This is an optimization exercise on Yosys and OpenROAD, whose aim is small area, a short achievable clock period and few clock cycles per item, not a production implementation.
Function was checked by simulation only, so behaviour that the tests miss may differ from the original.
Not every run is shown, and edits may drop behaviour that the tests do not exercise.

$ cat flow/design.v
module add_sub(
    input clk,                  
    input [31:0] A, B,          
    input control, reset, addsub,  
    output reg [31:0] out,      
    output reg exception        
);
    reg [7:0] expA, expB, expOut;      
    reg [24:0] mantA, mantB, mantOut;  
    reg signA, signB, signOut;         
    reg [7:0] expDiff;                 
	 integer i;
    always @(*) begin
            signA = A[31];
            if (addsub) signB = ~B[31];  
            else signB = B[31];
            expA = A[30:23];
            expB = B[30:23];
            mantA = {2'b01, A[22:0]};  
            mantB = {2'b01, B[22:0]};  
            if (expA > expB) begin
                expDiff = expA - expB;
                mantB = mantB >> expDiff;
                expOut = expA;
            end else begin
                expDiff = expB - expA;
                mantA = mantA >> expDiff;
                expOut = expB;
            end
            if (signA == signB) begin
                mantOut = mantA + mantB;
                signOut = signA;
            end else begin
                if (mantA >= mantB) begin
                    mantOut = mantA - mantB;
                    signOut = signA;
                end else begin
                    mantOut = mantB - mantA;
                    signOut = signB;
                end
            end
            if (mantOut[24]) begin
                mantOut = mantOut >> 1;
                expOut = expOut + 1;
            end else begin
					for (i = 0; i < 23; i = i + 1) begin
						if (mantOut[23] == 0 && expOut > 0) begin
							mantOut = mantOut << 1;
							expOut = expOut - 1;
						end
					end
            end
    end
    always @(posedge clk or posedge reset) begin
        if (reset) begin
            out <= 32'h00000000;   
            exception <= 0;        
        end else if (control) begin
            out <= {signOut, expOut, mantOut[22:0]};
            exception <= (expOut == 8'hFF);  
        end
    end
endmodule
module multiplier (
    input clk,                 
    input [31:0] A, B,        
    input control, reset,      
    output reg [31:0] out,     
    output reg exception       
);
    reg sign_A, sign_B, sign_out;   
    reg [7:0] exp_A, exp_B, exp_out;   
    reg [23:0] mant_A, mant_B;   
    reg [47:0] product;   
    reg [31:0] out_n;     
    reg exception_n;      
    function [47:0] booth_multiply(input [23:0] m1, input [23:0] m2);
        reg [47:0] P;   
        integer i;
        begin
            P = 0;
            for (i = 0; i < 24; i = i + 1) begin
                if (m2[i])   
                    P = P + (m1 << i);
            end
            booth_multiply = P;   
        end
    endfunction
    always @(*) begin
            sign_A = A[31];
            sign_B = B[31];
            exp_A = A[30:23];
            exp_B = B[30:23];
            mant_A = {1'b1, A[22:0]};   
            mant_B = {1'b1, B[22:0]};   
            sign_out = sign_A ^ sign_B;
            exp_out = exp_A + exp_B - 127;
            product = booth_multiply(mant_A, mant_B);
            if (product[47]) begin
                out_n[22:0] = product[46:24];   
                exp_out = exp_out + 1;        
            end else begin
                out_n[22:0] = product[45:23];   
            end
            out_n[31] = sign_out;
            out_n[30:23] = exp_out;
            exception_n = (exp_out >= 255) ? 1 : 0;
    end
    always @(posedge clk or posedge reset) begin
        if (reset) begin
            out <= 32'b0;
            exception <= 0;
        end else if (control) begin
            out <= out_n;
            exception <= exception_n;
        end
    end
endmodule
module divider (
    input clk,           
    input [31:0] DD,     
    input [31:0] DS,     
    input control,       
    input reset,         
    output reg [31:0] out,       
    output reg exception,        
    output reg zeroDiv           
);
    reg [7:0] exp_dd, exp_ds, exp_out;
    reg [23:0] mant_dd, mant_ds;
    reg [24:0] mant_out;
    reg sign_dd, sign_ds, sign_out;
    reg [31:0] out_n;
    reg exception_n, zeroDiv_n;
    function [24:0] performDiv;
        input [23:0] DD;  
        input [23:0] DS;  
        reg [24:0] remainder;  
        reg [24:0] quotient;   
        integer i;
        begin
            remainder = {1'b0, DD};
            quotient = 25'b0;       
            for (i = 24; i >= 0; i = i - 1) begin
                if (remainder >= {1'b0, DS}) begin
                    remainder = remainder - {1'b0, DS};
                    quotient[i] = 1'b1;  
                end else begin
                    quotient[i] = 1'b0;  
                end
                remainder = remainder << 1;  
            end
            performDiv = quotient;
        end
    endfunction
    always @(*) begin
            sign_dd = DD[31];
            sign_ds = DS[31];
            exp_dd = DD[30:23];
            exp_ds = DS[30:23];
            mant_dd = {1'b1, DD[22:0]};  
            mant_ds = {1'b1, DS[22:0]};  
            sign_out = sign_dd ^ sign_ds;
            exp_out = 8'b0;
            mant_out = 25'b0;
            if (DS == 0) begin
                zeroDiv_n = 1;
                if (DD == 0) begin
                    out_n = 32'hFFC00000;  
                    exception_n = 1;
                end else begin
                    out_n = {sign_out, 8'hFF, 23'b0};  
                    exception_n = 1;
                end
            end else if (DD == 0) begin
                zeroDiv_n = 0;
                exception_n = 0;
                out_n = 32'h00000000;  
            end else begin
                zeroDiv_n = 0;
                exception_n = 0;
                exp_out = exp_dd - exp_ds + 127;
                mant_out = performDiv(mant_dd, mant_ds);
                if (mant_out[24] == 1) begin
                    out_n = {sign_out, exp_out[7:0], mant_out[23:1]};
                end else begin
                    exp_out = exp_out - 1;
                    out_n = {sign_out, exp_out[7:0], mant_out[22:0]};
                end
            end
    end
    always @(posedge clk or posedge reset) begin
        if (reset) begin
            out <= 32'b0;
            exception <= 1'b0;
            zeroDiv <= 1'b0;
        end else if (control) begin
            out <= out_n;
            exception <= exception_n;
            zeroDiv <= zeroDiv_n;
        end
    end
endmodule
module fpu_top (
    input clk,                 
    input reset,               
    input control,             
    input [1:0] select,        
    input [31:0] A,            
    input [31:0] B,            
    output reg [31:0] result,  
    output reg exception,      
    output reg zeroDiv,        
    output reg done            
);
    wire [31:0] add_sub_out, mul_out, div_out;
    wire add_sub_exception, mul_exception, div_exception, div_zeroDiv;
    reg [1:0] select_q;        
    reg pending;               
    add_sub add_sub_inst (
        .clk(clk),
        .A(A),
        .B(B),
        .control(control),
        .reset(reset),
        .addsub(select[0]),
        .out(add_sub_out),
        .exception(add_sub_exception)
    );
    multiplier mul_inst (
        .clk(clk),
        .A(A),
        .B(B),
        .control(control),
        .reset(reset),
        .out(mul_out),
        .exception(mul_exception)
    );
    divider div_inst (
        .clk(clk),
        .DD(A),
        .DS(B),
        .control(control),
        .reset(reset),
        .out(div_out),
        .exception(div_exception),
        .zeroDiv(div_zeroDiv)
    );
    always @(posedge clk or posedge reset) begin
        if (reset) begin
            result <= 32'b0;
            exception <= 1'b0;
            zeroDiv <= 1'b0;
            done <= 1'b0;
            pending <= 1'b0;
            select_q <= 2'b00;
        end else begin
            pending <= control;
            done <= pending;
            if (control)
                select_q <= select;
            if (pending) begin
                case (select_q)
                    2'b00, 2'b01: begin  
                        result <= add_sub_out;
                        exception <= add_sub_exception;
                        zeroDiv <= 1'b0;
                    end
                    2'b10: begin  
                        result <= mul_out;
                        exception <= mul_exception;
                        zeroDiv <= 1'b0;
                    end
                    default: begin  
                        result <= div_out;
                        exception <= div_exception;
                        zeroDiv <= div_zeroDiv;
                    end
                endcase
            end
        end
    end
endmodule
$ cat flow/run.sh
#!/bin/bash
# synth_recipe.tcl (not shown) runs the flow's synth.tcl, then flattens the netlist and writes it again
# the make line also repeats each setting of config.mk as NAME=value (left out here)
make -C /OpenROAD-flow-scripts/flow DESIGN_CONFIG=/design/flow/config.mk WORK_HOME=/design/flow/orfs CLKGATE_MAP_FILE= SYNTH_SCRIPT=/design/flow/synth_recipe.tcl finish
$ cat flow/config.mk
export PLATFORM = sky130hd
export DESIGN_NAME = fpu_top
export DESIGN_NICKNAME = fpu_top
export VERILOG_FILES = /design/flow/design.v
export SDC_FILE = /design/flow/constraint.sdc
export NUM_CORES = 4
export LEC_CHECK = 0
export CAP_MARGIN = 20
export CORE_MARGIN = 2
export CORE_UTILIZATION = 45
export PLACE_DENSITY = 0.6
export SLEW_MARGIN = 20
$ cat flow/constraint.sdc
create_clock -name core_clock -period 150.0 [get_ports {clk}]
set_input_delay 30.0000 -clock core_clock [delete_from_list [all_inputs] [get_ports {clk}]]
set_output_delay 30.0000 -clock core_clock [all_outputs]
set_load 0.01 [all_outputs]
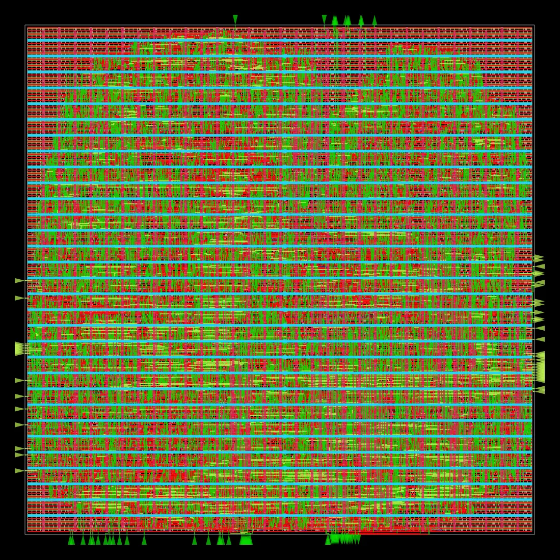
Fig. 1. Final layout (run 1).
Ports: 104
Die ar.: 191,000 um2
post-route cell area: 91,700 um2
die height: 437 um
Chip Width: 437 um

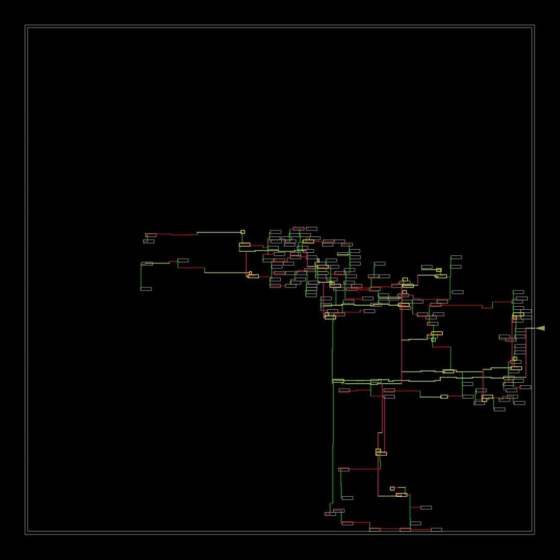
Fig. 2. The clock network (run 1).
num sequential: 137
clock latency (worst-skew pair): 520 ps

==> out/metrics.csv, run 1 <==
metric;value;unit
outcome;timing/DRC/antenna clean;
synth_commonest_cells;nor2_1, ha_1, o21ai_0;
setup_viol;0;
clock_buffers;18;
dr.first_iter.drc_count;6805;
busiest_layer;met2;
dpl_cell_area;89300;um2
cp-startpoint;B[0];
final_cell_mix;ha_1, nor2_1, nand2_1;
clkSinkCount;137;
setup.worst_path.end;div_inst.out[0];
final_common_cell;ha_1;
grt_pass1_vias;85408;
r2r_setup_slack;147550;ps
dp_hpwl;247000;um
comb.multi_input.count;10887;
synth_compound_area_share;32.3;%
vias;90888;
use_met2;51.6;%
crit_path_start_kind;input pin;
portBuffers;103;
maxSlewViolCount;0;
antenna_found_initial;13;
r2r-end;result[2];
yosys_warnings;4;
met2WireLength;142000;um
synthMuxAreaShare;10.0;%
relSlewSlack;23.5;%
drive_gt1_share;10.8;%
avgSynthCellArea;6.97;um2
fmax;6.98;MHz
Testbench counts for the RTL of run 1, summed over its fixed seeds: cycles 19,200, ops 9,600.
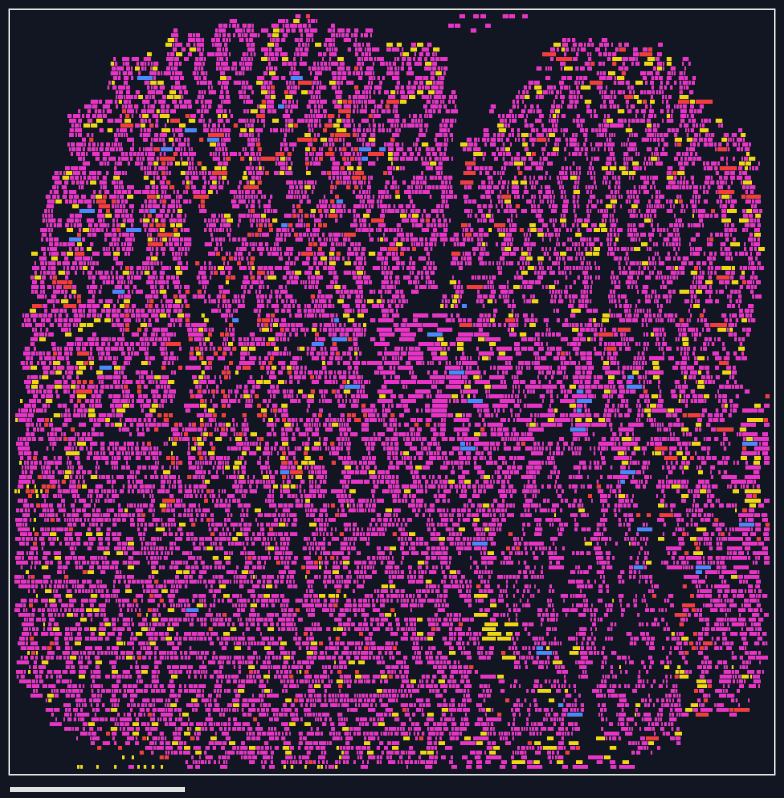
Fig. 3. Cells by drive strength (run 1).
Bar = 100 um.
Key: blue = x6 and larger [cells 49]; magenta = x1 and smaller [cells 10,881]; red = x3 and x4 [cells 471]; yellow = x2 [cells 801]

==> run 2: a larger rewrite; changed files in full <==
==> flow/design.v <==
module add_sub (
    input  [31:0] A, B,
    input         addsub,           
    output [31:0] out,
    output        exception
);
    wire       signA = A[31];
    wire       signB = B[31] ^ addsub;
    wire [7:0] expA  = A[30:23];
    wire [7:0] expB  = B[30:23];
    wire [8:0] dAB = {1'b0, expA} - {1'b0, expB};
    wire [7:0] dBA = expB - expA;
    wire       agt = ~dAB[8] & (dAB[7:0] != 8'd0);    
    wire       aeq = (dAB[7:0] == 8'd0);
    wire [7:0] diff = agt ? dAB[7:0] : dBA;
    wire [7:0] expBig = agt ? expA : expB;
    wire [23:0] mBig = agt ? {1'b1, A[22:0]} : {1'b1, B[22:0]};
    wire [23:0] mSml = agt ? {1'b1, B[22:0]} : {1'b1, A[22:0]};
    wire [23:0] mShf = (diff[7:5] != 3'd0) ? 24'd0 : (mSml >> diff[4:0]);
    wire        same = (signA == signB);
    wire [24:0] sum  = {1'b0, mBig} + {1'b0, mShf};
    wire [24:0] dif  = {1'b0, mBig} - {1'b0, mShf};    
    wire        neg  = dif[24];
    wire [23:0] mag  = neg ? (mShf - mBig) : dif[23:0];
    wire [24:0] m    = same ? sum : {1'b0, mag};
    wire aGE = neg | (dif[23:0] == 24'd0);               
    wire signOut = (same | agt | (aeq & aGE)) ? signA : signB;
    reg [4:0] lz;
    integer i;
    always @(*) begin
        lz = 5'd23;
        for (i = 0; i < 23; i = i + 1)
            if (m[i + 1]) lz = 5'd22 - i[4:0];
        if (m[23]) lz = 5'd0;
    end
    wire [4:0] sh = (expBig < {3'b000, lz}) ? expBig[4:0] : lz;
    wire [23:0] mNorm = m[23:0] << sh;
    wire [7:0]  expOut = m[24] ? expBig + 8'd1 : expBig - {3'b000, sh};
    wire [22:0] frac   = m[24] ? m[23:1] : mNorm[22:0];
    assign out = {signOut, expOut, frac};
    assign exception = (expOut == 8'hFF);
endmodule
module multiplier (
    input  [31:0] A, B,
    output [31:0] out,
    output        exception
);
    wire [47:0] p = {1'b1, A[22:0]} * {1'b1, B[22:0]};
    wire [7:0]  e = A[30:23] + B[30:23] + 8'd129 + {7'd0, p[47]};    
    assign out = {A[31] ^ B[31], e, p[47] ? p[46:24] : p[45:23]};
    assign exception = (e == 8'hFF);
endmodule
module div_steps #(parameter N = 13) (
    input  [26:0]    ys, yc,        
    input  [23:0]    dv,            
    output [26:0]    ws, wc,        
    output [N-1:0]   qp, qn         
);
    reg [26:0] s, c, x, sn, cn;
    reg [3:0]  t;
    reg [N-1:0] p, n;
    integer k;
    always @(*) begin
        s = ys;
        c = yc;
        for (k = N - 1; k >= 0; k = k - 1) begin
            t = s[26:23] + c[26:23];               
            p[k] = ~t[3];                           
            n[k] = t[3] & (t != 4'b1111);           
            x = p[k] ? ~{3'b000, dv} : (n[k] ? {3'b000, dv} : 27'd0);
            sn = s ^ c ^ x;
            cn = {(s[25:0] & c[25:0]) | (s[25:0] & x[25:0]) | (c[25:0] & x[25:0]), p[k]};
            if (k > 0) begin
                s = {sn[25:0], 1'b0};
                c = {cn[25:0], 1'b0};
            end else begin
                s = sn;
                c = cn;
            end
        end
    end
    assign ws = s;
    assign wc = c;
    assign qp = p;
    assign qn = n;
endmodule
module divider (
    input  [31:0] DD, DS,
    input  [24:0] qp, qn,
    input  [26:0] ws, wc,
    output [31:0] out,
    output        exception,
    output        zeroDiv
);
    wire [26:0] w   = ws + wc;
    wire        neg = w[26];
    wire [24:0] q   = qp + ~qn + {24'd0, ~neg};      
    wire        sgn = DD[31] ^ DS[31];
    wire [7:0]  e   = DD[30:23] - DS[30:23] + 8'd127 - {7'd0, ~q[24]};
    wire        dsz = (DS == 32'd0);
    wire        ddz = (DD == 32'd0);
    assign out = dsz ? (ddz ? 32'hFFC00000 : {sgn, 8'hFF, 23'd0}) :
                 ddz ? 32'd0 :
                 {sgn, e, q[24] ? q[23:1] : q[22:0]};
    assign exception = dsz;
    assign zeroDiv   = dsz;
endmodule
module fpu_top (
    input clk,                 
    input reset,               
    input control,             
    input [1:0] select,        
    input [31:0] A,            
    input [31:0] B,            
    output reg [31:0] result,  
    output reg exception,      
    output reg zeroDiv,        
    output reg done            
);
    reg [31:0] a_q, b_q;
    reg [1:0]  sel_q;
    reg st1, st2;
    reg [26:0] ws_q, wc_q;
    reg [12:0] qp_q, qn_q;
    wire [31:0] as_out, mul_out, div_out;
    wire as_exc, mul_exc, div_exc, div_zd;
    add_sub add_sub_inst (.A(a_q), .B(b_q), .addsub(sel_q[0]), .out(as_out), .exception(as_exc));
    multiplier mul_inst (.A(a_q), .B(b_q), .out(mul_out), .exception(mul_exc));
    wire [26:0] ys = st2 ? {ws_q[25:0], 1'b0} : {3'b000, 1'b1, a_q[22:0]};
    wire [26:0] yc = st2 ? {wc_q[25:0], 1'b0} : 27'd0;
    wire [26:0] ws13, wc13, ws12, wc12;
    wire [12:0] qp13, qn13;
    wire [11:0] qp12, qn12;
    div_steps #(.N(12)) steps_a (.ys(ys), .yc(yc), .dv({1'b1, b_q[22:0]}),
                                 .ws(ws12), .wc(wc12), .qp(qp12), .qn(qn12));
    div_steps #(.N(1)) steps_b (.ys({ws12[25:0], 1'b0}), .yc({wc12[25:0], 1'b0}), .dv({1'b1, b_q[22:0]}),
                                .ws(ws13), .wc(wc13), .qp(qp13[0]), .qn(qn13[0]));
    assign qp13[12:1] = qp12;
    assign qn13[12:1] = qn12;
    divider div_inst (.DD(a_q), .DS(b_q), .qp({qp_q, qp12}), .qn({qn_q, qn12}),
                      .ws(ws12), .wc(wc12), .out(div_out), .exception(div_exc), .zeroDiv(div_zd));
    always @(posedge clk or posedge reset) begin
        if (reset) begin
            st1  <= 1'b0;
            st2  <= 1'b0;
            done <= 1'b0;
        end else begin
            st1  <= control;
            st2  <= st1 & (sel_q == 2'b11);
            done <= (st1 & (sel_q != 2'b11)) | st2;
        end
    end
    always @(posedge clk) begin
        if (control) begin
            a_q   <= A;
            b_q   <= B;
            sel_q <= select;
        end
        ws_q <= ws13;
        wc_q <= wc13;
        qp_q <= qp13;
        qn_q <= qn13;
        case (sel_q)
            2'b00, 2'b01: begin result <= as_out;  exception <= as_exc;  zeroDiv <= 1'b0;   end
            2'b10:        begin result <= mul_out; exception <= mul_exc; zeroDiv <= 1'b0;   end
            default:      begin result <= div_out; exception <= div_exc; zeroDiv <= div_zd; end
        endcase
    end
endmodule
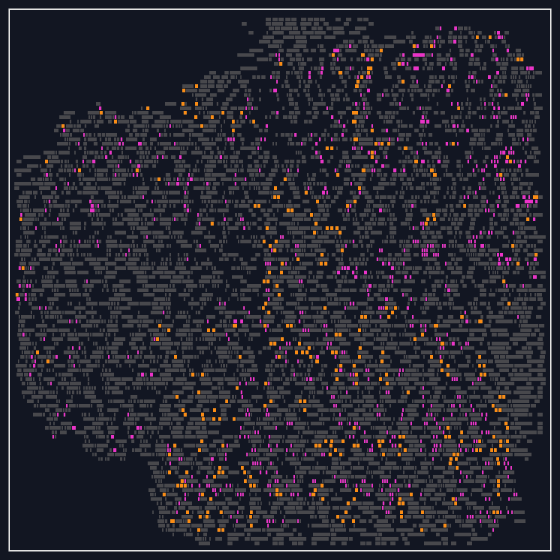
Fig. 4. Logic cells by family (run 2).
Key: magenta = nand cells [cells 732, most used nand2_1, where all over the die]; orange = and/or cells [cells 324, most used and2_1]

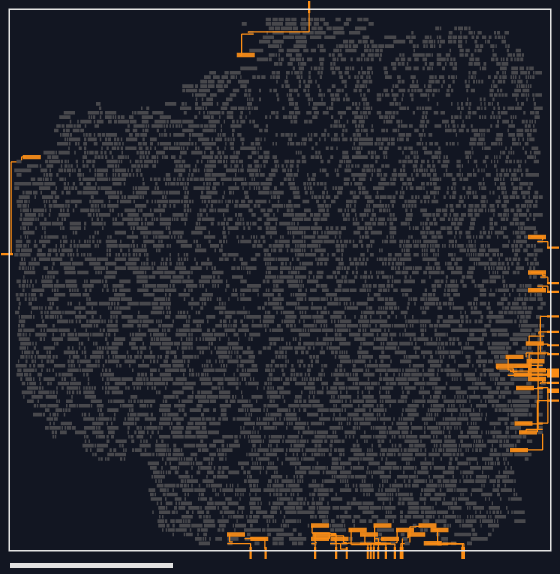
Fig. 5. Port wiring (run 2).
Bar = 100 um.
Key: orange = `A` [bits 32, direction input, edge 15 south, 15 east, 1 north, 1 west, end cells 32, buffers 32, wire 1,010 um]

==> run 2 against run 1 <==
Critical path depth is 938 lower. Routed wire length is 42% lower. Still clean. Sequential share of layout area is 4.6 points higher. Flip-flop and latch count is 42 higher. Critical endpoint is now result[30]. Highest routed layer is now met5. Clock skew is 3.1 ps lower. Fmax grew to 3.2 times the previous value. Die area is 43% lower.
==> out/metrics.csv, run 2 <==
metric;value;unit;change
synthToLayoutAreaGrowth;6.39;%;was 8.44%
drive_gt1_share;5.25;%;was 10.8%
cts_buffers;17;;unchanged
clkSinkCount;179;;was 137
setup.worst_path.end;result[30];;was div_inst.out[0]
seq_cell_count;179;;was 137
setup_viol;0;;unchanged
antenna_found_initial;8;;was 13
comb.multi_input.count;4253;;was 10,887
yosys_warnings;4;;unchanged
post-route-cell-area;51100;um2;was 91,700 um2
synth_commonest_cells;inv_1, fa_1, nand2_1;;was nor2_1, ha_1, o21ai_0
avgSynthCellArea;8.37;um2;was 6.97 um2
reg_top3;a_q (32), b_q (32), result (32);;
dpl_cell_area;50500;um2;was 89,300 um2
met2WireLength;82600;um;was 142,000 um
relSlewSlack;25.5;%;was 23.5%
synth_nets;6986;;was 13,448
dp_hpwl;142000;um;was 247,000 um
die_area;109000;um2;was 191,000 um2
path_buf_inv;39;;was 25
synthAdderAreaFrac;43.1;%;was 18.8%
overflow;0;;unchanged
synth_area_leaders;fa_1, ha_1, inv_1;;was ha_1, o21ai_0, a21oi_1
r2r_setup_slack;104970;ps;was 147,550 ps
outcome;timing/DRC/antenna clean;;unchanged
die_w;331;um;was 437 um
busiest_layer;met2;;unchanged
synth_compound_area_share;14.3;%;was 32.3%
clk_latency;550;ps;was 520 ps
portBuffers;103;;unchanged
cp-startpoint;st2;;was B[0]
synthMuxAreaShare;3.63;%;was 10.0%
crit_path_start_kind;flip-flop;;was input pin
fin_nets;6866;;was 13,507
vias;41687;;was 90,888
core_area;106000;um2;was 187,000 um2
maxSlewViolCount;0;;unchanged
worstSetupPathDepth;177;;was 1,115
die-height;331;um;was 437 um
fmax;22.2;MHz;was 6.98 MHz
use_met2;53.7;%;was 51.6%
hold_class;reg -> reg;;unchanged
dr.first_iter.drc_count;4347;;was 6,805
largest_cell_class;multi-input gates;;unchanged
final_cell_mix;inv_1, fa_1, nand2_1;;was ha_1, nor2_1, nand2_1
grt_pass1_vias;41893;;was 85,408
pin_count;104;;unchanged
drt-total-wl;183000;um;was 313,000 um
r2r-end;result[30];;was result[2]
cts_max_level;4;;unchanged
final_common_cell;inv_1;;was ha_1
critPathMostFrequentCell;inv_1;;was a21o_1
clock_buffers;17;;was 18
Testbench counts for the RTL of run 2, summed over its fixed seeds: cycles 21,548, ops 9,600.
--- run 3 (changed files replaced; the others as in run 2) ---
==> flow/design.v <==
module add_sub (
    input  [31:0] A, B,
    input         addsub,           
    output [31:0] out,
    output        exception
);
    function [24:0] rca24;
        input [23:0] a, b;
        input        ci;
        reg c;
        integer i;
        begin
            c = ci;
            for (i = 0; i < 24; i = i + 1) begin
                rca24[i] = a[i] ^ b[i] ^ c;
                c = (a[i] & b[i]) | (a[i] & c) | (b[i] & c);
            end
            rca24[24] = c;
        end
    endfunction
    function [8:0] rca8;
        input [7:0] a, b;
        input       ci;
        reg c;
        integer i;
        begin
            c = ci;
            for (i = 0; i < 8; i = i + 1) begin
                rca8[i] = a[i] ^ b[i] ^ c;
                c = (a[i] & b[i]) | (a[i] & c) | (b[i] & c);
            end
            rca8[8] = c;
        end
    endfunction
    reg ge;
    integer j;
    always @(*) begin
        ge = 1'b1;
        for (j = 0; j < 31; j = j + 1)
            ge = (A[j] & ~B[j]) | (~(A[j] ^ B[j]) & ge);
    end
    wire        signA = A[31];
    wire        signB = B[31] ^ addsub;
    wire [30:0] big   = ge ? A[30:0] : B[30:0];
    wire [30:0] sml   = ge ? B[30:0] : A[30:0];
    wire [7:0]  eBig  = big[30:23];
    wire [8:0]  dE    = rca8(eBig, ~sml[30:23], 1'b1);     
    wire [7:0]  diff  = dE[7:0];
    wire [23:0] mSml = {1'b1, sml[22:0]};
    wire [23:0] mShf = (diff[7:5] != 3'd0) ? 24'd0 : (mSml >> diff[4:0]);
    wire        same = (signA == signB);
    wire [24:0] m    = rca24({1'b1, big[22:0]}, same ? mShf : ~mShf, ~same);
    wire [24:0] mm   = {m[24] & same, m[23:0]};
    reg [4:0] lz;
    integer i;
    always @(*) begin
        lz = 5'd23;
        for (i = 0; i < 23; i = i + 1)
            if (mm[i + 1]) lz = 5'd22 - i[4:0];
    end
    wire [4:0]  sh    = (eBig < {3'b000, lz}) ? eBig[4:0] : lz;
    wire        ovf   = mm[24];
    wire [23:0] mSel  = ovf ? mm[24:1] : mm[23:0];
    wire [23:0] mNorm = mSel << (ovf ? 5'd0 : sh);
    wire [8:0]  eOut  = rca8(eBig, ovf ? 8'd0 : ~{3'b000, sh}, 1'b1);    
    wire [7:0]  expOut = eOut[7:0];
    assign out = {(same | ge) ? signA : signB, expOut, mNorm[22:0]};
    assign exception = (expOut == 8'hFF);
endmodule
module mul_rows (
    input  [22:0] s_in,          
    input  [23:0] c_in,          
    input  [23:0] ma,            
    input  [11:0] mb,            
    output [22:0] s_out,
    output [23:0] c_out,
    output        lsb            
);
    reg [23:0] s, c, x, sn;
    reg        l;
    integer k;
    always @(*) begin
        s = {1'b0, s_in};
        c = c_in;
        l = 1'b0;
        for (k = 0; k < 12; k = k + 1) begin
            x  = ma & {24{mb[k]}};
            sn = s ^ c ^ x;
            c  = (s & c) | (s & x) | (c & x);
            l  = sn[0];
            s  = {1'b0, sn[23:1]};
        end
    end
    assign s_out = s[22:0];
    assign c_out = c;
    assign lsb   = l;
endmodule
module multiplier (
    input  [31:0] A, B,
    input  [22:0] vs,
    input  [23:0] vc,
    input         p23,
    output [31:0] out,
    output        exception
);
    reg [24:0] p;                
    reg        c;
    integer i;
    always @(*) begin
        c = 1'b0;
        p[0] = p23;
        for (i = 0; i < 24; i = i + 1) begin
            p[i + 1] = (i < 23 ? vs[i] : 1'b0) ^ vc[i] ^ c;
            c = ((i < 23 ? vs[i] : 1'b0) & vc[i]) | ((i < 23 ? vs[i] : 1'b0) & c) | (vc[i] & c);
        end
    end
    wire [7:0] e = A[30:23] + B[30:23] + 8'd129 + {7'd0, p[24]};    
    assign out = {A[31] ^ B[31], e, p[24] ? p[23:1] : p[22:0]};
    assign exception = (e == 8'hFF);
endmodule
module div_steps #(parameter N = 9) (
    input  [26:0]  ys, yc,        
    input  [23:0]  dv,            
    output [26:0]  ws, wc,        
    output [N-1:0] qp, qn         
);
    reg [26:0]  s, c, x, sn, cn;
    reg [3:0]   t;
    reg [N-1:0] p, n;
    integer k;
    always @(*) begin
        s = ys;
        c = yc;
        for (k = N - 1; k >= 0; k = k - 1) begin
            t = s[26:23] + c[26:23];               
            p[k] = ~t[3];                           
            n[k] = t[3] & (t != 4'b1111);           
            x = {{3{p[k]}}, ({24{p[k]}} & ~dv) | ({24{n[k]}} & dv)};
            sn = s ^ c ^ x;
            cn = {(s[25:0] & c[25:0]) | (s[25:0] & x[25:0]) | (c[25:0] & x[25:0]), p[k]};
            if (k > 0) begin
                s = {sn[25:0], 1'b0};
                c = {cn[25:0], 1'b0};
            end else begin
                s = sn;
                c = cn;
            end
        end
    end
    assign ws = s;
    assign wc = c;
    assign qp = p;
    assign qn = n;
endmodule
module divider (
    input  [31:0] DD, DS,
    input  [17:0] qph, qnh,       
    input  [6:0]  qpl, qnl,       
    input  [26:0] ws, wc,         
    output [31:0] out,
    output        exception,
    output        zeroDiv
);
    reg [25:0] g, pr;
    integer i, l;
    always @(*) begin
        g  = ws[25:0] & wc[25:0];
        pr = ws[25:0] | wc[25:0];
        for (l = 1; l < 32; l = l * 2)
            for (i = 25; i >= 0; i = i - 1)
                if (i >= l && ((i + 1) % (2 * l)) == 0) begin
                    g[i]  = g[i] | (pr[i] & g[i - l]);
                    pr[i] = pr[i] & pr[i - l];
                end
    end
    wire c26 = g[25] | (pr[25] & (g[23] | (pr[23] & (g[15]))));
    wire neg = ws[26] ^ wc[26] ^ c26;
    function [18:0] sub18;    
        input [17:0] a, b;
        input        bi;
        reg c;
        integer j;
        begin
            c = ~bi;
            for (j = 0; j < 18; j = j + 1) begin
                sub18[j] = a[j] ^ ~b[j] ^ c;
                c = (a[j] & ~b[j]) | (a[j] & c) | (~b[j] & c);
            end
            sub18[18] = c;
        end
    endfunction
    wire [18:0] qh0 = sub18(qph, qnh, 1'b0);
    wire [18:0] qh1 = sub18(qph, qnh, 1'b1);
    reg [6:0] ql;
    reg       cl;
    integer j2;
    always @(*) begin
        cl = ~neg;
        for (j2 = 0; j2 < 7; j2 = j2 + 1) begin
            ql[j2] = qpl[j2] ^ ~qnl[j2] ^ cl;
            cl = (qpl[j2] & ~qnl[j2]) | (qpl[j2] & cl) | (~qnl[j2] & cl);
        end
    end
    wire [24:0] q = {cl ? qh0[17:0] : qh1[17:0], ql};
    wire        sgn = DD[31] ^ DS[31];
    wire [7:0]  e0  = DD[30:23] - DS[30:23] + 8'd127;
    wire [7:0]  e   = q[24] ? e0 : e0 - 8'd1;
    wire        dsz = (DS == 32'd0);
    wire        ddz = (DD == 32'd0);
    assign out = dsz ? (ddz ? 32'hFFC00000 : {sgn, 8'hFF, 23'd0}) :
                 ddz ? 32'd0 :
                 {sgn, e, q[24] ? q[23:1] : q[22:0]};
    assign exception = dsz;
    assign zeroDiv   = dsz;
endmodule
module fpu_top (
    input clk,                 
    input reset,               
    input control,             
    input [1:0] select,        
    input [31:0] A,            
    input [31:0] B,            
    output reg [31:0] result,  
    output reg exception,      
    output reg zeroDiv,        
    output reg done            
);
    reg [31:0] a_q, b_q;
    reg [1:0]  sel_q;
    reg st1, st2, st3;
    reg [26:0] vs_q, vc_q;
    reg [17:0] qp_q, qn_q;
    wire is_mul = (sel_q == 2'b10);
    wire is_div = (sel_q == 2'b11);
    wire [31:0] as_out;
    wire        as_exc;
    add_sub add_sub_inst (.A(a_q), .B(b_q), .addsub(sel_q[0]), .out(as_out), .exception(as_exc));
    wire [22:0] ms;
    wire [23:0] mc;
    wire        mlsb;
    mul_rows mrows (.s_in(st1 ? 23'd0 : vs_q[22:0]), .c_in(st1 ? 24'd0 : vc_q[23:0]),
                    .ma({1'b1, a_q[22:0]}), .mb(st1 ? b_q[11:0] : {1'b1, b_q[22:12]}),
                    .s_out(ms), .c_out(mc), .lsb(mlsb));
    wire [31:0] mul_out;
    wire        mul_exc;
    multiplier mul_inst (.A(a_q), .B(b_q), .vs(ms), .vc(mc), .p23(mlsb), .out(mul_out), .exception(mul_exc));
    wire [26:0] dys = st1 ? {3'b000, 1'b1, a_q[22:0]} : {vs_q[25:0], 1'b0};
    wire [26:0] dyc = st1 ? 27'd0 : {vc_q[25:0], 1'b0};
    wire [26:0] ws7, wc7, ws9, wc9;
    wire [6:0]  qp7, qn7;
    wire [1:0]  qp2, qn2;
    div_steps #(.N(7)) drows_a (.ys(dys), .yc(dyc), .dv({1'b1, b_q[22:0]}),
                                .ws(ws7), .wc(wc7), .qp(qp7), .qn(qn7));
    div_steps #(.N(2)) drows_b (.ys({ws7[25:0], 1'b0}), .yc({wc7[25:0], 1'b0}), .dv({1'b1, b_q[22:0]}),
                                .ws(ws9), .wc(wc9), .qp(qp2), .qn(qn2));
    wire [31:0] div_out;
    wire        div_exc, div_zd;
    divider div_inst (.DD(a_q), .DS(b_q), .qph(qp_q), .qnh(qn_q), .qpl(qp7), .qnl(qn7),
                      .ws(ws7), .wc(wc7), .out(div_out), .exception(div_exc), .zeroDiv(div_zd));
    always @(posedge clk or posedge reset) begin
        if (reset) begin
            st1  <= 1'b0;
            st2  <= 1'b0;
            st3  <= 1'b0;
            done <= 1'b0;
        end else begin
            st1  <= control;
            st2  <= st1 & sel_q[1];
            st3  <= st2 & is_div;
            done <= (st1 & ~sel_q[1]) | (st2 & is_mul) | st3;
        end
    end
    always @(posedge clk) begin
        if (control) begin
            a_q   <= A;
            b_q   <= B;
            sel_q <= select;
        end
        if (sel_q[0]) begin
            vs_q <= ws9;
            vc_q <= wc9;
        end else begin
            vs_q <= {4'd0, ms};
            vc_q <= {3'd0, mc};
        end
        qp_q <= {qp_q[8:0], qp7, qp2};
        qn_q <= {qn_q[8:0], qn7, qn2};
        case (sel_q)
            2'b00, 2'b01: begin result <= as_out;  exception <= as_exc;  zeroDiv <= 1'b0;   end
            2'b10:        begin result <= mul_out; exception <= mul_exc; zeroDiv <= 1'b0;   end
            default:      begin result <= div_out; exception <= div_exc; zeroDiv <= div_zd; end
        endcase
    end
endmodule
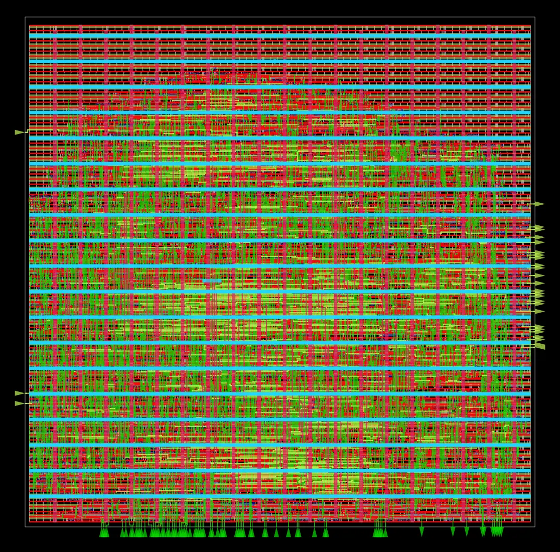
Fig. 6. Final layout (run 3).
post-route cell area: 34,800 um2
Chip Width: 271 um
Util after Layout: 49.5%
detailed-route wire length: 108,000 um
Die ar.: 73,500 um2

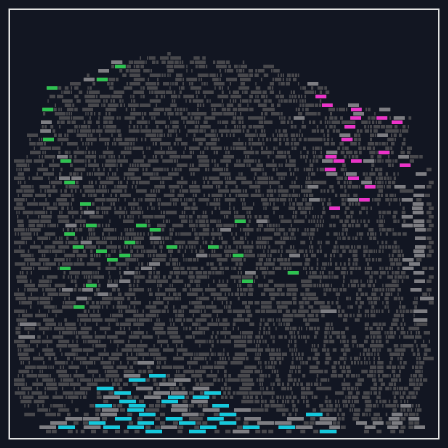
Fig. 7. Where the registers sit (run 3).
Other sequential cells in the stronger gray, the rest of the logic in the fainter gray.
Key: green = `vc_q` [flops 26]; cyan = `b_q` [flops 32]; magenta = `qp_q` [flops 18]

==> run 3 against run 2 <==
Critical endpoint is now done. Core utilization rose by 1.0 points. Sequential share of layout area rose by 4.7 points. Clock skew fell by 9.9 ps. Worst setup slack improved by 14000 ps. Synthesized cell count fell by 36%.
==> out/metrics.csv, run 3 <==
metric;value;unit;change
clock_buffers;17;;unchanged
seq_cell_count;192;;was 179
synth_compound_area_share;14.1;%;was 14.3%
synth_edf_count;66;;unchanged
maxSlewViolCount;0;;unchanged
setup_viol;0;;unchanged
r2r.worst_path.cells;97;;was 177
cp-startpoint;done;;was st2
comb.multi_input.count;2822;;was 4,253
overflow;0;;unchanged
setup_tns;0;ps;unchanged
ys.flop_type;dfxtp_1;;unchanged
cts_buffers;17;;unchanged
r2r-end;vs_q[3];;was result[30]
largest_cell_class;multi-input gates;;unchanged
min_to;qn_q[12];;was st2
outcome;timing/DRC/antenna clean;;unchanged
final_cell_mix;fa_1, nand2_1, inv_1;;was inv_1, fa_1, nand2_1
grt_pass1_vias;26569;;was 41,893
detailedPlace.worstSlack;118800;ps;was 105,360 ps
synthToLayoutAreaGrowth;8.25;%;was 6.39%
synth_area_leaders;fa_1, dfxtp_1, ha_1;;was fa_1, ha_1, inv_1
instances_no_fill;4609;;was 7,032
crit_path_start_kind;flip-flop;;unchanged
fin_nets;4421;;was 6,866
clkSinkCount;192;;was 179
use_met2;47.1;%;was 53.7%
drive_gt1_share;5.89;%;was 5.25%
clk_latency;520;ps;was 550 ps
worstSetupPathDepth;1;;was 177
met2WireLength;49000;um;was 82,600 um
final_common_cell;fa_1;;was inv_1
synthMuxAreaShare;4.90;%;was 3.63%
fmax;31.9;MHz;was 22.2 MHz
hold_viol;0;;unchanged
reg_top3;a_q (32), b_q (32), result (32);;unchanged
cts_max_level;4;;unchanged
dp_hpwl;84300;um;was 142,000 um
filler_cell_count;6828;;was 10,217
path_buf_inv;1;;was 39
dpl_cell_area;34200;um2;was 50,500 um2
yosys_warnings;7;;was 4
synth_commonest_cells;fa_1, nand2_1, inv_1;;was inv_1, fa_1, nand2_1
setup.worst_path.end;done;;was result[30]
vias;26714;;was 41,687
synthAdderAreaFrac;39.7;%;was 43.1%
relSlewSlack;25.1;%;was 25.5%
antenna_found_initial;2;;was 8
core_area;70300;um2;was 106,000 um2
r2r_setup_slack;123150;ps;was 104,970 ps
Testbench counts for the RTL of run 3, summed over its fixed seeds: cycles 26,295, ops 9,600.
--- run 4 (changed files replaced; the others as in run 3) ---
==> flow/design.v <==
module add_sub (
    input  [31:0] A, B,
    input         addsub,           
    output [31:0] out,
    output        exception
);
    function [24:0] rca24;
        input [23:0] a, b;
        input        ci;
        reg c;
        integer i;
        begin
            c = ci;
            for (i = 0; i < 24; i = i + 1) begin
                rca24[i] = a[i] ^ b[i] ^ c;
                c = (a[i] & b[i]) | (a[i] & c) | (b[i] & c);
            end
            rca24[24] = c;
        end
    endfunction
    function [8:0] rca8;
        input [7:0] a, b;
        input       ci;
        reg c;
        integer i;
        begin
            c = ci;
            for (i = 0; i < 8; i = i + 1) begin
                rca8[i] = a[i] ^ b[i] ^ c;
                c = (a[i] & b[i]) | (a[i] & c) | (b[i] & c);
            end
            rca8[8] = c;
        end
    endfunction
    reg ge;
    integer j;
    always @(*) begin
        ge = 1'b1;
        for (j = 0; j < 31; j = j + 1)
            ge = (A[j] & ~B[j]) | (~(A[j] ^ B[j]) & ge);
    end
    wire        signA = A[31];
    wire        signB = B[31] ^ addsub;
    wire [30:0] big   = ge ? A[30:0] : B[30:0];
    wire [30:0] sml   = ge ? B[30:0] : A[30:0];
    wire [7:0]  eBig  = big[30:23];
    wire [8:0]  dE    = rca8(eBig, ~sml[30:23], 1'b1);     
    wire [7:0]  diff  = dE[7:0];
    wire [23:0] mSml = {1'b1, sml[22:0]};
    wire [23:0] mShf = (diff[7:5] != 3'd0) ? 24'd0 : (mSml >> diff[4:0]);
    wire        same = (signA == signB);
    wire [24:0] m    = rca24({1'b1, big[22:0]}, same ? mShf : ~mShf, ~same);
    wire [24:0] mm   = {m[24] & same, m[23:0]};
    reg [4:0] lz;
    integer i;
    always @(*) begin
        lz = 5'd23;
        for (i = 0; i < 23; i = i + 1)
            if (mm[i + 1]) lz = 5'd22 - i[4:0];
    end
    wire [4:0]  sh    = (eBig < {3'b000, lz}) ? eBig[4:0] : lz;
    wire        ovf   = mm[24];
    wire [23:0] mSel  = ovf ? mm[24:1] : mm[23:0];
    wire [23:0] mNorm = mSel << (ovf ? 5'd0 : sh);
    wire [8:0]  eOut  = rca8(eBig, ovf ? 8'd0 : ~{3'b000, sh}, 1'b1);    
    wire [7:0]  expOut = eOut[7:0];
    assign out = {(same | ge) ? signA : signB, expOut, mNorm[22:0]};
    assign exception = (expOut == 8'hFF);
endmodule
module mul_rows (
    input  [22:0] s_in,          
    input  [23:0] c_in,          
    input  [23:0] ma,            
    input  [11:0] mb,            
    output [22:0] s_out,
    output [23:0] c_out,
    output        lsb            
);
    reg [23:0] s, c, x, sn;
    reg        l;
    integer k;
    always @(*) begin
        s = {1'b0, s_in};
        c = c_in;
        l = 1'b0;
        for (k = 0; k < 12; k = k + 1) begin
            x  = ma & {24{mb[k]}};
            sn = s ^ c ^ x;
            c  = (s & c) | (s & x) | (c & x);
            l  = sn[0];
            s  = {1'b0, sn[23:1]};
        end
    end
    assign s_out = s[22:0];
    assign c_out = c;
    assign lsb   = l;
endmodule
module multiplier (
    input  [22:0] vs,
    input  [23:0] vc,
    input         p23,
    output [24:0] p
);
    reg [24:0] r;
    reg        c;
    integer i;
    always @(*) begin
        c = 1'b0;
        r[0] = p23;
        for (i = 0; i < 24; i = i + 1) begin
            r[i + 1] = (i < 23 ? vs[i] : 1'b0) ^ vc[i] ^ c;
            c = ((i < 23 ? vs[i] : 1'b0) & vc[i]) | ((i < 23 ? vs[i] : 1'b0) & c) | (vc[i] & c);
        end
    end
    assign p = r;
endmodule
module div_steps #(parameter N = 9) (
    input  [26:0]  ys, yc,        
    input  [23:0]  dv,            
    output [26:0]  ws, wc,        
    output [N-1:0] qp, qn         
);
    reg [26:0]  s, c, x, sn, cn;
    reg [3:0]   t;
    reg [N-1:0] p, n;
    integer k;
    always @(*) begin
        s = ys;
        c = yc;
        for (k = N - 1; k >= 0; k = k - 1) begin
            t = s[26:23] + c[26:23];               
            p[k] = ~t[3];                           
            n[k] = t[3] & (t != 4'b1111);           
            x = {{3{p[k]}}, ({24{p[k]}} & ~dv) | ({24{n[k]}} & dv)};
            sn = s ^ c ^ x;
            cn = {(s[25:0] & c[25:0]) | (s[25:0] & x[25:0]) | (c[25:0] & x[25:0]), p[k]};
            if (k > 0) begin
                s = {sn[25:0], 1'b0};
                c = {cn[25:0], 1'b0};
            end else begin
                s = sn;
                c = cn;
            end
        end
    end
    assign ws = s;
    assign wc = c;
    assign qp = p;
    assign qn = n;
endmodule
module divider (
    input  [17:0] qph, qnh,       
    input  [6:0]  qpl, qnl,       
    input  [26:0] ws, wc,         
    output [24:0] q
);
    reg [25:0] g, pr;
    integer i, l;
    always @(*) begin
        g  = ws[25:0] & wc[25:0];
        pr = ws[25:0] | wc[25:0];
        for (l = 1; l < 32; l = l * 2)
            for (i = 25; i >= 0; i = i - 1)
                if (i >= l && ((i + 1) % (2 * l)) == 0) begin
                    g[i]  = g[i] | (pr[i] & g[i - l]);
                    pr[i] = pr[i] & pr[i - l];
                end
    end
    wire c26 = g[25] | (pr[25] & (g[23] | (pr[23] & g[15])));
    wire neg = ws[26] ^ wc[26] ^ c26;
    function [17:0] sub18;
        input [17:0] a, b;
        input        bi;
        reg c;
        integer j;
        begin
            c = ~bi;
            for (j = 0; j < 18; j = j + 1) begin
                sub18[j] = a[j] ^ ~b[j] ^ c;
                c = (a[j] & ~b[j]) | (a[j] & c) | (~b[j] & c);
            end
        end
    endfunction
    wire [17:0] qh0 = sub18(qph, qnh, 1'b0);
    wire [17:0] qh1 = sub18(qph, qnh, 1'b1);
    reg [6:0] ql;
    reg       cl;
    integer j2;
    always @(*) begin
        cl = ~neg;
        for (j2 = 0; j2 < 7; j2 = j2 + 1) begin
            ql[j2] = qpl[j2] ^ ~qnl[j2] ^ cl;
            cl = (qpl[j2] & ~qnl[j2]) | (qpl[j2] & cl) | (~qnl[j2] & cl);
        end
    end
    assign q = {cl ? qh0 : qh1, ql};
endmodule
module fpu_top (
    input clk,                 
    input reset,               
    input control,             
    input [1:0] select,        
    input [31:0] A,            
    input [31:0] B,            
    output [31:0] result,      
    output exception,          
    output zeroDiv,            
    output reg done            
);
    function [7:0] add8;
        input [7:0] a, b;
        input       ci;
        reg c;
        integer i;
        begin
            c = ci;
            for (i = 0; i < 8; i = i + 1) begin
                add8[i] = a[i] ^ b[i] ^ c;
                c = (a[i] & b[i]) | (a[i] & c) | (b[i] & c);
            end
        end
    endfunction
    reg [31:0] a_q, b_q;
    reg [1:0]  sel_q;
    reg st1, st2, st3;
    reg [26:0] vs_q, vc_q;
    reg [17:0] qp_q, qn_q;
    wire is_div = sel_q[1] & sel_q[0];
    wire last   = (st1 & ~sel_q[1]) | (st2 & ~sel_q[0]) | st3;
    wire [31:0] as_out;
    wire        as_exc;
    add_sub add_sub_inst (.A(a_q), .B(b_q), .addsub(sel_q[0]), .out(as_out), .exception(as_exc));
    wire [22:0] ms;
    wire [23:0] mc;
    wire        mlsb;
    mul_rows mrows (.s_in(st1 ? 23'd0 : vs_q[22:0]), .c_in(st1 ? 24'd0 : vc_q[23:0]),
                    .ma({1'b1, a_q[22:0]}), .mb(st1 ? b_q[11:0] : {1'b1, b_q[22:12]}),
                    .s_out(ms), .c_out(mc), .lsb(mlsb));
    wire [24:0] prod;            
    multiplier mul_inst (.vs(ms), .vc(mc), .p23(mlsb), .p(prod));
    wire [26:0] dys = st1 ? {3'b000, 1'b1, a_q[22:0]} : {vs_q[25:0], 1'b0};
    wire [26:0] dyc = st1 ? 27'd0 : {vc_q[25:0], 1'b0};
    wire [26:0] ws7, wc7, ws9, wc9;
    wire [6:0]  qp7, qn7;
    wire [1:0]  qp2, qn2;
    div_steps #(.N(7)) drows_a (.ys(dys), .yc(dyc), .dv({1'b1, b_q[22:0]}),
                                .ws(ws7), .wc(wc7), .qp(qp7), .qn(qn7));
    div_steps #(.N(2)) drows_b (.ys({ws7[25:0], 1'b0}), .yc({wc7[25:0], 1'b0}), .dv({1'b1, b_q[22:0]}),
                                .ws(ws9), .wc(wc9), .qp(qp2), .qn(qn2));
    wire [24:0] quot;            
    divider div_inst (.qph(qp_q), .qnh(qn_q), .qpl(qp7), .qnl(qn7), .ws(ws7), .wc(wc7), .q(quot));
    wire [24:0] md   = is_div ? quot : prod;
    wire [7:0]  eab  = add8(a_q[30:23], b_q[30:23] ^ {8{is_div}}, 1'b1);      
    wire [7:0]  emd  = add8(eab, is_div ? 8'd126 : 8'd128, md[24]);          
    wire        smd  = a_q[31] ^ b_q[31];
    wire        dsz  = (b_q == 32'd0);
    wire        ddz  = (a_q == 32'd0);
    reg  [33:0] res;             
    always @(*) begin
        if (~sel_q[1])
            res = {as_out, as_exc, 1'b0};
        else if (is_div & dsz)
            res = {ddz ? 32'hFFC00000 : {smd, 8'hFF, 23'd0}, 2'b11};
        else if (is_div & ddz)
            res = 34'd0;
        else
            res = {smd, emd, md[24] ? md[23:1] : md[22:0], ~is_div & (emd == 8'hFF), 1'b0};
    end
    always @(posedge clk or posedge reset) begin
        if (reset) begin
            st1  <= 1'b0;
            st2  <= 1'b0;
            st3  <= 1'b0;
            done <= 1'b0;
        end else begin
            st1  <= control;
            st2  <= st1 & sel_q[1];
            st3  <= st2 & is_div;
            done <= last;
        end
    end
    always @(posedge clk) begin
        if (control) begin
            a_q   <= A;
            b_q   <= B;
            sel_q <= select;
        end
        if (last)
            vs_q <= res[33:7];
        else
            vs_q <= sel_q[0] ? ws9 : {4'd0, ms};
        vc_q[26:7] <= sel_q[0] ? wc9[26:7] : {3'd0, mc[23:7]};
        if (last)
            vc_q[6:0] <= res[6:0];
        else
            vc_q[6:0] <= sel_q[0] ? wc9[6:0] : mc[6:0];
        qp_q <= {qp_q[8:0], qp7, qp2};
        qn_q <= {qn_q[8:0], qn7, qn2};
    end
    assign result    = {vs_q, vc_q[6:2]};
    assign exception = vc_q[1];
    assign zeroDiv   = vc_q[0];
endmodule
==> flow/config.mk <==
export PLATFORM = sky130hd
export DESIGN_NAME = fpu_top
export DESIGN_NICKNAME = fpu_top
export VERILOG_FILES = /design/flow/design.v
export SDC_FILE = /design/flow/constraint.sdc
export NUM_CORES = 4
export LEC_CHECK = 0
export ABC_AREA = 1
export CAP_MARGIN = 20
export CORE_MARGIN = 2
export CORE_UTILIZATION = 45
export PLACE_DENSITY = 0.6
export SLEW_MARGIN = 20
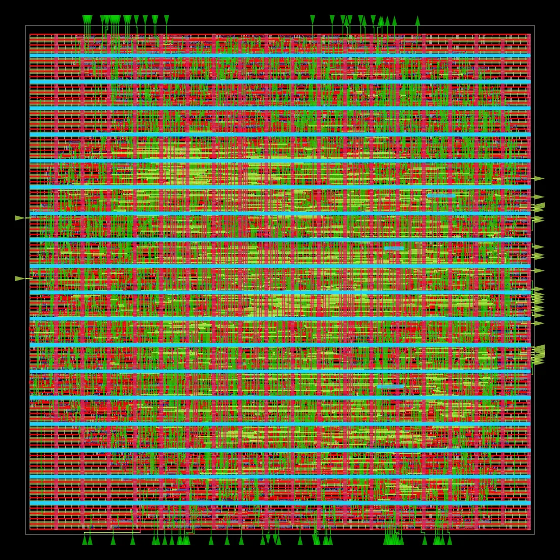
Fig. 8. Final layout (run 4).
Chip Width: 263 um
Util after Layout: 49.4%
Layout Cells excl Fill: 4,756

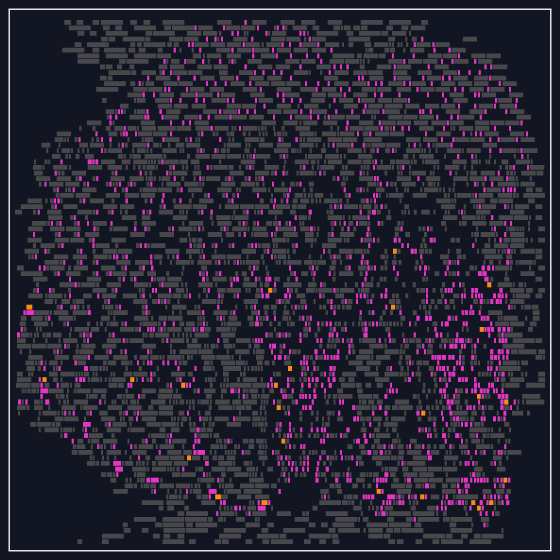
Fig. 9. Logic cells by family (run 4).
Key: orange = and/or cells [cells 25, most used or2_2]; magenta = nand cells [cells 1,126, most used nand2_1, where all over the die]

==> run 4 against run 3 <==
Critical path depth unchanged. Global-route usage grew 3.8 points. Cell count increased by 3.2%. Clock-buffer cell count rose by 1. Synthesized area shrank 6.0%. Largest cell class unchanged.
==> out/metrics.csv, run 4 <==
metric;value;unit;change
outcome;timing/DRC/antenna clean;;unchanged
comb.multi_input.count;2871;;was 2,822
crit_path_start_kind;flip-flop;;unchanged
largest_cell_class;multi-input gates;;unchanged
r2r_setup_slack;120860;ps;was 123,150 ps
overflow;0;;unchanged
synth_area_leaders;fa_1, nand2_1, inv_1;;was fa_1, dfxtp_1, ha_1
busiest_layer;met2;;unchanged
cts_buffers;17;;unchanged
reg_top3;a_q (32), b_q (32), vs_q (27);;was a_q (32), b_q (32), result (32)
ys.flop_type;dfxtp_1;;unchanged
hold_viol;0;;unchanged
use_met2;51.3;%;was 47.1%
synth_edf_count;66;;unchanged
path_buf_inv;1;;unchanged
min_to;qn_q[12];;unchanged
setup.worst_path.end;result[27];;was done
detailedPlace.worstSlack;118720;ps;was 118,800 ps
dpl_cell_area;32000;um2;was 34,200 um2
core_area;66100;um2;was 70,300 um2
synth_commonest_cells;nand2_1, inv_1, fa_1;;was fa_1, nand2_1, inv_1
synthMuxAreaShare;0.0663;%;was 4.90%
cts_max_level;4;;unchanged
relSlewSlack;14.4;%;was 25.1%
maxSlewViolCount;0;;unchanged
final_cell_mix;nand2_1, inv_1, fa_1;;was fa_1, nand2_1, inv_1
fin_nets;4635;;was 4,421
worstSetupPathDepth;1;;unchanged
met2WireLength;50300;um;was 49,000 um
clock_buffers;18;;was 17
post-route-cell-area;32600;um2;was 34,800 um2
cp-startpoint;vs_q[22];;was done
synth_compound_area_share;12.6;%;was 14.1%
yosys_warnings;7;;unchanged
filler_cell_count;6624;;was 6,828
setup_viol;0;;unchanged
grt_pass1_vias;26077;;was 26,569
synthAdderAreaFrac;42.1;%;was 39.7%
synthToLayoutAreaGrowth;8.10;%;was 8.25%
vias;26620;;was 26,714
fmax;31.8;MHz;was 31.9 MHz
portBuffers;103;;unchanged
seq_cell_count;159;;was 192
Testbench counts for the RTL of run 4, summed over its fixed seeds: cycles 26,295, ops 9,600.
==> run 5: changes to the inputs <==
--- a/flow/design.v
+++ b/flow/design.v
@@ -151,4 +151,4 @@
 module divider (
-    input  [17:0] qph, qnh,       
-    input  [6:0]  qpl, qnl,       
+    input  [15:0] qph, qnh,       
+    input  [7:0]  qpl, qnl,       
     input  [26:0] ws, wc,         
@@ -170,4 +170,4 @@
     wire neg = ws[26] ^ wc[26] ^ c26;
-    function [17:0] sub18;
-        input [17:0] a, b;
+    function [16:0] sub17;
+        input [16:0] a, b;
         input        bi;
@@ -177,4 +177,4 @@
             c = ~bi;
-            for (j = 0; j < 18; j = j + 1) begin
-                sub18[j] = a[j] ^ ~b[j] ^ c;
+            for (j = 0; j < 17; j = j + 1) begin
+                sub17[j] = a[j] ^ ~b[j] ^ c;
                 c = (a[j] & ~b[j]) | (a[j] & c) | (~b[j] & c);
@@ -183,5 +183,5 @@
     endfunction
-    wire [17:0] qh0 = sub18(qph, qnh, 1'b0);
-    wire [17:0] qh1 = sub18(qph, qnh, 1'b1);
-    reg [6:0] ql;
+    wire [16:0] qh0 = sub17({1'b1, qph}, {1'b0, qnh}, 1'b0);
+    wire [16:0] qh1 = sub17({1'b1, qph}, {1'b0, qnh}, 1'b1);
+    reg [7:0] ql;
     reg       cl;
@@ -190,3 +190,3 @@
         cl = ~neg;
-        for (j2 = 0; j2 < 7; j2 = j2 + 1) begin
+        for (j2 = 0; j2 < 8; j2 = j2 + 1) begin
             ql[j2] = qpl[j2] ^ ~qnl[j2] ^ cl;
@@ -226,3 +226,3 @@
     reg [26:0] vs_q, vc_q;
-    reg [17:0] qp_q, qn_q;
+    reg [15:0] qp_q, qn_q;
     wire is_div = sel_q[1] & sel_q[0];
@@ -235,3 +235,3 @@
     wire        mlsb;
-    mul_rows mrows (.s_in(st1 ? 23'd0 : vs_q[22:0]), .c_in(st1 ? 24'd0 : vc_q[23:0]),
+    mul_rows mrows (.s_in(vs_q[22:0]), .c_in(vc_q[23:0]),
                     .ma({1'b1, a_q[22:0]}), .mb(st1 ? b_q[11:0] : {1'b1, b_q[22:12]}),
@@ -240,13 +240,8 @@
     multiplier mul_inst (.vs(ms), .vc(mc), .p23(mlsb), .p(prod));
-    wire [26:0] dys = st1 ? {3'b000, 1'b1, a_q[22:0]} : {vs_q[25:0], 1'b0};
-    wire [26:0] dyc = st1 ? 27'd0 : {vc_q[25:0], 1'b0};
-    wire [26:0] ws7, wc7, ws9, wc9;
-    wire [6:0]  qp7, qn7;
-    wire [1:0]  qp2, qn2;
-    div_steps #(.N(7)) drows_a (.ys(dys), .yc(dyc), .dv({1'b1, b_q[22:0]}),
-                                .ws(ws7), .wc(wc7), .qp(qp7), .qn(qn7));
-    div_steps #(.N(2)) drows_b (.ys({ws7[25:0], 1'b0}), .yc({wc7[25:0], 1'b0}), .dv({1'b1, b_q[22:0]}),
-                                .ws(ws9), .wc(wc9), .qp(qp2), .qn(qn2));
+    wire [26:0] ws8, wc8;
+    wire [7:0]  qp8, qn8;
+    div_steps #(.N(8)) drows (.ys(vs_q), .yc(vc_q), .dv({1'b1, b_q[22:0]}),
+                              .ws(ws8), .wc(wc8), .qp(qp8), .qn(qn8));
     wire [24:0] quot;            
-    divider div_inst (.qph(qp_q), .qnh(qn_q), .qpl(qp7), .qnl(qn7), .ws(ws7), .wc(wc7), .q(quot));
+    divider div_inst (.qph(qp_q), .qnh(qn_q), .qpl(qp8), .qnl(qn8), .ws(ws8), .wc(wc8), .q(quot));
     wire [24:0] md   = is_div ? quot : prod;
@@ -287,13 +282,18 @@
         end
-        if (last)
-            vs_q <= res[33:7];
-        else
-            vs_q <= sel_q[0] ? ws9 : {4'd0, ms};
-        vc_q[26:7] <= sel_q[0] ? wc9[26:7] : {3'd0, mc[23:7]};
-        if (last)
-            vc_q[6:0] <= res[6:0];
-        else
-            vc_q[6:0] <= sel_q[0] ? wc9[6:0] : mc[6:0];
-        qp_q <= {qp_q[8:0], qp7, qp2};
-        qn_q <= {qn_q[8:0], qn7, qn2};
+        if (control) begin
+            vs_q <= select[0] ? {3'b001, A[22:0], 1'b1} : 27'd0;
+            vc_q <= select[0] ? {3'b110, ~B[22:0], 1'b1} : 27'd0;
+        end else begin
+            if (last)
+                vs_q <= res[33:7];
+            else
+                vs_q <= sel_q[0] ? {ws8[25:0], 1'b0} : {4'd0, ms};
+            vc_q[26:7] <= sel_q[0] ? wc8[25:6] : {3'd0, mc[23:7]};
+            if (last)
+                vc_q[6:0] <= res[6:0];
+            else
+                vc_q[6:0] <= sel_q[0] ? {wc8[5:0], 1'b0} : mc[6:0];
+        end
+        qp_q <= {qp_q[7:0], qp8};
+        qn_q <= {qn_q[7:0], qn8};
     end
==> flow/flow/run.sh (new file) <==
#!/bin/bash
# The standard layout (standard.sh), except that the port buffers are
# sky130_fd_sc_hd__buf_1 cells instead of the default pick (a larger, slower
# delay buffer).  make's full output goes to standard.log; each ORFS step keeps
# its own log under orfs/logs.
set -euo pipefail
bash standard.sh "BUFFER_PORTS_ARGS=-buffer_cell sky130_fd_sc_hd__buf_1" finish > standard.log 2>&1
==> flow/standard.sh (new file) <==
#!/bin/bash
# synth_recipe.tcl (not shown) runs the flow's synth.tcl, then flattens the netlist and writes it again
# the make line also repeats each setting of config.mk as NAME=value (left out here)
make -C /OpenROAD-flow-scripts/flow DESIGN_CONFIG=/design/flow/config.mk WORK_HOME=/design/flow/orfs CLKGATE_MAP_FILE= SYNTH_SCRIPT=/design/flow/synth_recipe.tcl "${@:-finish}"
removed: flow/run.sh
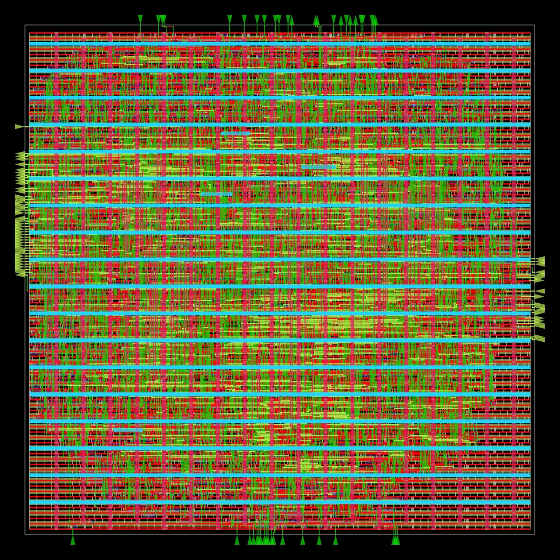
Fig. 10. Final layout (run 5).
Layout Cells excl Fill: 4,593
post-route cell area: 30,500 um2
Util after Layout: 48.3%
die height: 257 um

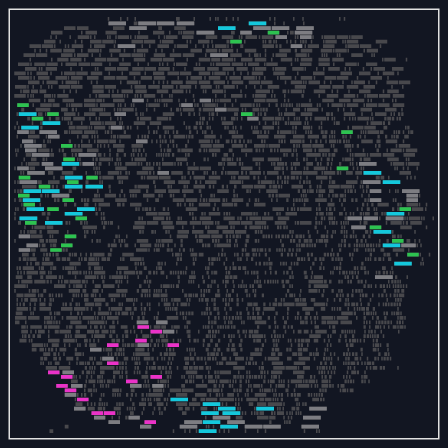
Fig. 11. Where the registers sit (run 5).
Other sequential cells in the stronger gray, the rest of the logic in the fainter gray.
Seq/total area: 12.5%
FF/Latch Area: 3800 um2

==> run 5 against run 4 <==
Still clean. Register-to-register slack got worse by 680 ps. Cell count is 3.4% lower. Critical path type is now in -> reg.
==> out/metrics.csv, run 5 <==
metric;value;unit;change
synth_edf_count;66;;unchanged
synthToLayoutAreaGrowth;6.08;%;was 8.10%
drive_gt1_share;4.86;%;was 4.88%
pin_count;104;;unchanged
synth_area_leaders;fa_1, nand2_1, edfxtp_1;;was fa_1, nand2_1, inv_1
dp_hpwl;88800;um;was 93,400 um
antenna_found_initial;5;;was 4
setup.worst_path.end;vc_q[9];;was result[27]
first_pass_iters;6;;was 7
worstSetupPathDepth;6;;was 1
use_met2;51.3;%;about the same
maxSlewViolCount;0;;unchanged
clk_latency;520;ps;was 530 ps
busiest_layer;met2;;unchanged
grt_pass1_vias;25082;;was 26,077
comb.multi_input.count;2856;;was 2,871
largest_cell_class;multi-input gates;;unchanged
r2r_setup_slack;120180;ps;was 120,860 ps
met2WireLength;47900;um;was 50,300 um
yosys_warnings;6;;was 7
relSlewSlack;25.2;%;was 14.4%
path_buf_inv;3;;was 1
min_to;qn_q[9];;was qn_q[12]
setup_viol;0;;unchanged
dr.first_iter.drc_count;2581;;was 2,935
filler_cell_count;6489;;was 6,624
synth_top_cell_by_area;fa_1;;unchanged
final_common_cell;nand2_1;;unchanged
synthAdderAreaFrac;40.3;%;was 42.1%
dpl_cell_area;29900;um2;was 32,000 um2
vias;25924;;was 26,620
synth_nets;4444;;was 4,649
synthMuxAreaShare;0.104;%;was 0.0663%
cts_max_level;4;;unchanged
reg_top3;a_q (32), b_q (32);;was a_q (32), b_q (32), vs_q (27)
portBuffers;103;;unchanged
core_area;63200;um2;was 66,100 um2
synth_compound_area_share;12.4;%;was 12.6%
seq_cell_count;156;;was 159
multi_input_area;22200;um2;was 23,100 um2
die_w;257;um;was 263 um
fmax;31.7;MHz;was 31.8 MHz
die_area;66000;um2;was 69,200 um2
detailedPlace.worstSlack;117960;ps;was 118,720 ps
hold_class;reg -> reg;;unchanged
ctsRootBufferMaster;clkbuf_16;;unchanged
cp-startpoint;control;;was vs_q[22]
r2r-end;vc_q[1];;was exception
clkSinkCount;156;;was 159
final_cell_mix;nand2_1, fa_1, inv_1;;was nand2_1, inv_1, fa_1
overflow;0;;unchanged
outcome;timing/DRC/antenna clean;;unchanged
drt-total-wl;109000;um;was 115,000 um
avgSynthCellArea;7.66;um2;was 7.76 um2
Testbench counts for the RTL of run 5, summed over its fixed seeds: cycles 26,295, ops 9,600.
==> run 6: changes to the inputs <==
--- a/flow/design.v
+++ b/flow/design.v
@@ -228,2 +228,3 @@
     wire is_div = sel_q[1] & sel_q[0];
+    wire idle   = ~(st1 | st2 | st3);
     wire last   = (st1 & ~sel_q[1]) | (st2 & ~sel_q[0]) | st3;
@@ -235,3 +236,3 @@
     wire        mlsb;
-    mul_rows mrows (.s_in(vs_q[22:0]), .c_in(vc_q[23:0]),
+    mul_rows mrows (.s_in(vs_q[22:0] & {23{~st1}}), .c_in(vc_q[23:0] & {24{~st1}}),
                     .ma({1'b1, a_q[22:0]}), .mb(st1 ? b_q[11:0] : {1'b1, b_q[22:12]}),
@@ -277,3 +278,3 @@
     always @(posedge clk) begin
-        if (control) begin
+        if (idle) begin
             a_q   <= A;
@@ -282,5 +283,5 @@
         end
-        if (control) begin
-            vs_q <= select[0] ? {3'b001, A[22:0], 1'b1} : 27'd0;
-            vc_q <= select[0] ? {3'b110, ~B[22:0], 1'b1} : 27'd0;
+        if (idle) begin
+            vs_q <= {3'b001, A[22:0], 1'b1};
+            vc_q <= {3'b110, ~B[22:0], 1'b1};
         end else begin
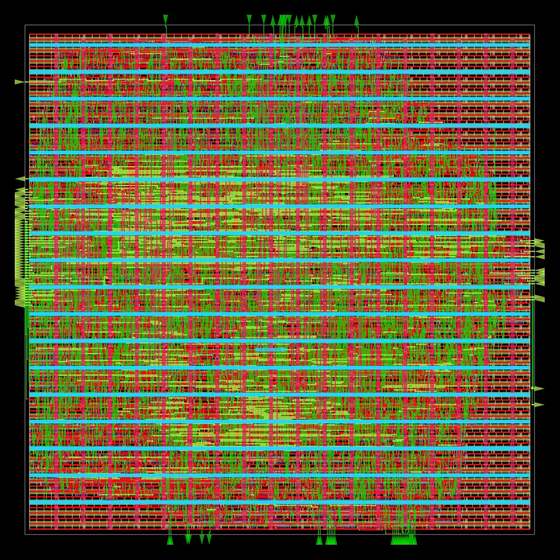
Fig. 12. Final layout (run 6).
Layout Cells excl Fill: 4,636
Util after Layout: 48.3%
detailed-route wire length: 108,000 um
Row Count: 92

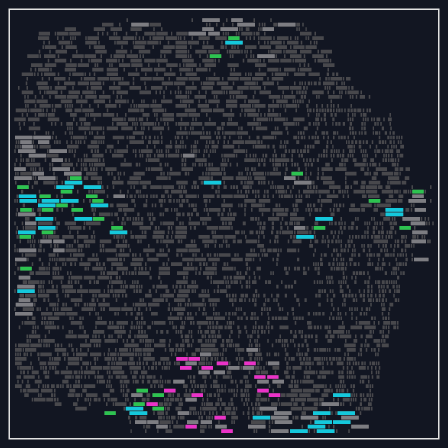
Fig. 13. Where the registers sit (run 6).
Other sequential cells in the stronger gray, the rest of the logic in the fainter gray.
FF/Latch Area: 3800 um2
Seq/total area: 12.4%

==> run 6 against run 5 <==
Still clean. Final area grew 0.12%. Synthesized cell count grew 1.4%. Routed wire length shrank 0.30%. Highest routed layer unchanged.
==> out/metrics.csv, run 6 <==
metric;value;unit;change
outcome;timing/DRC/antenna clean;;unchanged
seq_cell_count;156;;unchanged
dr.first_iter.drc_count;2609;;was 2,581
cts_max_level;4;;unchanged
avgSynthCellArea;7.59;um2;was 7.66 um2
maxSlewViolCount;0;;unchanged
cts_buffers;17;;unchanged
die_area;66400;um2;was 66,000 um2
hold_viol;0;;unchanged
relSlewSlack;25.2;%;about the same
overflow;0;;unchanged
setup.worst_path.end;result[14];;was vc_q[9]
synthAdderAreaFrac;40.1;%;was 40.3%
synth_area_leaders;fa_1, nand2_1, inv_1;;was fa_1, nand2_1, edfxtp_1
r2r-end;vc_q[1];;unchanged
clkSinkCount;156;;unchanged
die_w;258;um;was 257 um
final_common_cell;nand2_1;;unchanged
first_pass_iters;6;;unchanged
filler_cell_count;6522;;was 6,489
Testbench counts for the RTL of run 6, summed over its fixed seeds: cycles 26,295, ops 9,600.
==> run 7: changes to the inputs <==
--- a/flow/design.v
+++ b/flow/design.v
@@ -70,32 +70,65 @@
 module mul_rows (
-    input  [22:0] s_in,          
-    input  [23:0] c_in,          
+    input  [23:0] s_in,          
+    input  [24:0] c_in,          
+    input         ci,            
     input  [23:0] ma,            
+    input  [25:0] ma3,           
     input  [11:0] mb,            
-    output [22:0] s_out,
-    output [23:0] c_out,
-    output        lsb            
+    output [23:0] s_out,
+    output [24:0] c_out,
+    output        co,
+    output        p_hi           
 );
-    reg [23:0] s, c, x, sn;
-    reg        l;
+    reg [25:0] s, c, x, sn, mj;
+    reg [2:0]  l;
+    reg        cy, hi;
     integer k;
     always @(*) begin
-        s = {1'b0, s_in};
-        c = c_in;
-        l = 1'b0;
-        for (k = 0; k < 12; k = k + 1) begin
-            x  = ma & {24{mb[k]}};
+        s  = {2'b00, s_in};
+        c  = {1'b0, c_in};
+        cy = ci;
+        hi = 1'b0;
+        for (k = 0; k < 6; k = k + 1) begin
+            case (mb[2*k+1 -: 2])
+                2'd0:    x = 26'd0;
+                2'd1:    x = {2'b00, ma};
+                2'd2:    x = {1'b0, ma, 1'b0};
+                default: x = ma3;
+            endcase
             sn = s ^ c ^ x;
-            c  = (s & c) | (s & x) | (c & x);
-            l  = sn[0];
-            s  = {1'b0, sn[23:1]};
+            mj = (s & c) | (s & x) | (c & x);
+            l  = {2'b00, sn[0]} + {1'b0, sn[1], 1'b0} + {1'b0, mj[0], 1'b0} + {2'b00, cy};
+            hi = l[1];
+            cy = l[2];
+            s  = {2'b00, sn[25:2]};
+            c  = {1'b0, mj[25:1]};
         end
     end
-    assign s_out = s[22:0];
-    assign c_out = c;
-    assign lsb   = l;
+    assign s_out = s[23:0];
+    assign c_out = c[24:0];
+    assign co    = cy;
+    assign p_hi  = hi;
+endmodule
+module mul_triple (
+    input  [23:0] ma,
+    output [25:0] ma3
+);
+    reg [25:0] t;
+    reg        c;
+    integer i;
+    always @(*) begin
+        c = 1'b0;
+        t[0] = ma[0];
+        for (i = 1; i < 25; i = i + 1) begin
+            t[i] = (i < 24 ? ma[i] : 1'b0) ^ ma[i - 1] ^ c;
+            c = ((i < 24 ? ma[i] : 1'b0) & ma[i - 1]) | ((i < 24 ? ma[i] : 1'b0) & c) | (ma[i - 1] & c);
+        end
+        t[25] = c;
+    end
+    assign ma3 = t;
 endmodule
 module multiplier (
-    input  [22:0] vs,
-    input  [23:0] vc,
+    input  [23:0] vs,
+    input  [24:0] vc,
+    input         ci,
     input         p23,
@@ -107,7 +140,7 @@
     always @(*) begin
-        c = 1'b0;
+        c = ci;
         r[0] = p23;
         for (i = 0; i < 24; i = i + 1) begin
-            r[i + 1] = (i < 23 ? vs[i] : 1'b0) ^ vc[i] ^ c;
-            c = ((i < 23 ? vs[i] : 1'b0) & vc[i]) | ((i < 23 ? vs[i] : 1'b0) & c) | (vc[i] & c);
+            r[i + 1] = vs[i] ^ vc[i] ^ c;
+            c = (vs[i] & vc[i]) | (vs[i] & c) | (vc[i] & c);
         end
@@ -170,3 +203,3 @@
     wire neg = ws[26] ^ wc[26] ^ c26;
-    function [16:0] sub17;
+    function [17:0] sub17;
         input [16:0] a, b;
@@ -181,17 +214,14 @@
             end
+            sub17[17] = c;
         end
     endfunction
-    wire [16:0] qh0 = sub17({1'b1, qph}, {1'b0, qnh}, 1'b0);
-    wire [16:0] qh1 = sub17({1'b1, qph}, {1'b0, qnh}, 1'b1);
-    reg [7:0] ql;
-    reg       cl;
-    integer j2;
-    always @(*) begin
-        cl = ~neg;
-        for (j2 = 0; j2 < 8; j2 = j2 + 1) begin
-            ql[j2] = qpl[j2] ^ ~qnl[j2] ^ cl;
-            cl = (qpl[j2] & ~qnl[j2]) | (qpl[j2] & cl) | (~qnl[j2] & cl);
-        end
-    end
-    assign q = {cl ? qh0 : qh1, ql};
+    wire [17:0] qh0 = sub17({1'b1, qph}, {1'b0, qnh}, 1'b0);
+    wire [17:0] qh1 = sub17({1'b1, qph}, {1'b0, qnh}, 1'b1);
+    wire [17:0] ql0 = sub17({9'd0, qpl}, {9'd0, qnl}, 1'b0);
+    wire [17:0] ql1 = sub17({9'd0, qpl}, {9'd0, qnl}, 1'b1);
+    wire        nb0 = ~ql0[8];
+    wire        nb1 = ~ql1[8];
+    wire        nb  = neg ? nb1 : nb0;
+    wire [7:0]  ql  = neg ? ql1[7:0] : ql0[7:0];
+    assign q = {nb ? qh0[16:0] : qh1[16:0], ql};
 endmodule
@@ -233,10 +263,13 @@
     add_sub add_sub_inst (.A(a_q), .B(b_q), .addsub(sel_q[0]), .out(as_out), .exception(as_exc));
-    wire [22:0] ms;
-    wire [23:0] mc;
-    wire        mlsb;
-    mul_rows mrows (.s_in(vs_q[22:0] & {23{~st1}}), .c_in(vc_q[23:0] & {24{~st1}}),
-                    .ma({1'b1, a_q[22:0]}), .mb(st1 ? b_q[11:0] : {1'b1, b_q[22:12]}),
-                    .s_out(ms), .c_out(mc), .lsb(mlsb));
+    wire [23:0] ms;
+    wire [24:0] mc;
+    wire        mco, mhi;
+    wire [25:0] ma3;
+    mul_triple mtri (.ma({1'b1, a_q[22:0]}), .ma3(ma3));
+    mul_rows mrows (.s_in(vs_q[23:0] & {24{~st1}}), .c_in(vc_q[24:0] & {25{~st1}}),
+                    .ci(vs_q[24] & ~st1), .ma({1'b1, a_q[22:0]}), .ma3(ma3),
+                    .mb(st1 ? b_q[11:0] : {1'b1, b_q[22:12]}),
+                    .s_out(ms), .c_out(mc), .co(mco), .p_hi(mhi));
     wire [24:0] prod;            
-    multiplier mul_inst (.vs(ms), .vc(mc), .p23(mlsb), .p(prod));
+    multiplier mul_inst (.vs(ms), .vc(mc), .ci(mco), .p23(mhi), .p(prod));
     wire [26:0] ws8, wc8;
@@ -249,3 +282,5 @@
     wire [7:0]  eab  = add8(a_q[30:23], b_q[30:23] ^ {8{is_div}}, 1'b1);      
-    wire [7:0]  emd  = add8(eab, is_div ? 8'd126 : 8'd128, md[24]);          
+    wire [7:0]  emd0 = add8(eab, is_div ? 8'd126 : 8'd128, 1'b0);
+    wire [7:0]  emd1 = add8(eab, is_div ? 8'd126 : 8'd128, 1'b1);
+    wire [7:0]  emd  = md[24] ? emd1 : emd0;
     wire        smd  = a_q[31] ^ b_q[31];
@@ -290,4 +325,4 @@
             else
-                vs_q <= sel_q[0] ? {ws8[25:0], 1'b0} : {4'd0, ms};
-            vc_q[26:7] <= sel_q[0] ? wc8[25:6] : {3'd0, mc[23:7]};
+                vs_q <= sel_q[0] ? {ws8[25:0], 1'b0} : {2'd0, mco, ms};
+            vc_q[26:7] <= sel_q[0] ? wc8[25:6] : {2'd0, mc[24:7]};
             if (last)
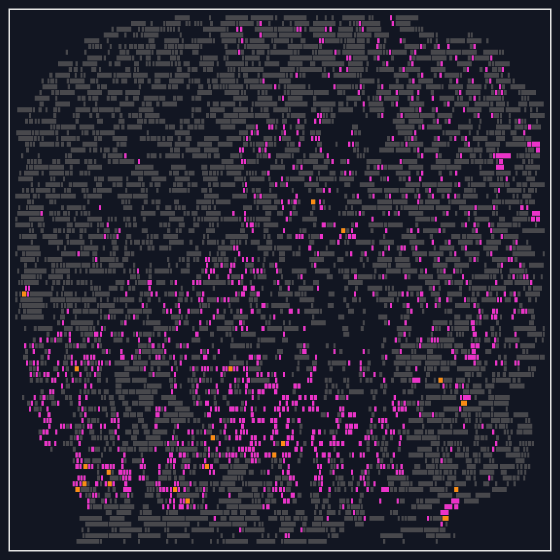
Fig. 14. Logic cells by family (run 7).
Key: magenta = nand cells [cells 984, most used nand2_1, where all over the die]; orange = and/or cells [cells 20, most used or2_2]

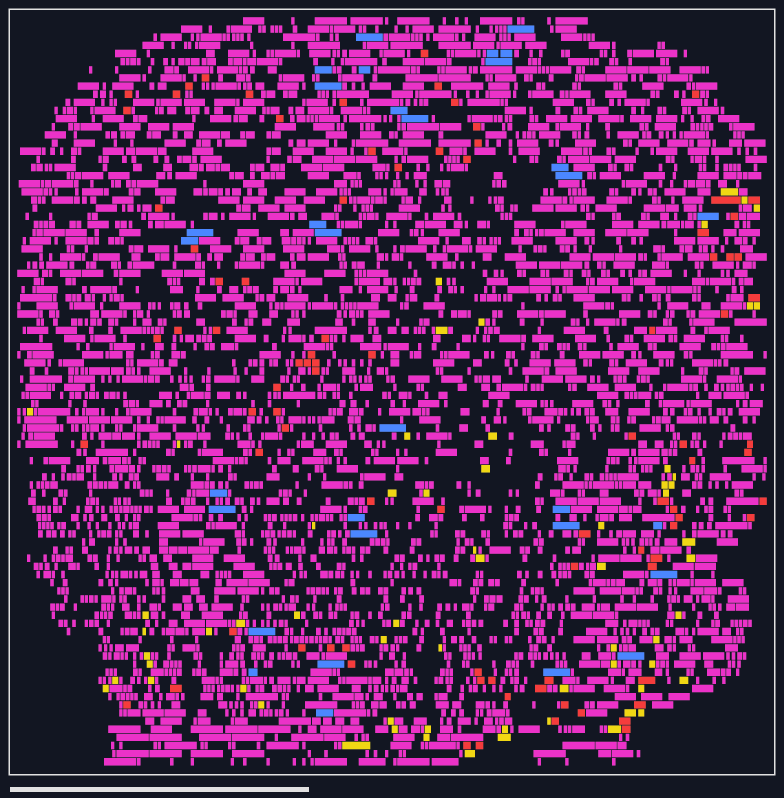
Fig. 15. Cells by drive strength (run 7).
Bar = 100 um.
post-route cell area: 30,000 um2
Synth-to-Final Area Change: 5.74%
Final WS setup: 118,580 ps
Repair and plain buffers: 172

==> run 7 against run 6 <==
Still clean on timing, DRC and antenna. Global-route usage is 5.5 points higher. Highest routed layer unchanged. Fmax is 0.59% lower. Critical path depth stayed put. Flip-flop and latch count stayed put. Worst setup slack worse by 190 ps.
==> out/metrics.csv, run 7 <==
metric;value;unit;change
outcome;timing/DRC/antenna clean;;unchanged
setup_tns;0;ps;unchanged
path_buf_inv;1;;unchanged
dpl_cell_area;29400;um2;was 30,000 um2
comb.multi_input.count;2850;;was 2,870
synthAdderAreaFrac;34.0;%;was 40.1%
setup_viol;0;;unchanged
grt_pass1_vias;25806;;was 25,446
clkSinkCount;156;;unchanged
min_to;qn_q[9];;was qn_q[10]
largest_cell_class;multi-input gates;;unchanged
drive_gt1_share;4.80;%;was 4.46%
yosys_warnings;7;;was 6
row_count;92;;unchanged
filler_cell_count;6331;;was 6,522
relSlewSlack;32.8;%;was 25.2%
clk_latency;530;ps;was 520 ps
dp_hpwl;100000;um;was 87,600 um
die_area;65200;um2;was 66,400 um2
synthMuxAreaShare;0.106;%;was 0.104%
multi_input_area;21300;um2;was 22,200 um2
worstSetupPathDepth;1;;unchanged
final_util;47.9;%;was 48.3%
antenna_found_initial;1;;was 3
reg_top3;a_q (32), b_q (32);;unchanged
fin_nets;4416;;was 4,461
maxSlewViolCount;0;;unchanged
synth_edf_count;66;;unchanged
fmax;31.8;MHz;was 32.0 MHz
dr.first_iter.drc_count;3268;;was 2,609
avgSynthCellArea;7.38;um2;was 7.59 um2
setup.worst_path.end;result[1];;was result[14]
busiest_layer;met2;;unchanged
overflow;0;;unchanged
cp-startpoint;vc_q[3];;was vs_q[9]
r2r_setup_slack;123440;ps;was 120,030 ps
portBuffers;103;;unchanged
use_met2;56.9;%;was 52.3%
clock_buffers;17;;unchanged
synth_compound_area_share;19.1;%;was 12.6%
Testbench counts for the RTL of run 7, summed over its fixed seeds: cycles 26,295, ops 9,600.
==> run 8: changes to the inputs <==
==> flow/flow/run.sh (replaced) <==
#!/bin/bash
# The standard layout (standard.sh) with two changes:
#  - synthesis maps the logic with flow/abc_area.script (ABC's area-oriented
#    mapper, amap) in place of ORFS's abc_area.script.  The rest of synthesis
#    is ORFS's own, run from an unchanged copy of its scripts, so the
#    registers are those of the standard synthesis;
#  - the port buffers are sky130_fd_sc_hd__buf_1 cells instead of the
#    default pick (a larger, slower delay buffer).
# make's full output goes to synth.log and finish.log; each ORFS step keeps
# its own log under orfs/logs.
set -euo pipefail
work=$(pwd)
rm -rf "$work/orfs_scripts"
cp -r "$FLOW_HOME/scripts" "$work/orfs_scripts"
cp "$work/flow/abc_area.script" "$work/orfs_scripts/abc_area.script"
ports="BUFFER_PORTS_ARGS=-buffer_cell sky130_fd_sc_hd__buf_1"
bash standard.sh "SCRIPTS_DIR=$work/orfs_scripts" "$ports" synth > synth.log 2>&1
bash standard.sh "$ports" finish > finish.log 2>&1
==> flow/flow/abc_area.script (new file) <==
strash
dch -f
amap
topo
stime -c
buffer -c
upsize -c
dnsize -c
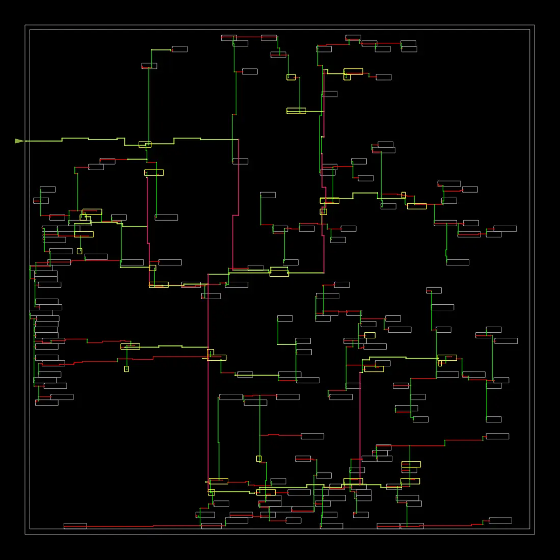
Fig. 16. The clock network (run 8).
clock buffer count from CTS: 17
num sequential: 156
Clock Skew: 22.3 ps

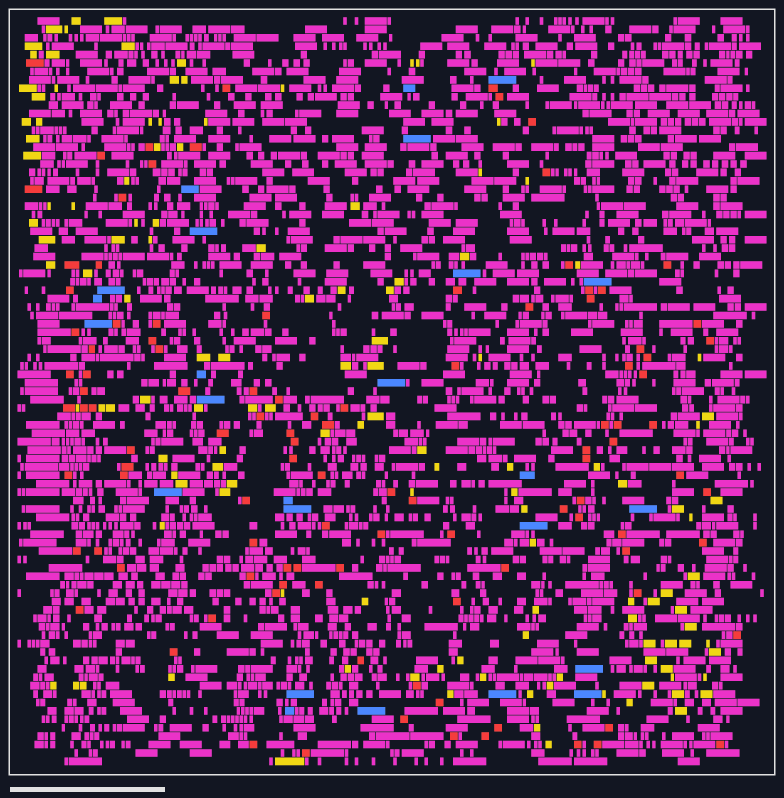
Fig. 17. Cells by drive strength (run 8).
Bar = 50 um.
Key: red = x3 and x4 [cells 109]; blue = x6 and larger [cells 25]; magenta = x1 and smaller [cells 2,875]; yellow = x2 [cells 131]

==> run 8 against run 7 <==
Register-to-register slack worse by 8900 ps. Critical path depth is 154 higher. Hold slack better by 41 ps. Routed wire length is 14% higher. First-iteration DRC count is 22% higher. Sequential share of layout area is 0.81 points higher. Critical path type is now reg -> reg. Critical endpoint is now vc_q[1]. Highest routed layer unchanged.
==> out/metrics.csv, run 8 <==
metric;value;unit;change
setup_viol;0;;unchanged
regArea;3800;um2;unchanged
synthToLayoutAreaGrowth;6.31;%;was 5.74%
final_common_cell;o22ai_1;;was nand2_1
final_cell_mix;o22ai_1, inv_1, fa_1;;was nand2_1, inv_1, o21ai_0
pin_count;104;;unchanged
drive_gt1_share;8.44;%;was 4.80%
relSlewSlack;17.5;%;was 32.8%
worstSetupPathDepth;155;;was 1
yosys_warnings;7;;unchanged
dp_hpwl;112000;um;was 100,000 um
r2r_setup_slack;114530;ps;was 123,440 ps
grt_pass1_vias;26419;;was 25,806
fmax;28.2;MHz;was 31.8 MHz
die-height;247;um;was 255 um
ctsRootBufferMaster;clkbuf_16;;unchanged
synthMuxAreaShare;0;%;was 0.106%
fin_nets;3722;;was 4,416
setup_tns;0;ps;unchanged
r2r.worst_path.cells;155;;was 118
dpl_cell_area;27700;um2;was 29,400 um2
instances_no_fill;3916;;was 4,681
met2WireLength;58500;um;was 52,100 um
r2r-end;vc_q[1];;unchanged
buffers;200;;was 172
filler_cell_count;5779;;was 6,331
min_to;qn_q[8];;was qn_q[9]
critPathMostFrequentCell;nor2_1;;
dr.first_iter.drc_count;4000;;was 3,268
overflow;0;;unchanged
multi_input_area;20000;um2;was 21,300 um2
clock_buffers;20;;was 17
post-route-cell-area;28200;um2;was 30,000 um2
cts_max_level;4;;unchanged
synth_top_cell_by_area;fa_1;;unchanged
synth_area_leaders;fa_1, o22ai_1, edfxtp_1;;was fa_1, nand2_1, o21ai_0
die_area;61000;um2;was 65,200 um2
hold_viol;0;;unchanged
outcome;timing/DRC/antenna clean;;unchanged
==> run 9: changes to the inputs <==
--- a/flow/flow/run.sh
+++ b/flow/flow/run.sh
@@ -1,3 +1,3 @@
 #!/bin/bash
-# The standard layout (standard.sh) with two changes:
+# The standard layout (standard.sh) with three changes:
 #  - synthesis maps the logic with flow/abc_area.script (ABC's area-oriented
@@ -7,3 +7,6 @@
 #  - the port buffers are sky130_fd_sc_hd__buf_1 cells instead of the
-#    default pick (a larger, slower delay buffer).
+#    default pick (a larger, slower delay buffer);
+#  - ORFS's timing repair (after clock tree synthesis and global routing)
+#    works to a setup margin of 119 ns, that is, it repairs the paths longer
+#    than 31 ns; the constraints themselves (constraint.sdc) are unchanged.
 # make's full output goes to synth.log and finish.log; each ORFS step keeps
@@ -17,2 +20,2 @@
 bash standard.sh "SCRIPTS_DIR=$work/orfs_scripts" "$ports" synth > synth.log 2>&1
-bash standard.sh "$ports" finish > finish.log 2>&1
+bash standard.sh "$ports" SETUP_SLACK_MARGIN=119 finish > finish.log 2>&1
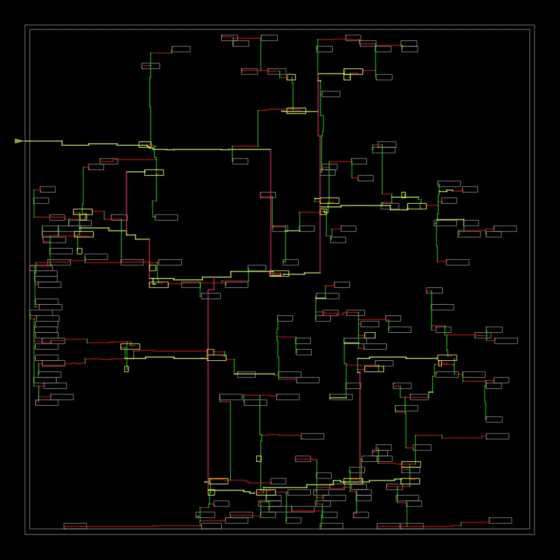
Fig. 18. The clock network (run 9).
Clock Skew: 26.9 ps
clock sinks: 156
clock buffer count: 20

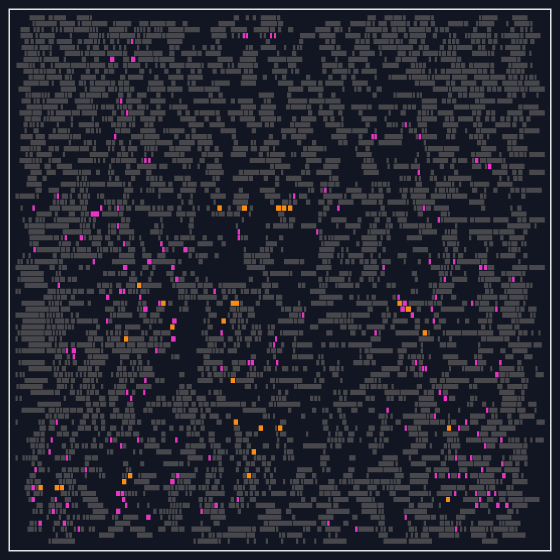
Fig. 19. Logic cells by family (run 9).
Key: orange = and/or cells [cells 27, most used or3_1]; magenta = nand cells [cells 157, most used nand2_1, where all over the die]

==> run 9 against run 8 <==
Clock skew is 4.6 ps higher. Fmax up 14%.
==> out/metrics.csv, run 9 <==
metric;value;unit;change
met2WireLength;59500;um;was 58,500 um
portBuffers;103;;unchanged
detailedPlace.worstSlack;115440;ps;unchanged
avgSynthCellArea;8.48;um2;unchanged
r2r_setup_slack;120620;ps;was 114,530 ps
r2r-end;vc_q[1];;unchanged
pin_count;104;;unchanged
worstSetupPathDepth;1;;was 155
overflow;0;;unchanged
final_cell_mix;o22ai_1, inv_1, fa_1;;unchanged
outcome;timing/DRC/antenna clean;;unchanged
synth_area_leaders;fa_1, o22ai_1, edfxtp_1;;unchanged
dpl_cell_area;27700;um2;unchanged
regArea;3890;um2;was 3800 um2
fmax;32.2;MHz;was 28.2 MHz
min_to;qn_q[8];;unchanged
vias;27382;;was 27,081
post-route-cell-area;29100;um2;was 28,200 um2
sh_seq_area;13.4;%;was 13.5%
hold_class;reg -> reg;;unchanged
dp_hpwl;112000;um;unchanged
hold_viol;0;;unchanged
ys.flop_type;dfxtp_1;;unchanged
cp-startpoint;vs_q[23];;was vc_q[23]
dr.first_iter.drc_count;3924;;was 4,000
antenna_found_initial;8;;was 6
synth_nets;3729;;unchanged
synthAdderAreaFrac;36.3;%;unchanged
synth_edf_count;66;;unchanged
synthToLayoutAreaGrowth;9.49;%;was 6.31%
setup_tns;0;ps;unchanged
synth_commonest_cells;o22ai_1, inv_1, fa_1;;unchanged
yosys_warnings;7;;unchanged
cts_max_level;4;;unchanged
largest_cell_class;multi-input gates;;unchanged
drt-total-wl;143000;um;was 142,000 um
maxSlewViolCount;0;;unchanged
synth_compound_area_share;26.2;%;unchanged
seq_cell_count;156;;unchanged
final_util;49.6;%;was 48.1%
crit_path_start_kind;flip-flop;;unchanged
ctsRootBufferMaster;clkbuf_16;;unchanged
multi_input_area;20100;um2;was 20,000 um2
path_buf_inv;1;;was 30
buffers;251;;was 200
==> run 10: changes to the inputs <==
--- a/flow/flow/run.sh
+++ b/flow/flow/run.sh
@@ -9,4 +9,4 @@
 #  - ORFS's timing repair (after clock tree synthesis and global routing)
-#    works to a setup margin of 119 ns, that is, it repairs the paths longer
-#    than 31 ns; the constraints themselves (constraint.sdc) are unchanged.
+#    works to a setup margin of 118 ns, that is, it repairs the paths longer
+#    than 32 ns; the constraints themselves (constraint.sdc) are unchanged.
 # make's full output goes to synth.log and finish.log; each ORFS step keeps
@@ -20,2 +20,2 @@
 bash standard.sh "SCRIPTS_DIR=$work/orfs_scripts" "$ports" synth > synth.log 2>&1
-bash standard.sh "$ports" SETUP_SLACK_MARGIN=119 finish > finish.log 2>&1
+bash standard.sh "$ports" SETUP_SLACK_MARGIN=118 finish > finish.log 2>&1
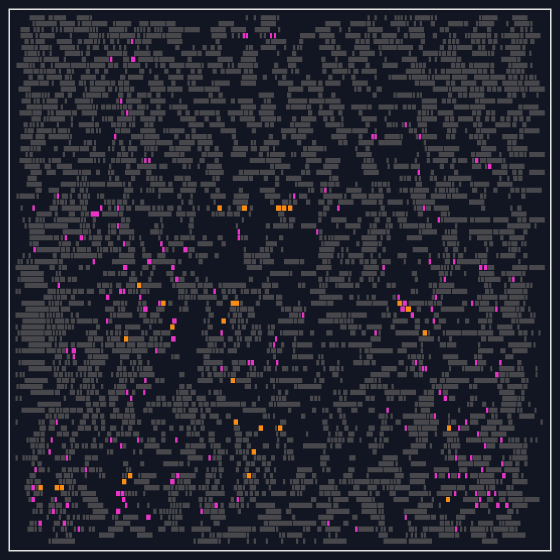
Fig. 20. Logic cells by family (run 10).
Layout Cells excl Fill: 3,934
commonest non-fill, non-tap cell in the layout: o22ai_1
multi-input gate share of the layout cell area: 70.5%

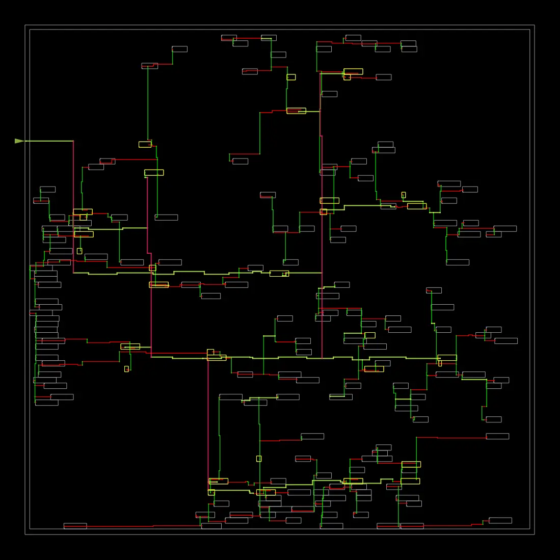
Fig. 21. The clock network (run 10).
Clock Skew: 20.0 ps

==> run 10 against run 9 <==
Core utilization down 0.99 points. Hold slack worse by 2.9 ps. Critical path depth unchanged. Critical path type unchanged. Synthesized area unchanged. Flip-flop and latch count unchanged. Via count down 0.58%. Routed wire length down 0.73%. Worst setup slack worse by 220 ps. Register-to-register slack worse by 930 ps. Final area down 2.0%. Largest cell class unchanged.
==> out/metrics.csv, run 10 <==
metric;value;unit;change
first_pass_iters;9;;was 7
crit_path_start_kind;flip-flop;;unchanged
dpl_cell_area;27700;um2;unchanged
largest_cell_class;multi-input gates;;unchanged
r2r_setup_slack;119690;ps;was 120,620 ps
ctsRootBufferMaster;clkbuf_16;;unchanged
synth_nets;3729;;unchanged
drive_gt1_share;9.25;%;was 12.5%
dp_hpwl;112000;um;unchanged
synth_top_cell_by_area;fa_1;;unchanged
synth_area_leaders;fa_1, o22ai_1, edfxtp_1;;unchanged
grt_pass1_vias;26496;;was 26,625
synth_compound_area_share;26.2;%;unchanged
die-height;247;um;unchanged
outcome;timing/DRC/antenna clean;;unchanged
r2r-end;vc_q[1];;unchanged
post-route-cell-area;28500;um2;was 29,100 um2
hold_class;reg -> reg;;unchanged
reg_top3;a_q (32), b_q (32);;unchanged
antenna_found_initial;9;;was 8
fin_nets;3738;;was 3,775
synthToLayoutAreaGrowth;7.30;%;was 9.49%
relSlewSlack;17.7;%;was 18.4%
busiest_layer;met2;;unchanged
final.setup.worst_slack;118720;ps;was 118,940 ps
clock_buffers;20;;unchanged
cts_buffers;17;;unchanged
multi_input_area;20100;um2;about the same
comb.multi_input.count;2280;;unchanged
hold_viol;0;;unchanged
met2WireLength;58900;um;was 59,500 um
drt-total-wl;142000;um;was 143,000 um
core_area;58700;um2;unchanged
path_buf_inv;1;;unchanged
==> run 11: changes to the inputs <==
--- a/flow/flow/run.sh
+++ b/flow/flow/run.sh
@@ -3,3 +3,3 @@
 #  - synthesis maps the logic with flow/abc_area.script (ABC's area-oriented
-#    mapper, amap) in place of ORFS's abc_area.script.  The rest of synthesis
+#    mapper, amap, run twice) in place of ORFS's abc_area.script.  The rest of synthesis
 #    is ORFS's own, run from an unchanged copy of its scripts, so the
==> flow/flow/abc_area.script (replaced) <==
strash
dch -f
amap
strash
dch -f
amap
topo
stime -c
buffer -c
upsize -c
dnsize -c
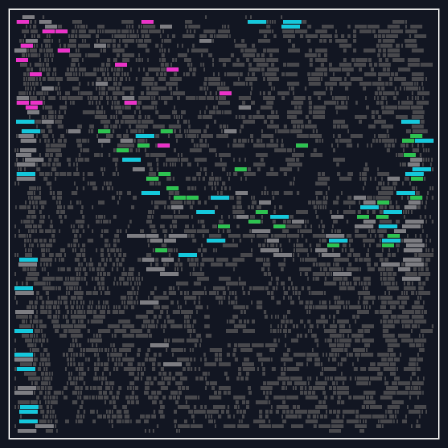
Fig. 22. Where the registers sit (run 11).
Other sequential cells in the stronger gray, the rest of the logic in the fainter gray.
Key: green = `vc_q` [flops 27]; magenta = `qp_q` [flops 16, where north-west]; cyan = `b_q` [flops 32]

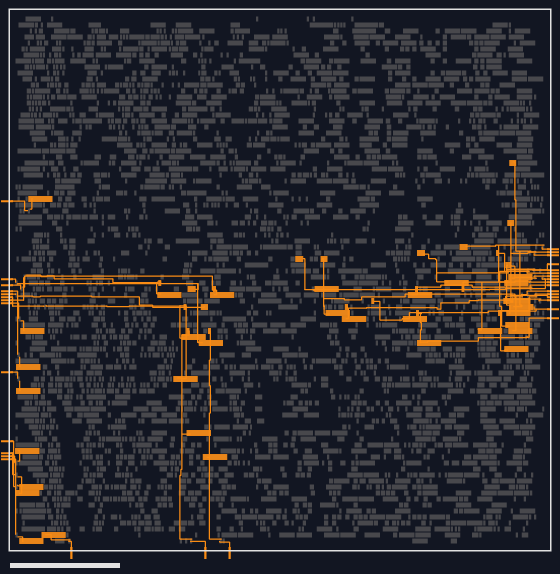
Fig. 23. Port wiring (run 11).
Bar = 50 um.
Key: orange = `A` [bits 32, direction input, edge 16 east, 13 west, 3 south, end cells 55, buffers 32, wire 2,190 um]

==> run 11 against run 10 <==
Routed wire length down 7.4%. Sequential share of layout area up 0.19 points. Hold slack worse by 23 ps. Core utilization up 0.30 points.
==> out/metrics.csv, run 11 <==
metric;value;unit;change
fmax;31.9;MHz;was 32.0 MHz
synthAdderAreaFrac;36.9;%;was 36.3%
comb.multi_input.count;2203;;was 2,280
cts_max_level;4;;unchanged
multi_input_area_share;70.0;%;was 70.5%
largest_cell_class;multi-input gates;;unchanged
clk_latency;510;ps;was 520 ps
grt_pass1_vias;25637;;was 26,496
synthToLayoutAreaGrowth;7.67;%;was 7.30%
synthMuxAreaShare;0;%;unchanged
seq_cell_count;156;;unchanged
worstSetupPathDepth;1;;unchanged
synth_top_cell_by_area;fa_1;;unchanged
busiest_layer;met2;;unchanged
ctsRootBufferMaster;clkbuf_16;;unchanged
detailedPlace.worstSlack;118160;ps;was 115,440 ps
hold_viol;0;;unchanged
cts_buffers;17;;unchanged
pin_count;104;;unchanged
final_cell_mix;inv_1, o22ai_1, fa_1;;was o22ai_1, inv_1, fa_1
die_area;59900;um2;was 61,000 um2
fin_nets;3679;;was 3,738
synth_edf_count;66;;unchanged
portBuffers;103;;unchanged
instances_no_fill;3863;;was 3,934
antenna_found_initial;6;;was 9
die_w;245;um;was 247 um
relSlewSlack;21.3;%;was 17.7%
avgSynthCellArea;8.46;um2;was 8.48 um2
reg_top3;a_q (32), b_q (32);;unchanged
clock_buffers;18;;was 20
min_to;qn_q[12];;was qn_q[8]
synth_nets;3678;;was 3,729
r2r_setup_slack;120040;ps;was 119,690 ps
final_common_cell;inv_1;;was o22ai_1
core_area;57500;um2;was 58,700 um2
setup.worst_path.end;result[29];;was result[7]
yosys_warnings;7;;unchanged
setup_tns;0;ps;unchanged
r2r.worst_path.cells;163;;was 156
final.setup.worst_slack;118630;ps;was 118,720 ps
setup_viol;0;;unchanged
hold_class;reg -> reg;;unchanged
synth_commonest_cells;inv_1, o22ai_1, fa_1;;was o22ai_1, inv_1, fa_1
vias;26515;;was 27,223
sh_seq_area;13.5;%;was 13.4%
drt-total-wl;132000;um;was 142,000 um
clkSinkCount;156;;unchanged
row_count;88;;was 89
multi_input_area;19700;um2;was 20,100 um2
synth_area_leaders;fa_1, o22ai_1, edfxtp_1;;unchanged
r2r-end;vc_q[1];;unchanged
outcome;timing/DRC/antenna clean;;unchanged
maxSlewViolCount;0;;unchanged

==> separate check: timing with driven ports <==
The flow's constraints put no driver on any port. The routed layouts listed below were extracted and timed again, unchanged, in two steps.
Step 1 sets driving cells, clkbuf_16 on the clock port and buf_2 on the other inputs (assumed; they add their load-dependent delay and slew).
Step 2 adds t to the input delays and takes it off the output delays; t is the mean of the earliest and latest rising clock arrival at the registers after step 1. Input paths then give back, and output paths get back, about the clock's delay inside the block.
a / b / c = no drivers / after step 1 / after step 2; a / b = the first two.
| run | shift t [ns] | setup WS [ns] | worst setup path at the end | worst data-port slew with drivers (ns) |
|---|---|---|---|---|
| run 1 | 0.571 | 6.755 / 6.677 / 6.107 | input to register | 0.13 |
| run 2 | 0.607 | 104.974 / 104.974 / 104.974 | register to register | 0.07 |
| run 3 | 0.573 | 118.639 / 118.575 / 118.788 | input to register | 0.05 |
| run 4 | 0.581 | 118.560 / 118.493 / 118.791 | input to register | 0.04 |
| run 5 | 0.570 | 118.493 / 118.533 / 117.963 | input to register | 0.06 |
| run 6 | 0.568 | 118.767 / 118.703 / 119.271 | register to output | 0.07 |
| run 7 | 0.581 | 118.581 / 118.511 / 119.093 | register to output | 0.06 |
| run 8 | 0.568 | 114.534 / 114.534 / 114.534 | register to register | 0.12 |
| run 9 | 0.574 | 118.936 / 118.878 / 118.734 | input to register | 0.12 |
| run 10 | 0.569 | 118.721 / 118.660 / 118.725 | input to register | 0.11 |
| run 11 | 0.569 | 118.631 / 118.561 / 119.130 | register to output | 0.05 |
After both steps setup and hold are still met in every run listed. For run 1, which loses most, drivers alone change the setup slack by -0.078 ns; drivers and shift together by -0.648 ns.
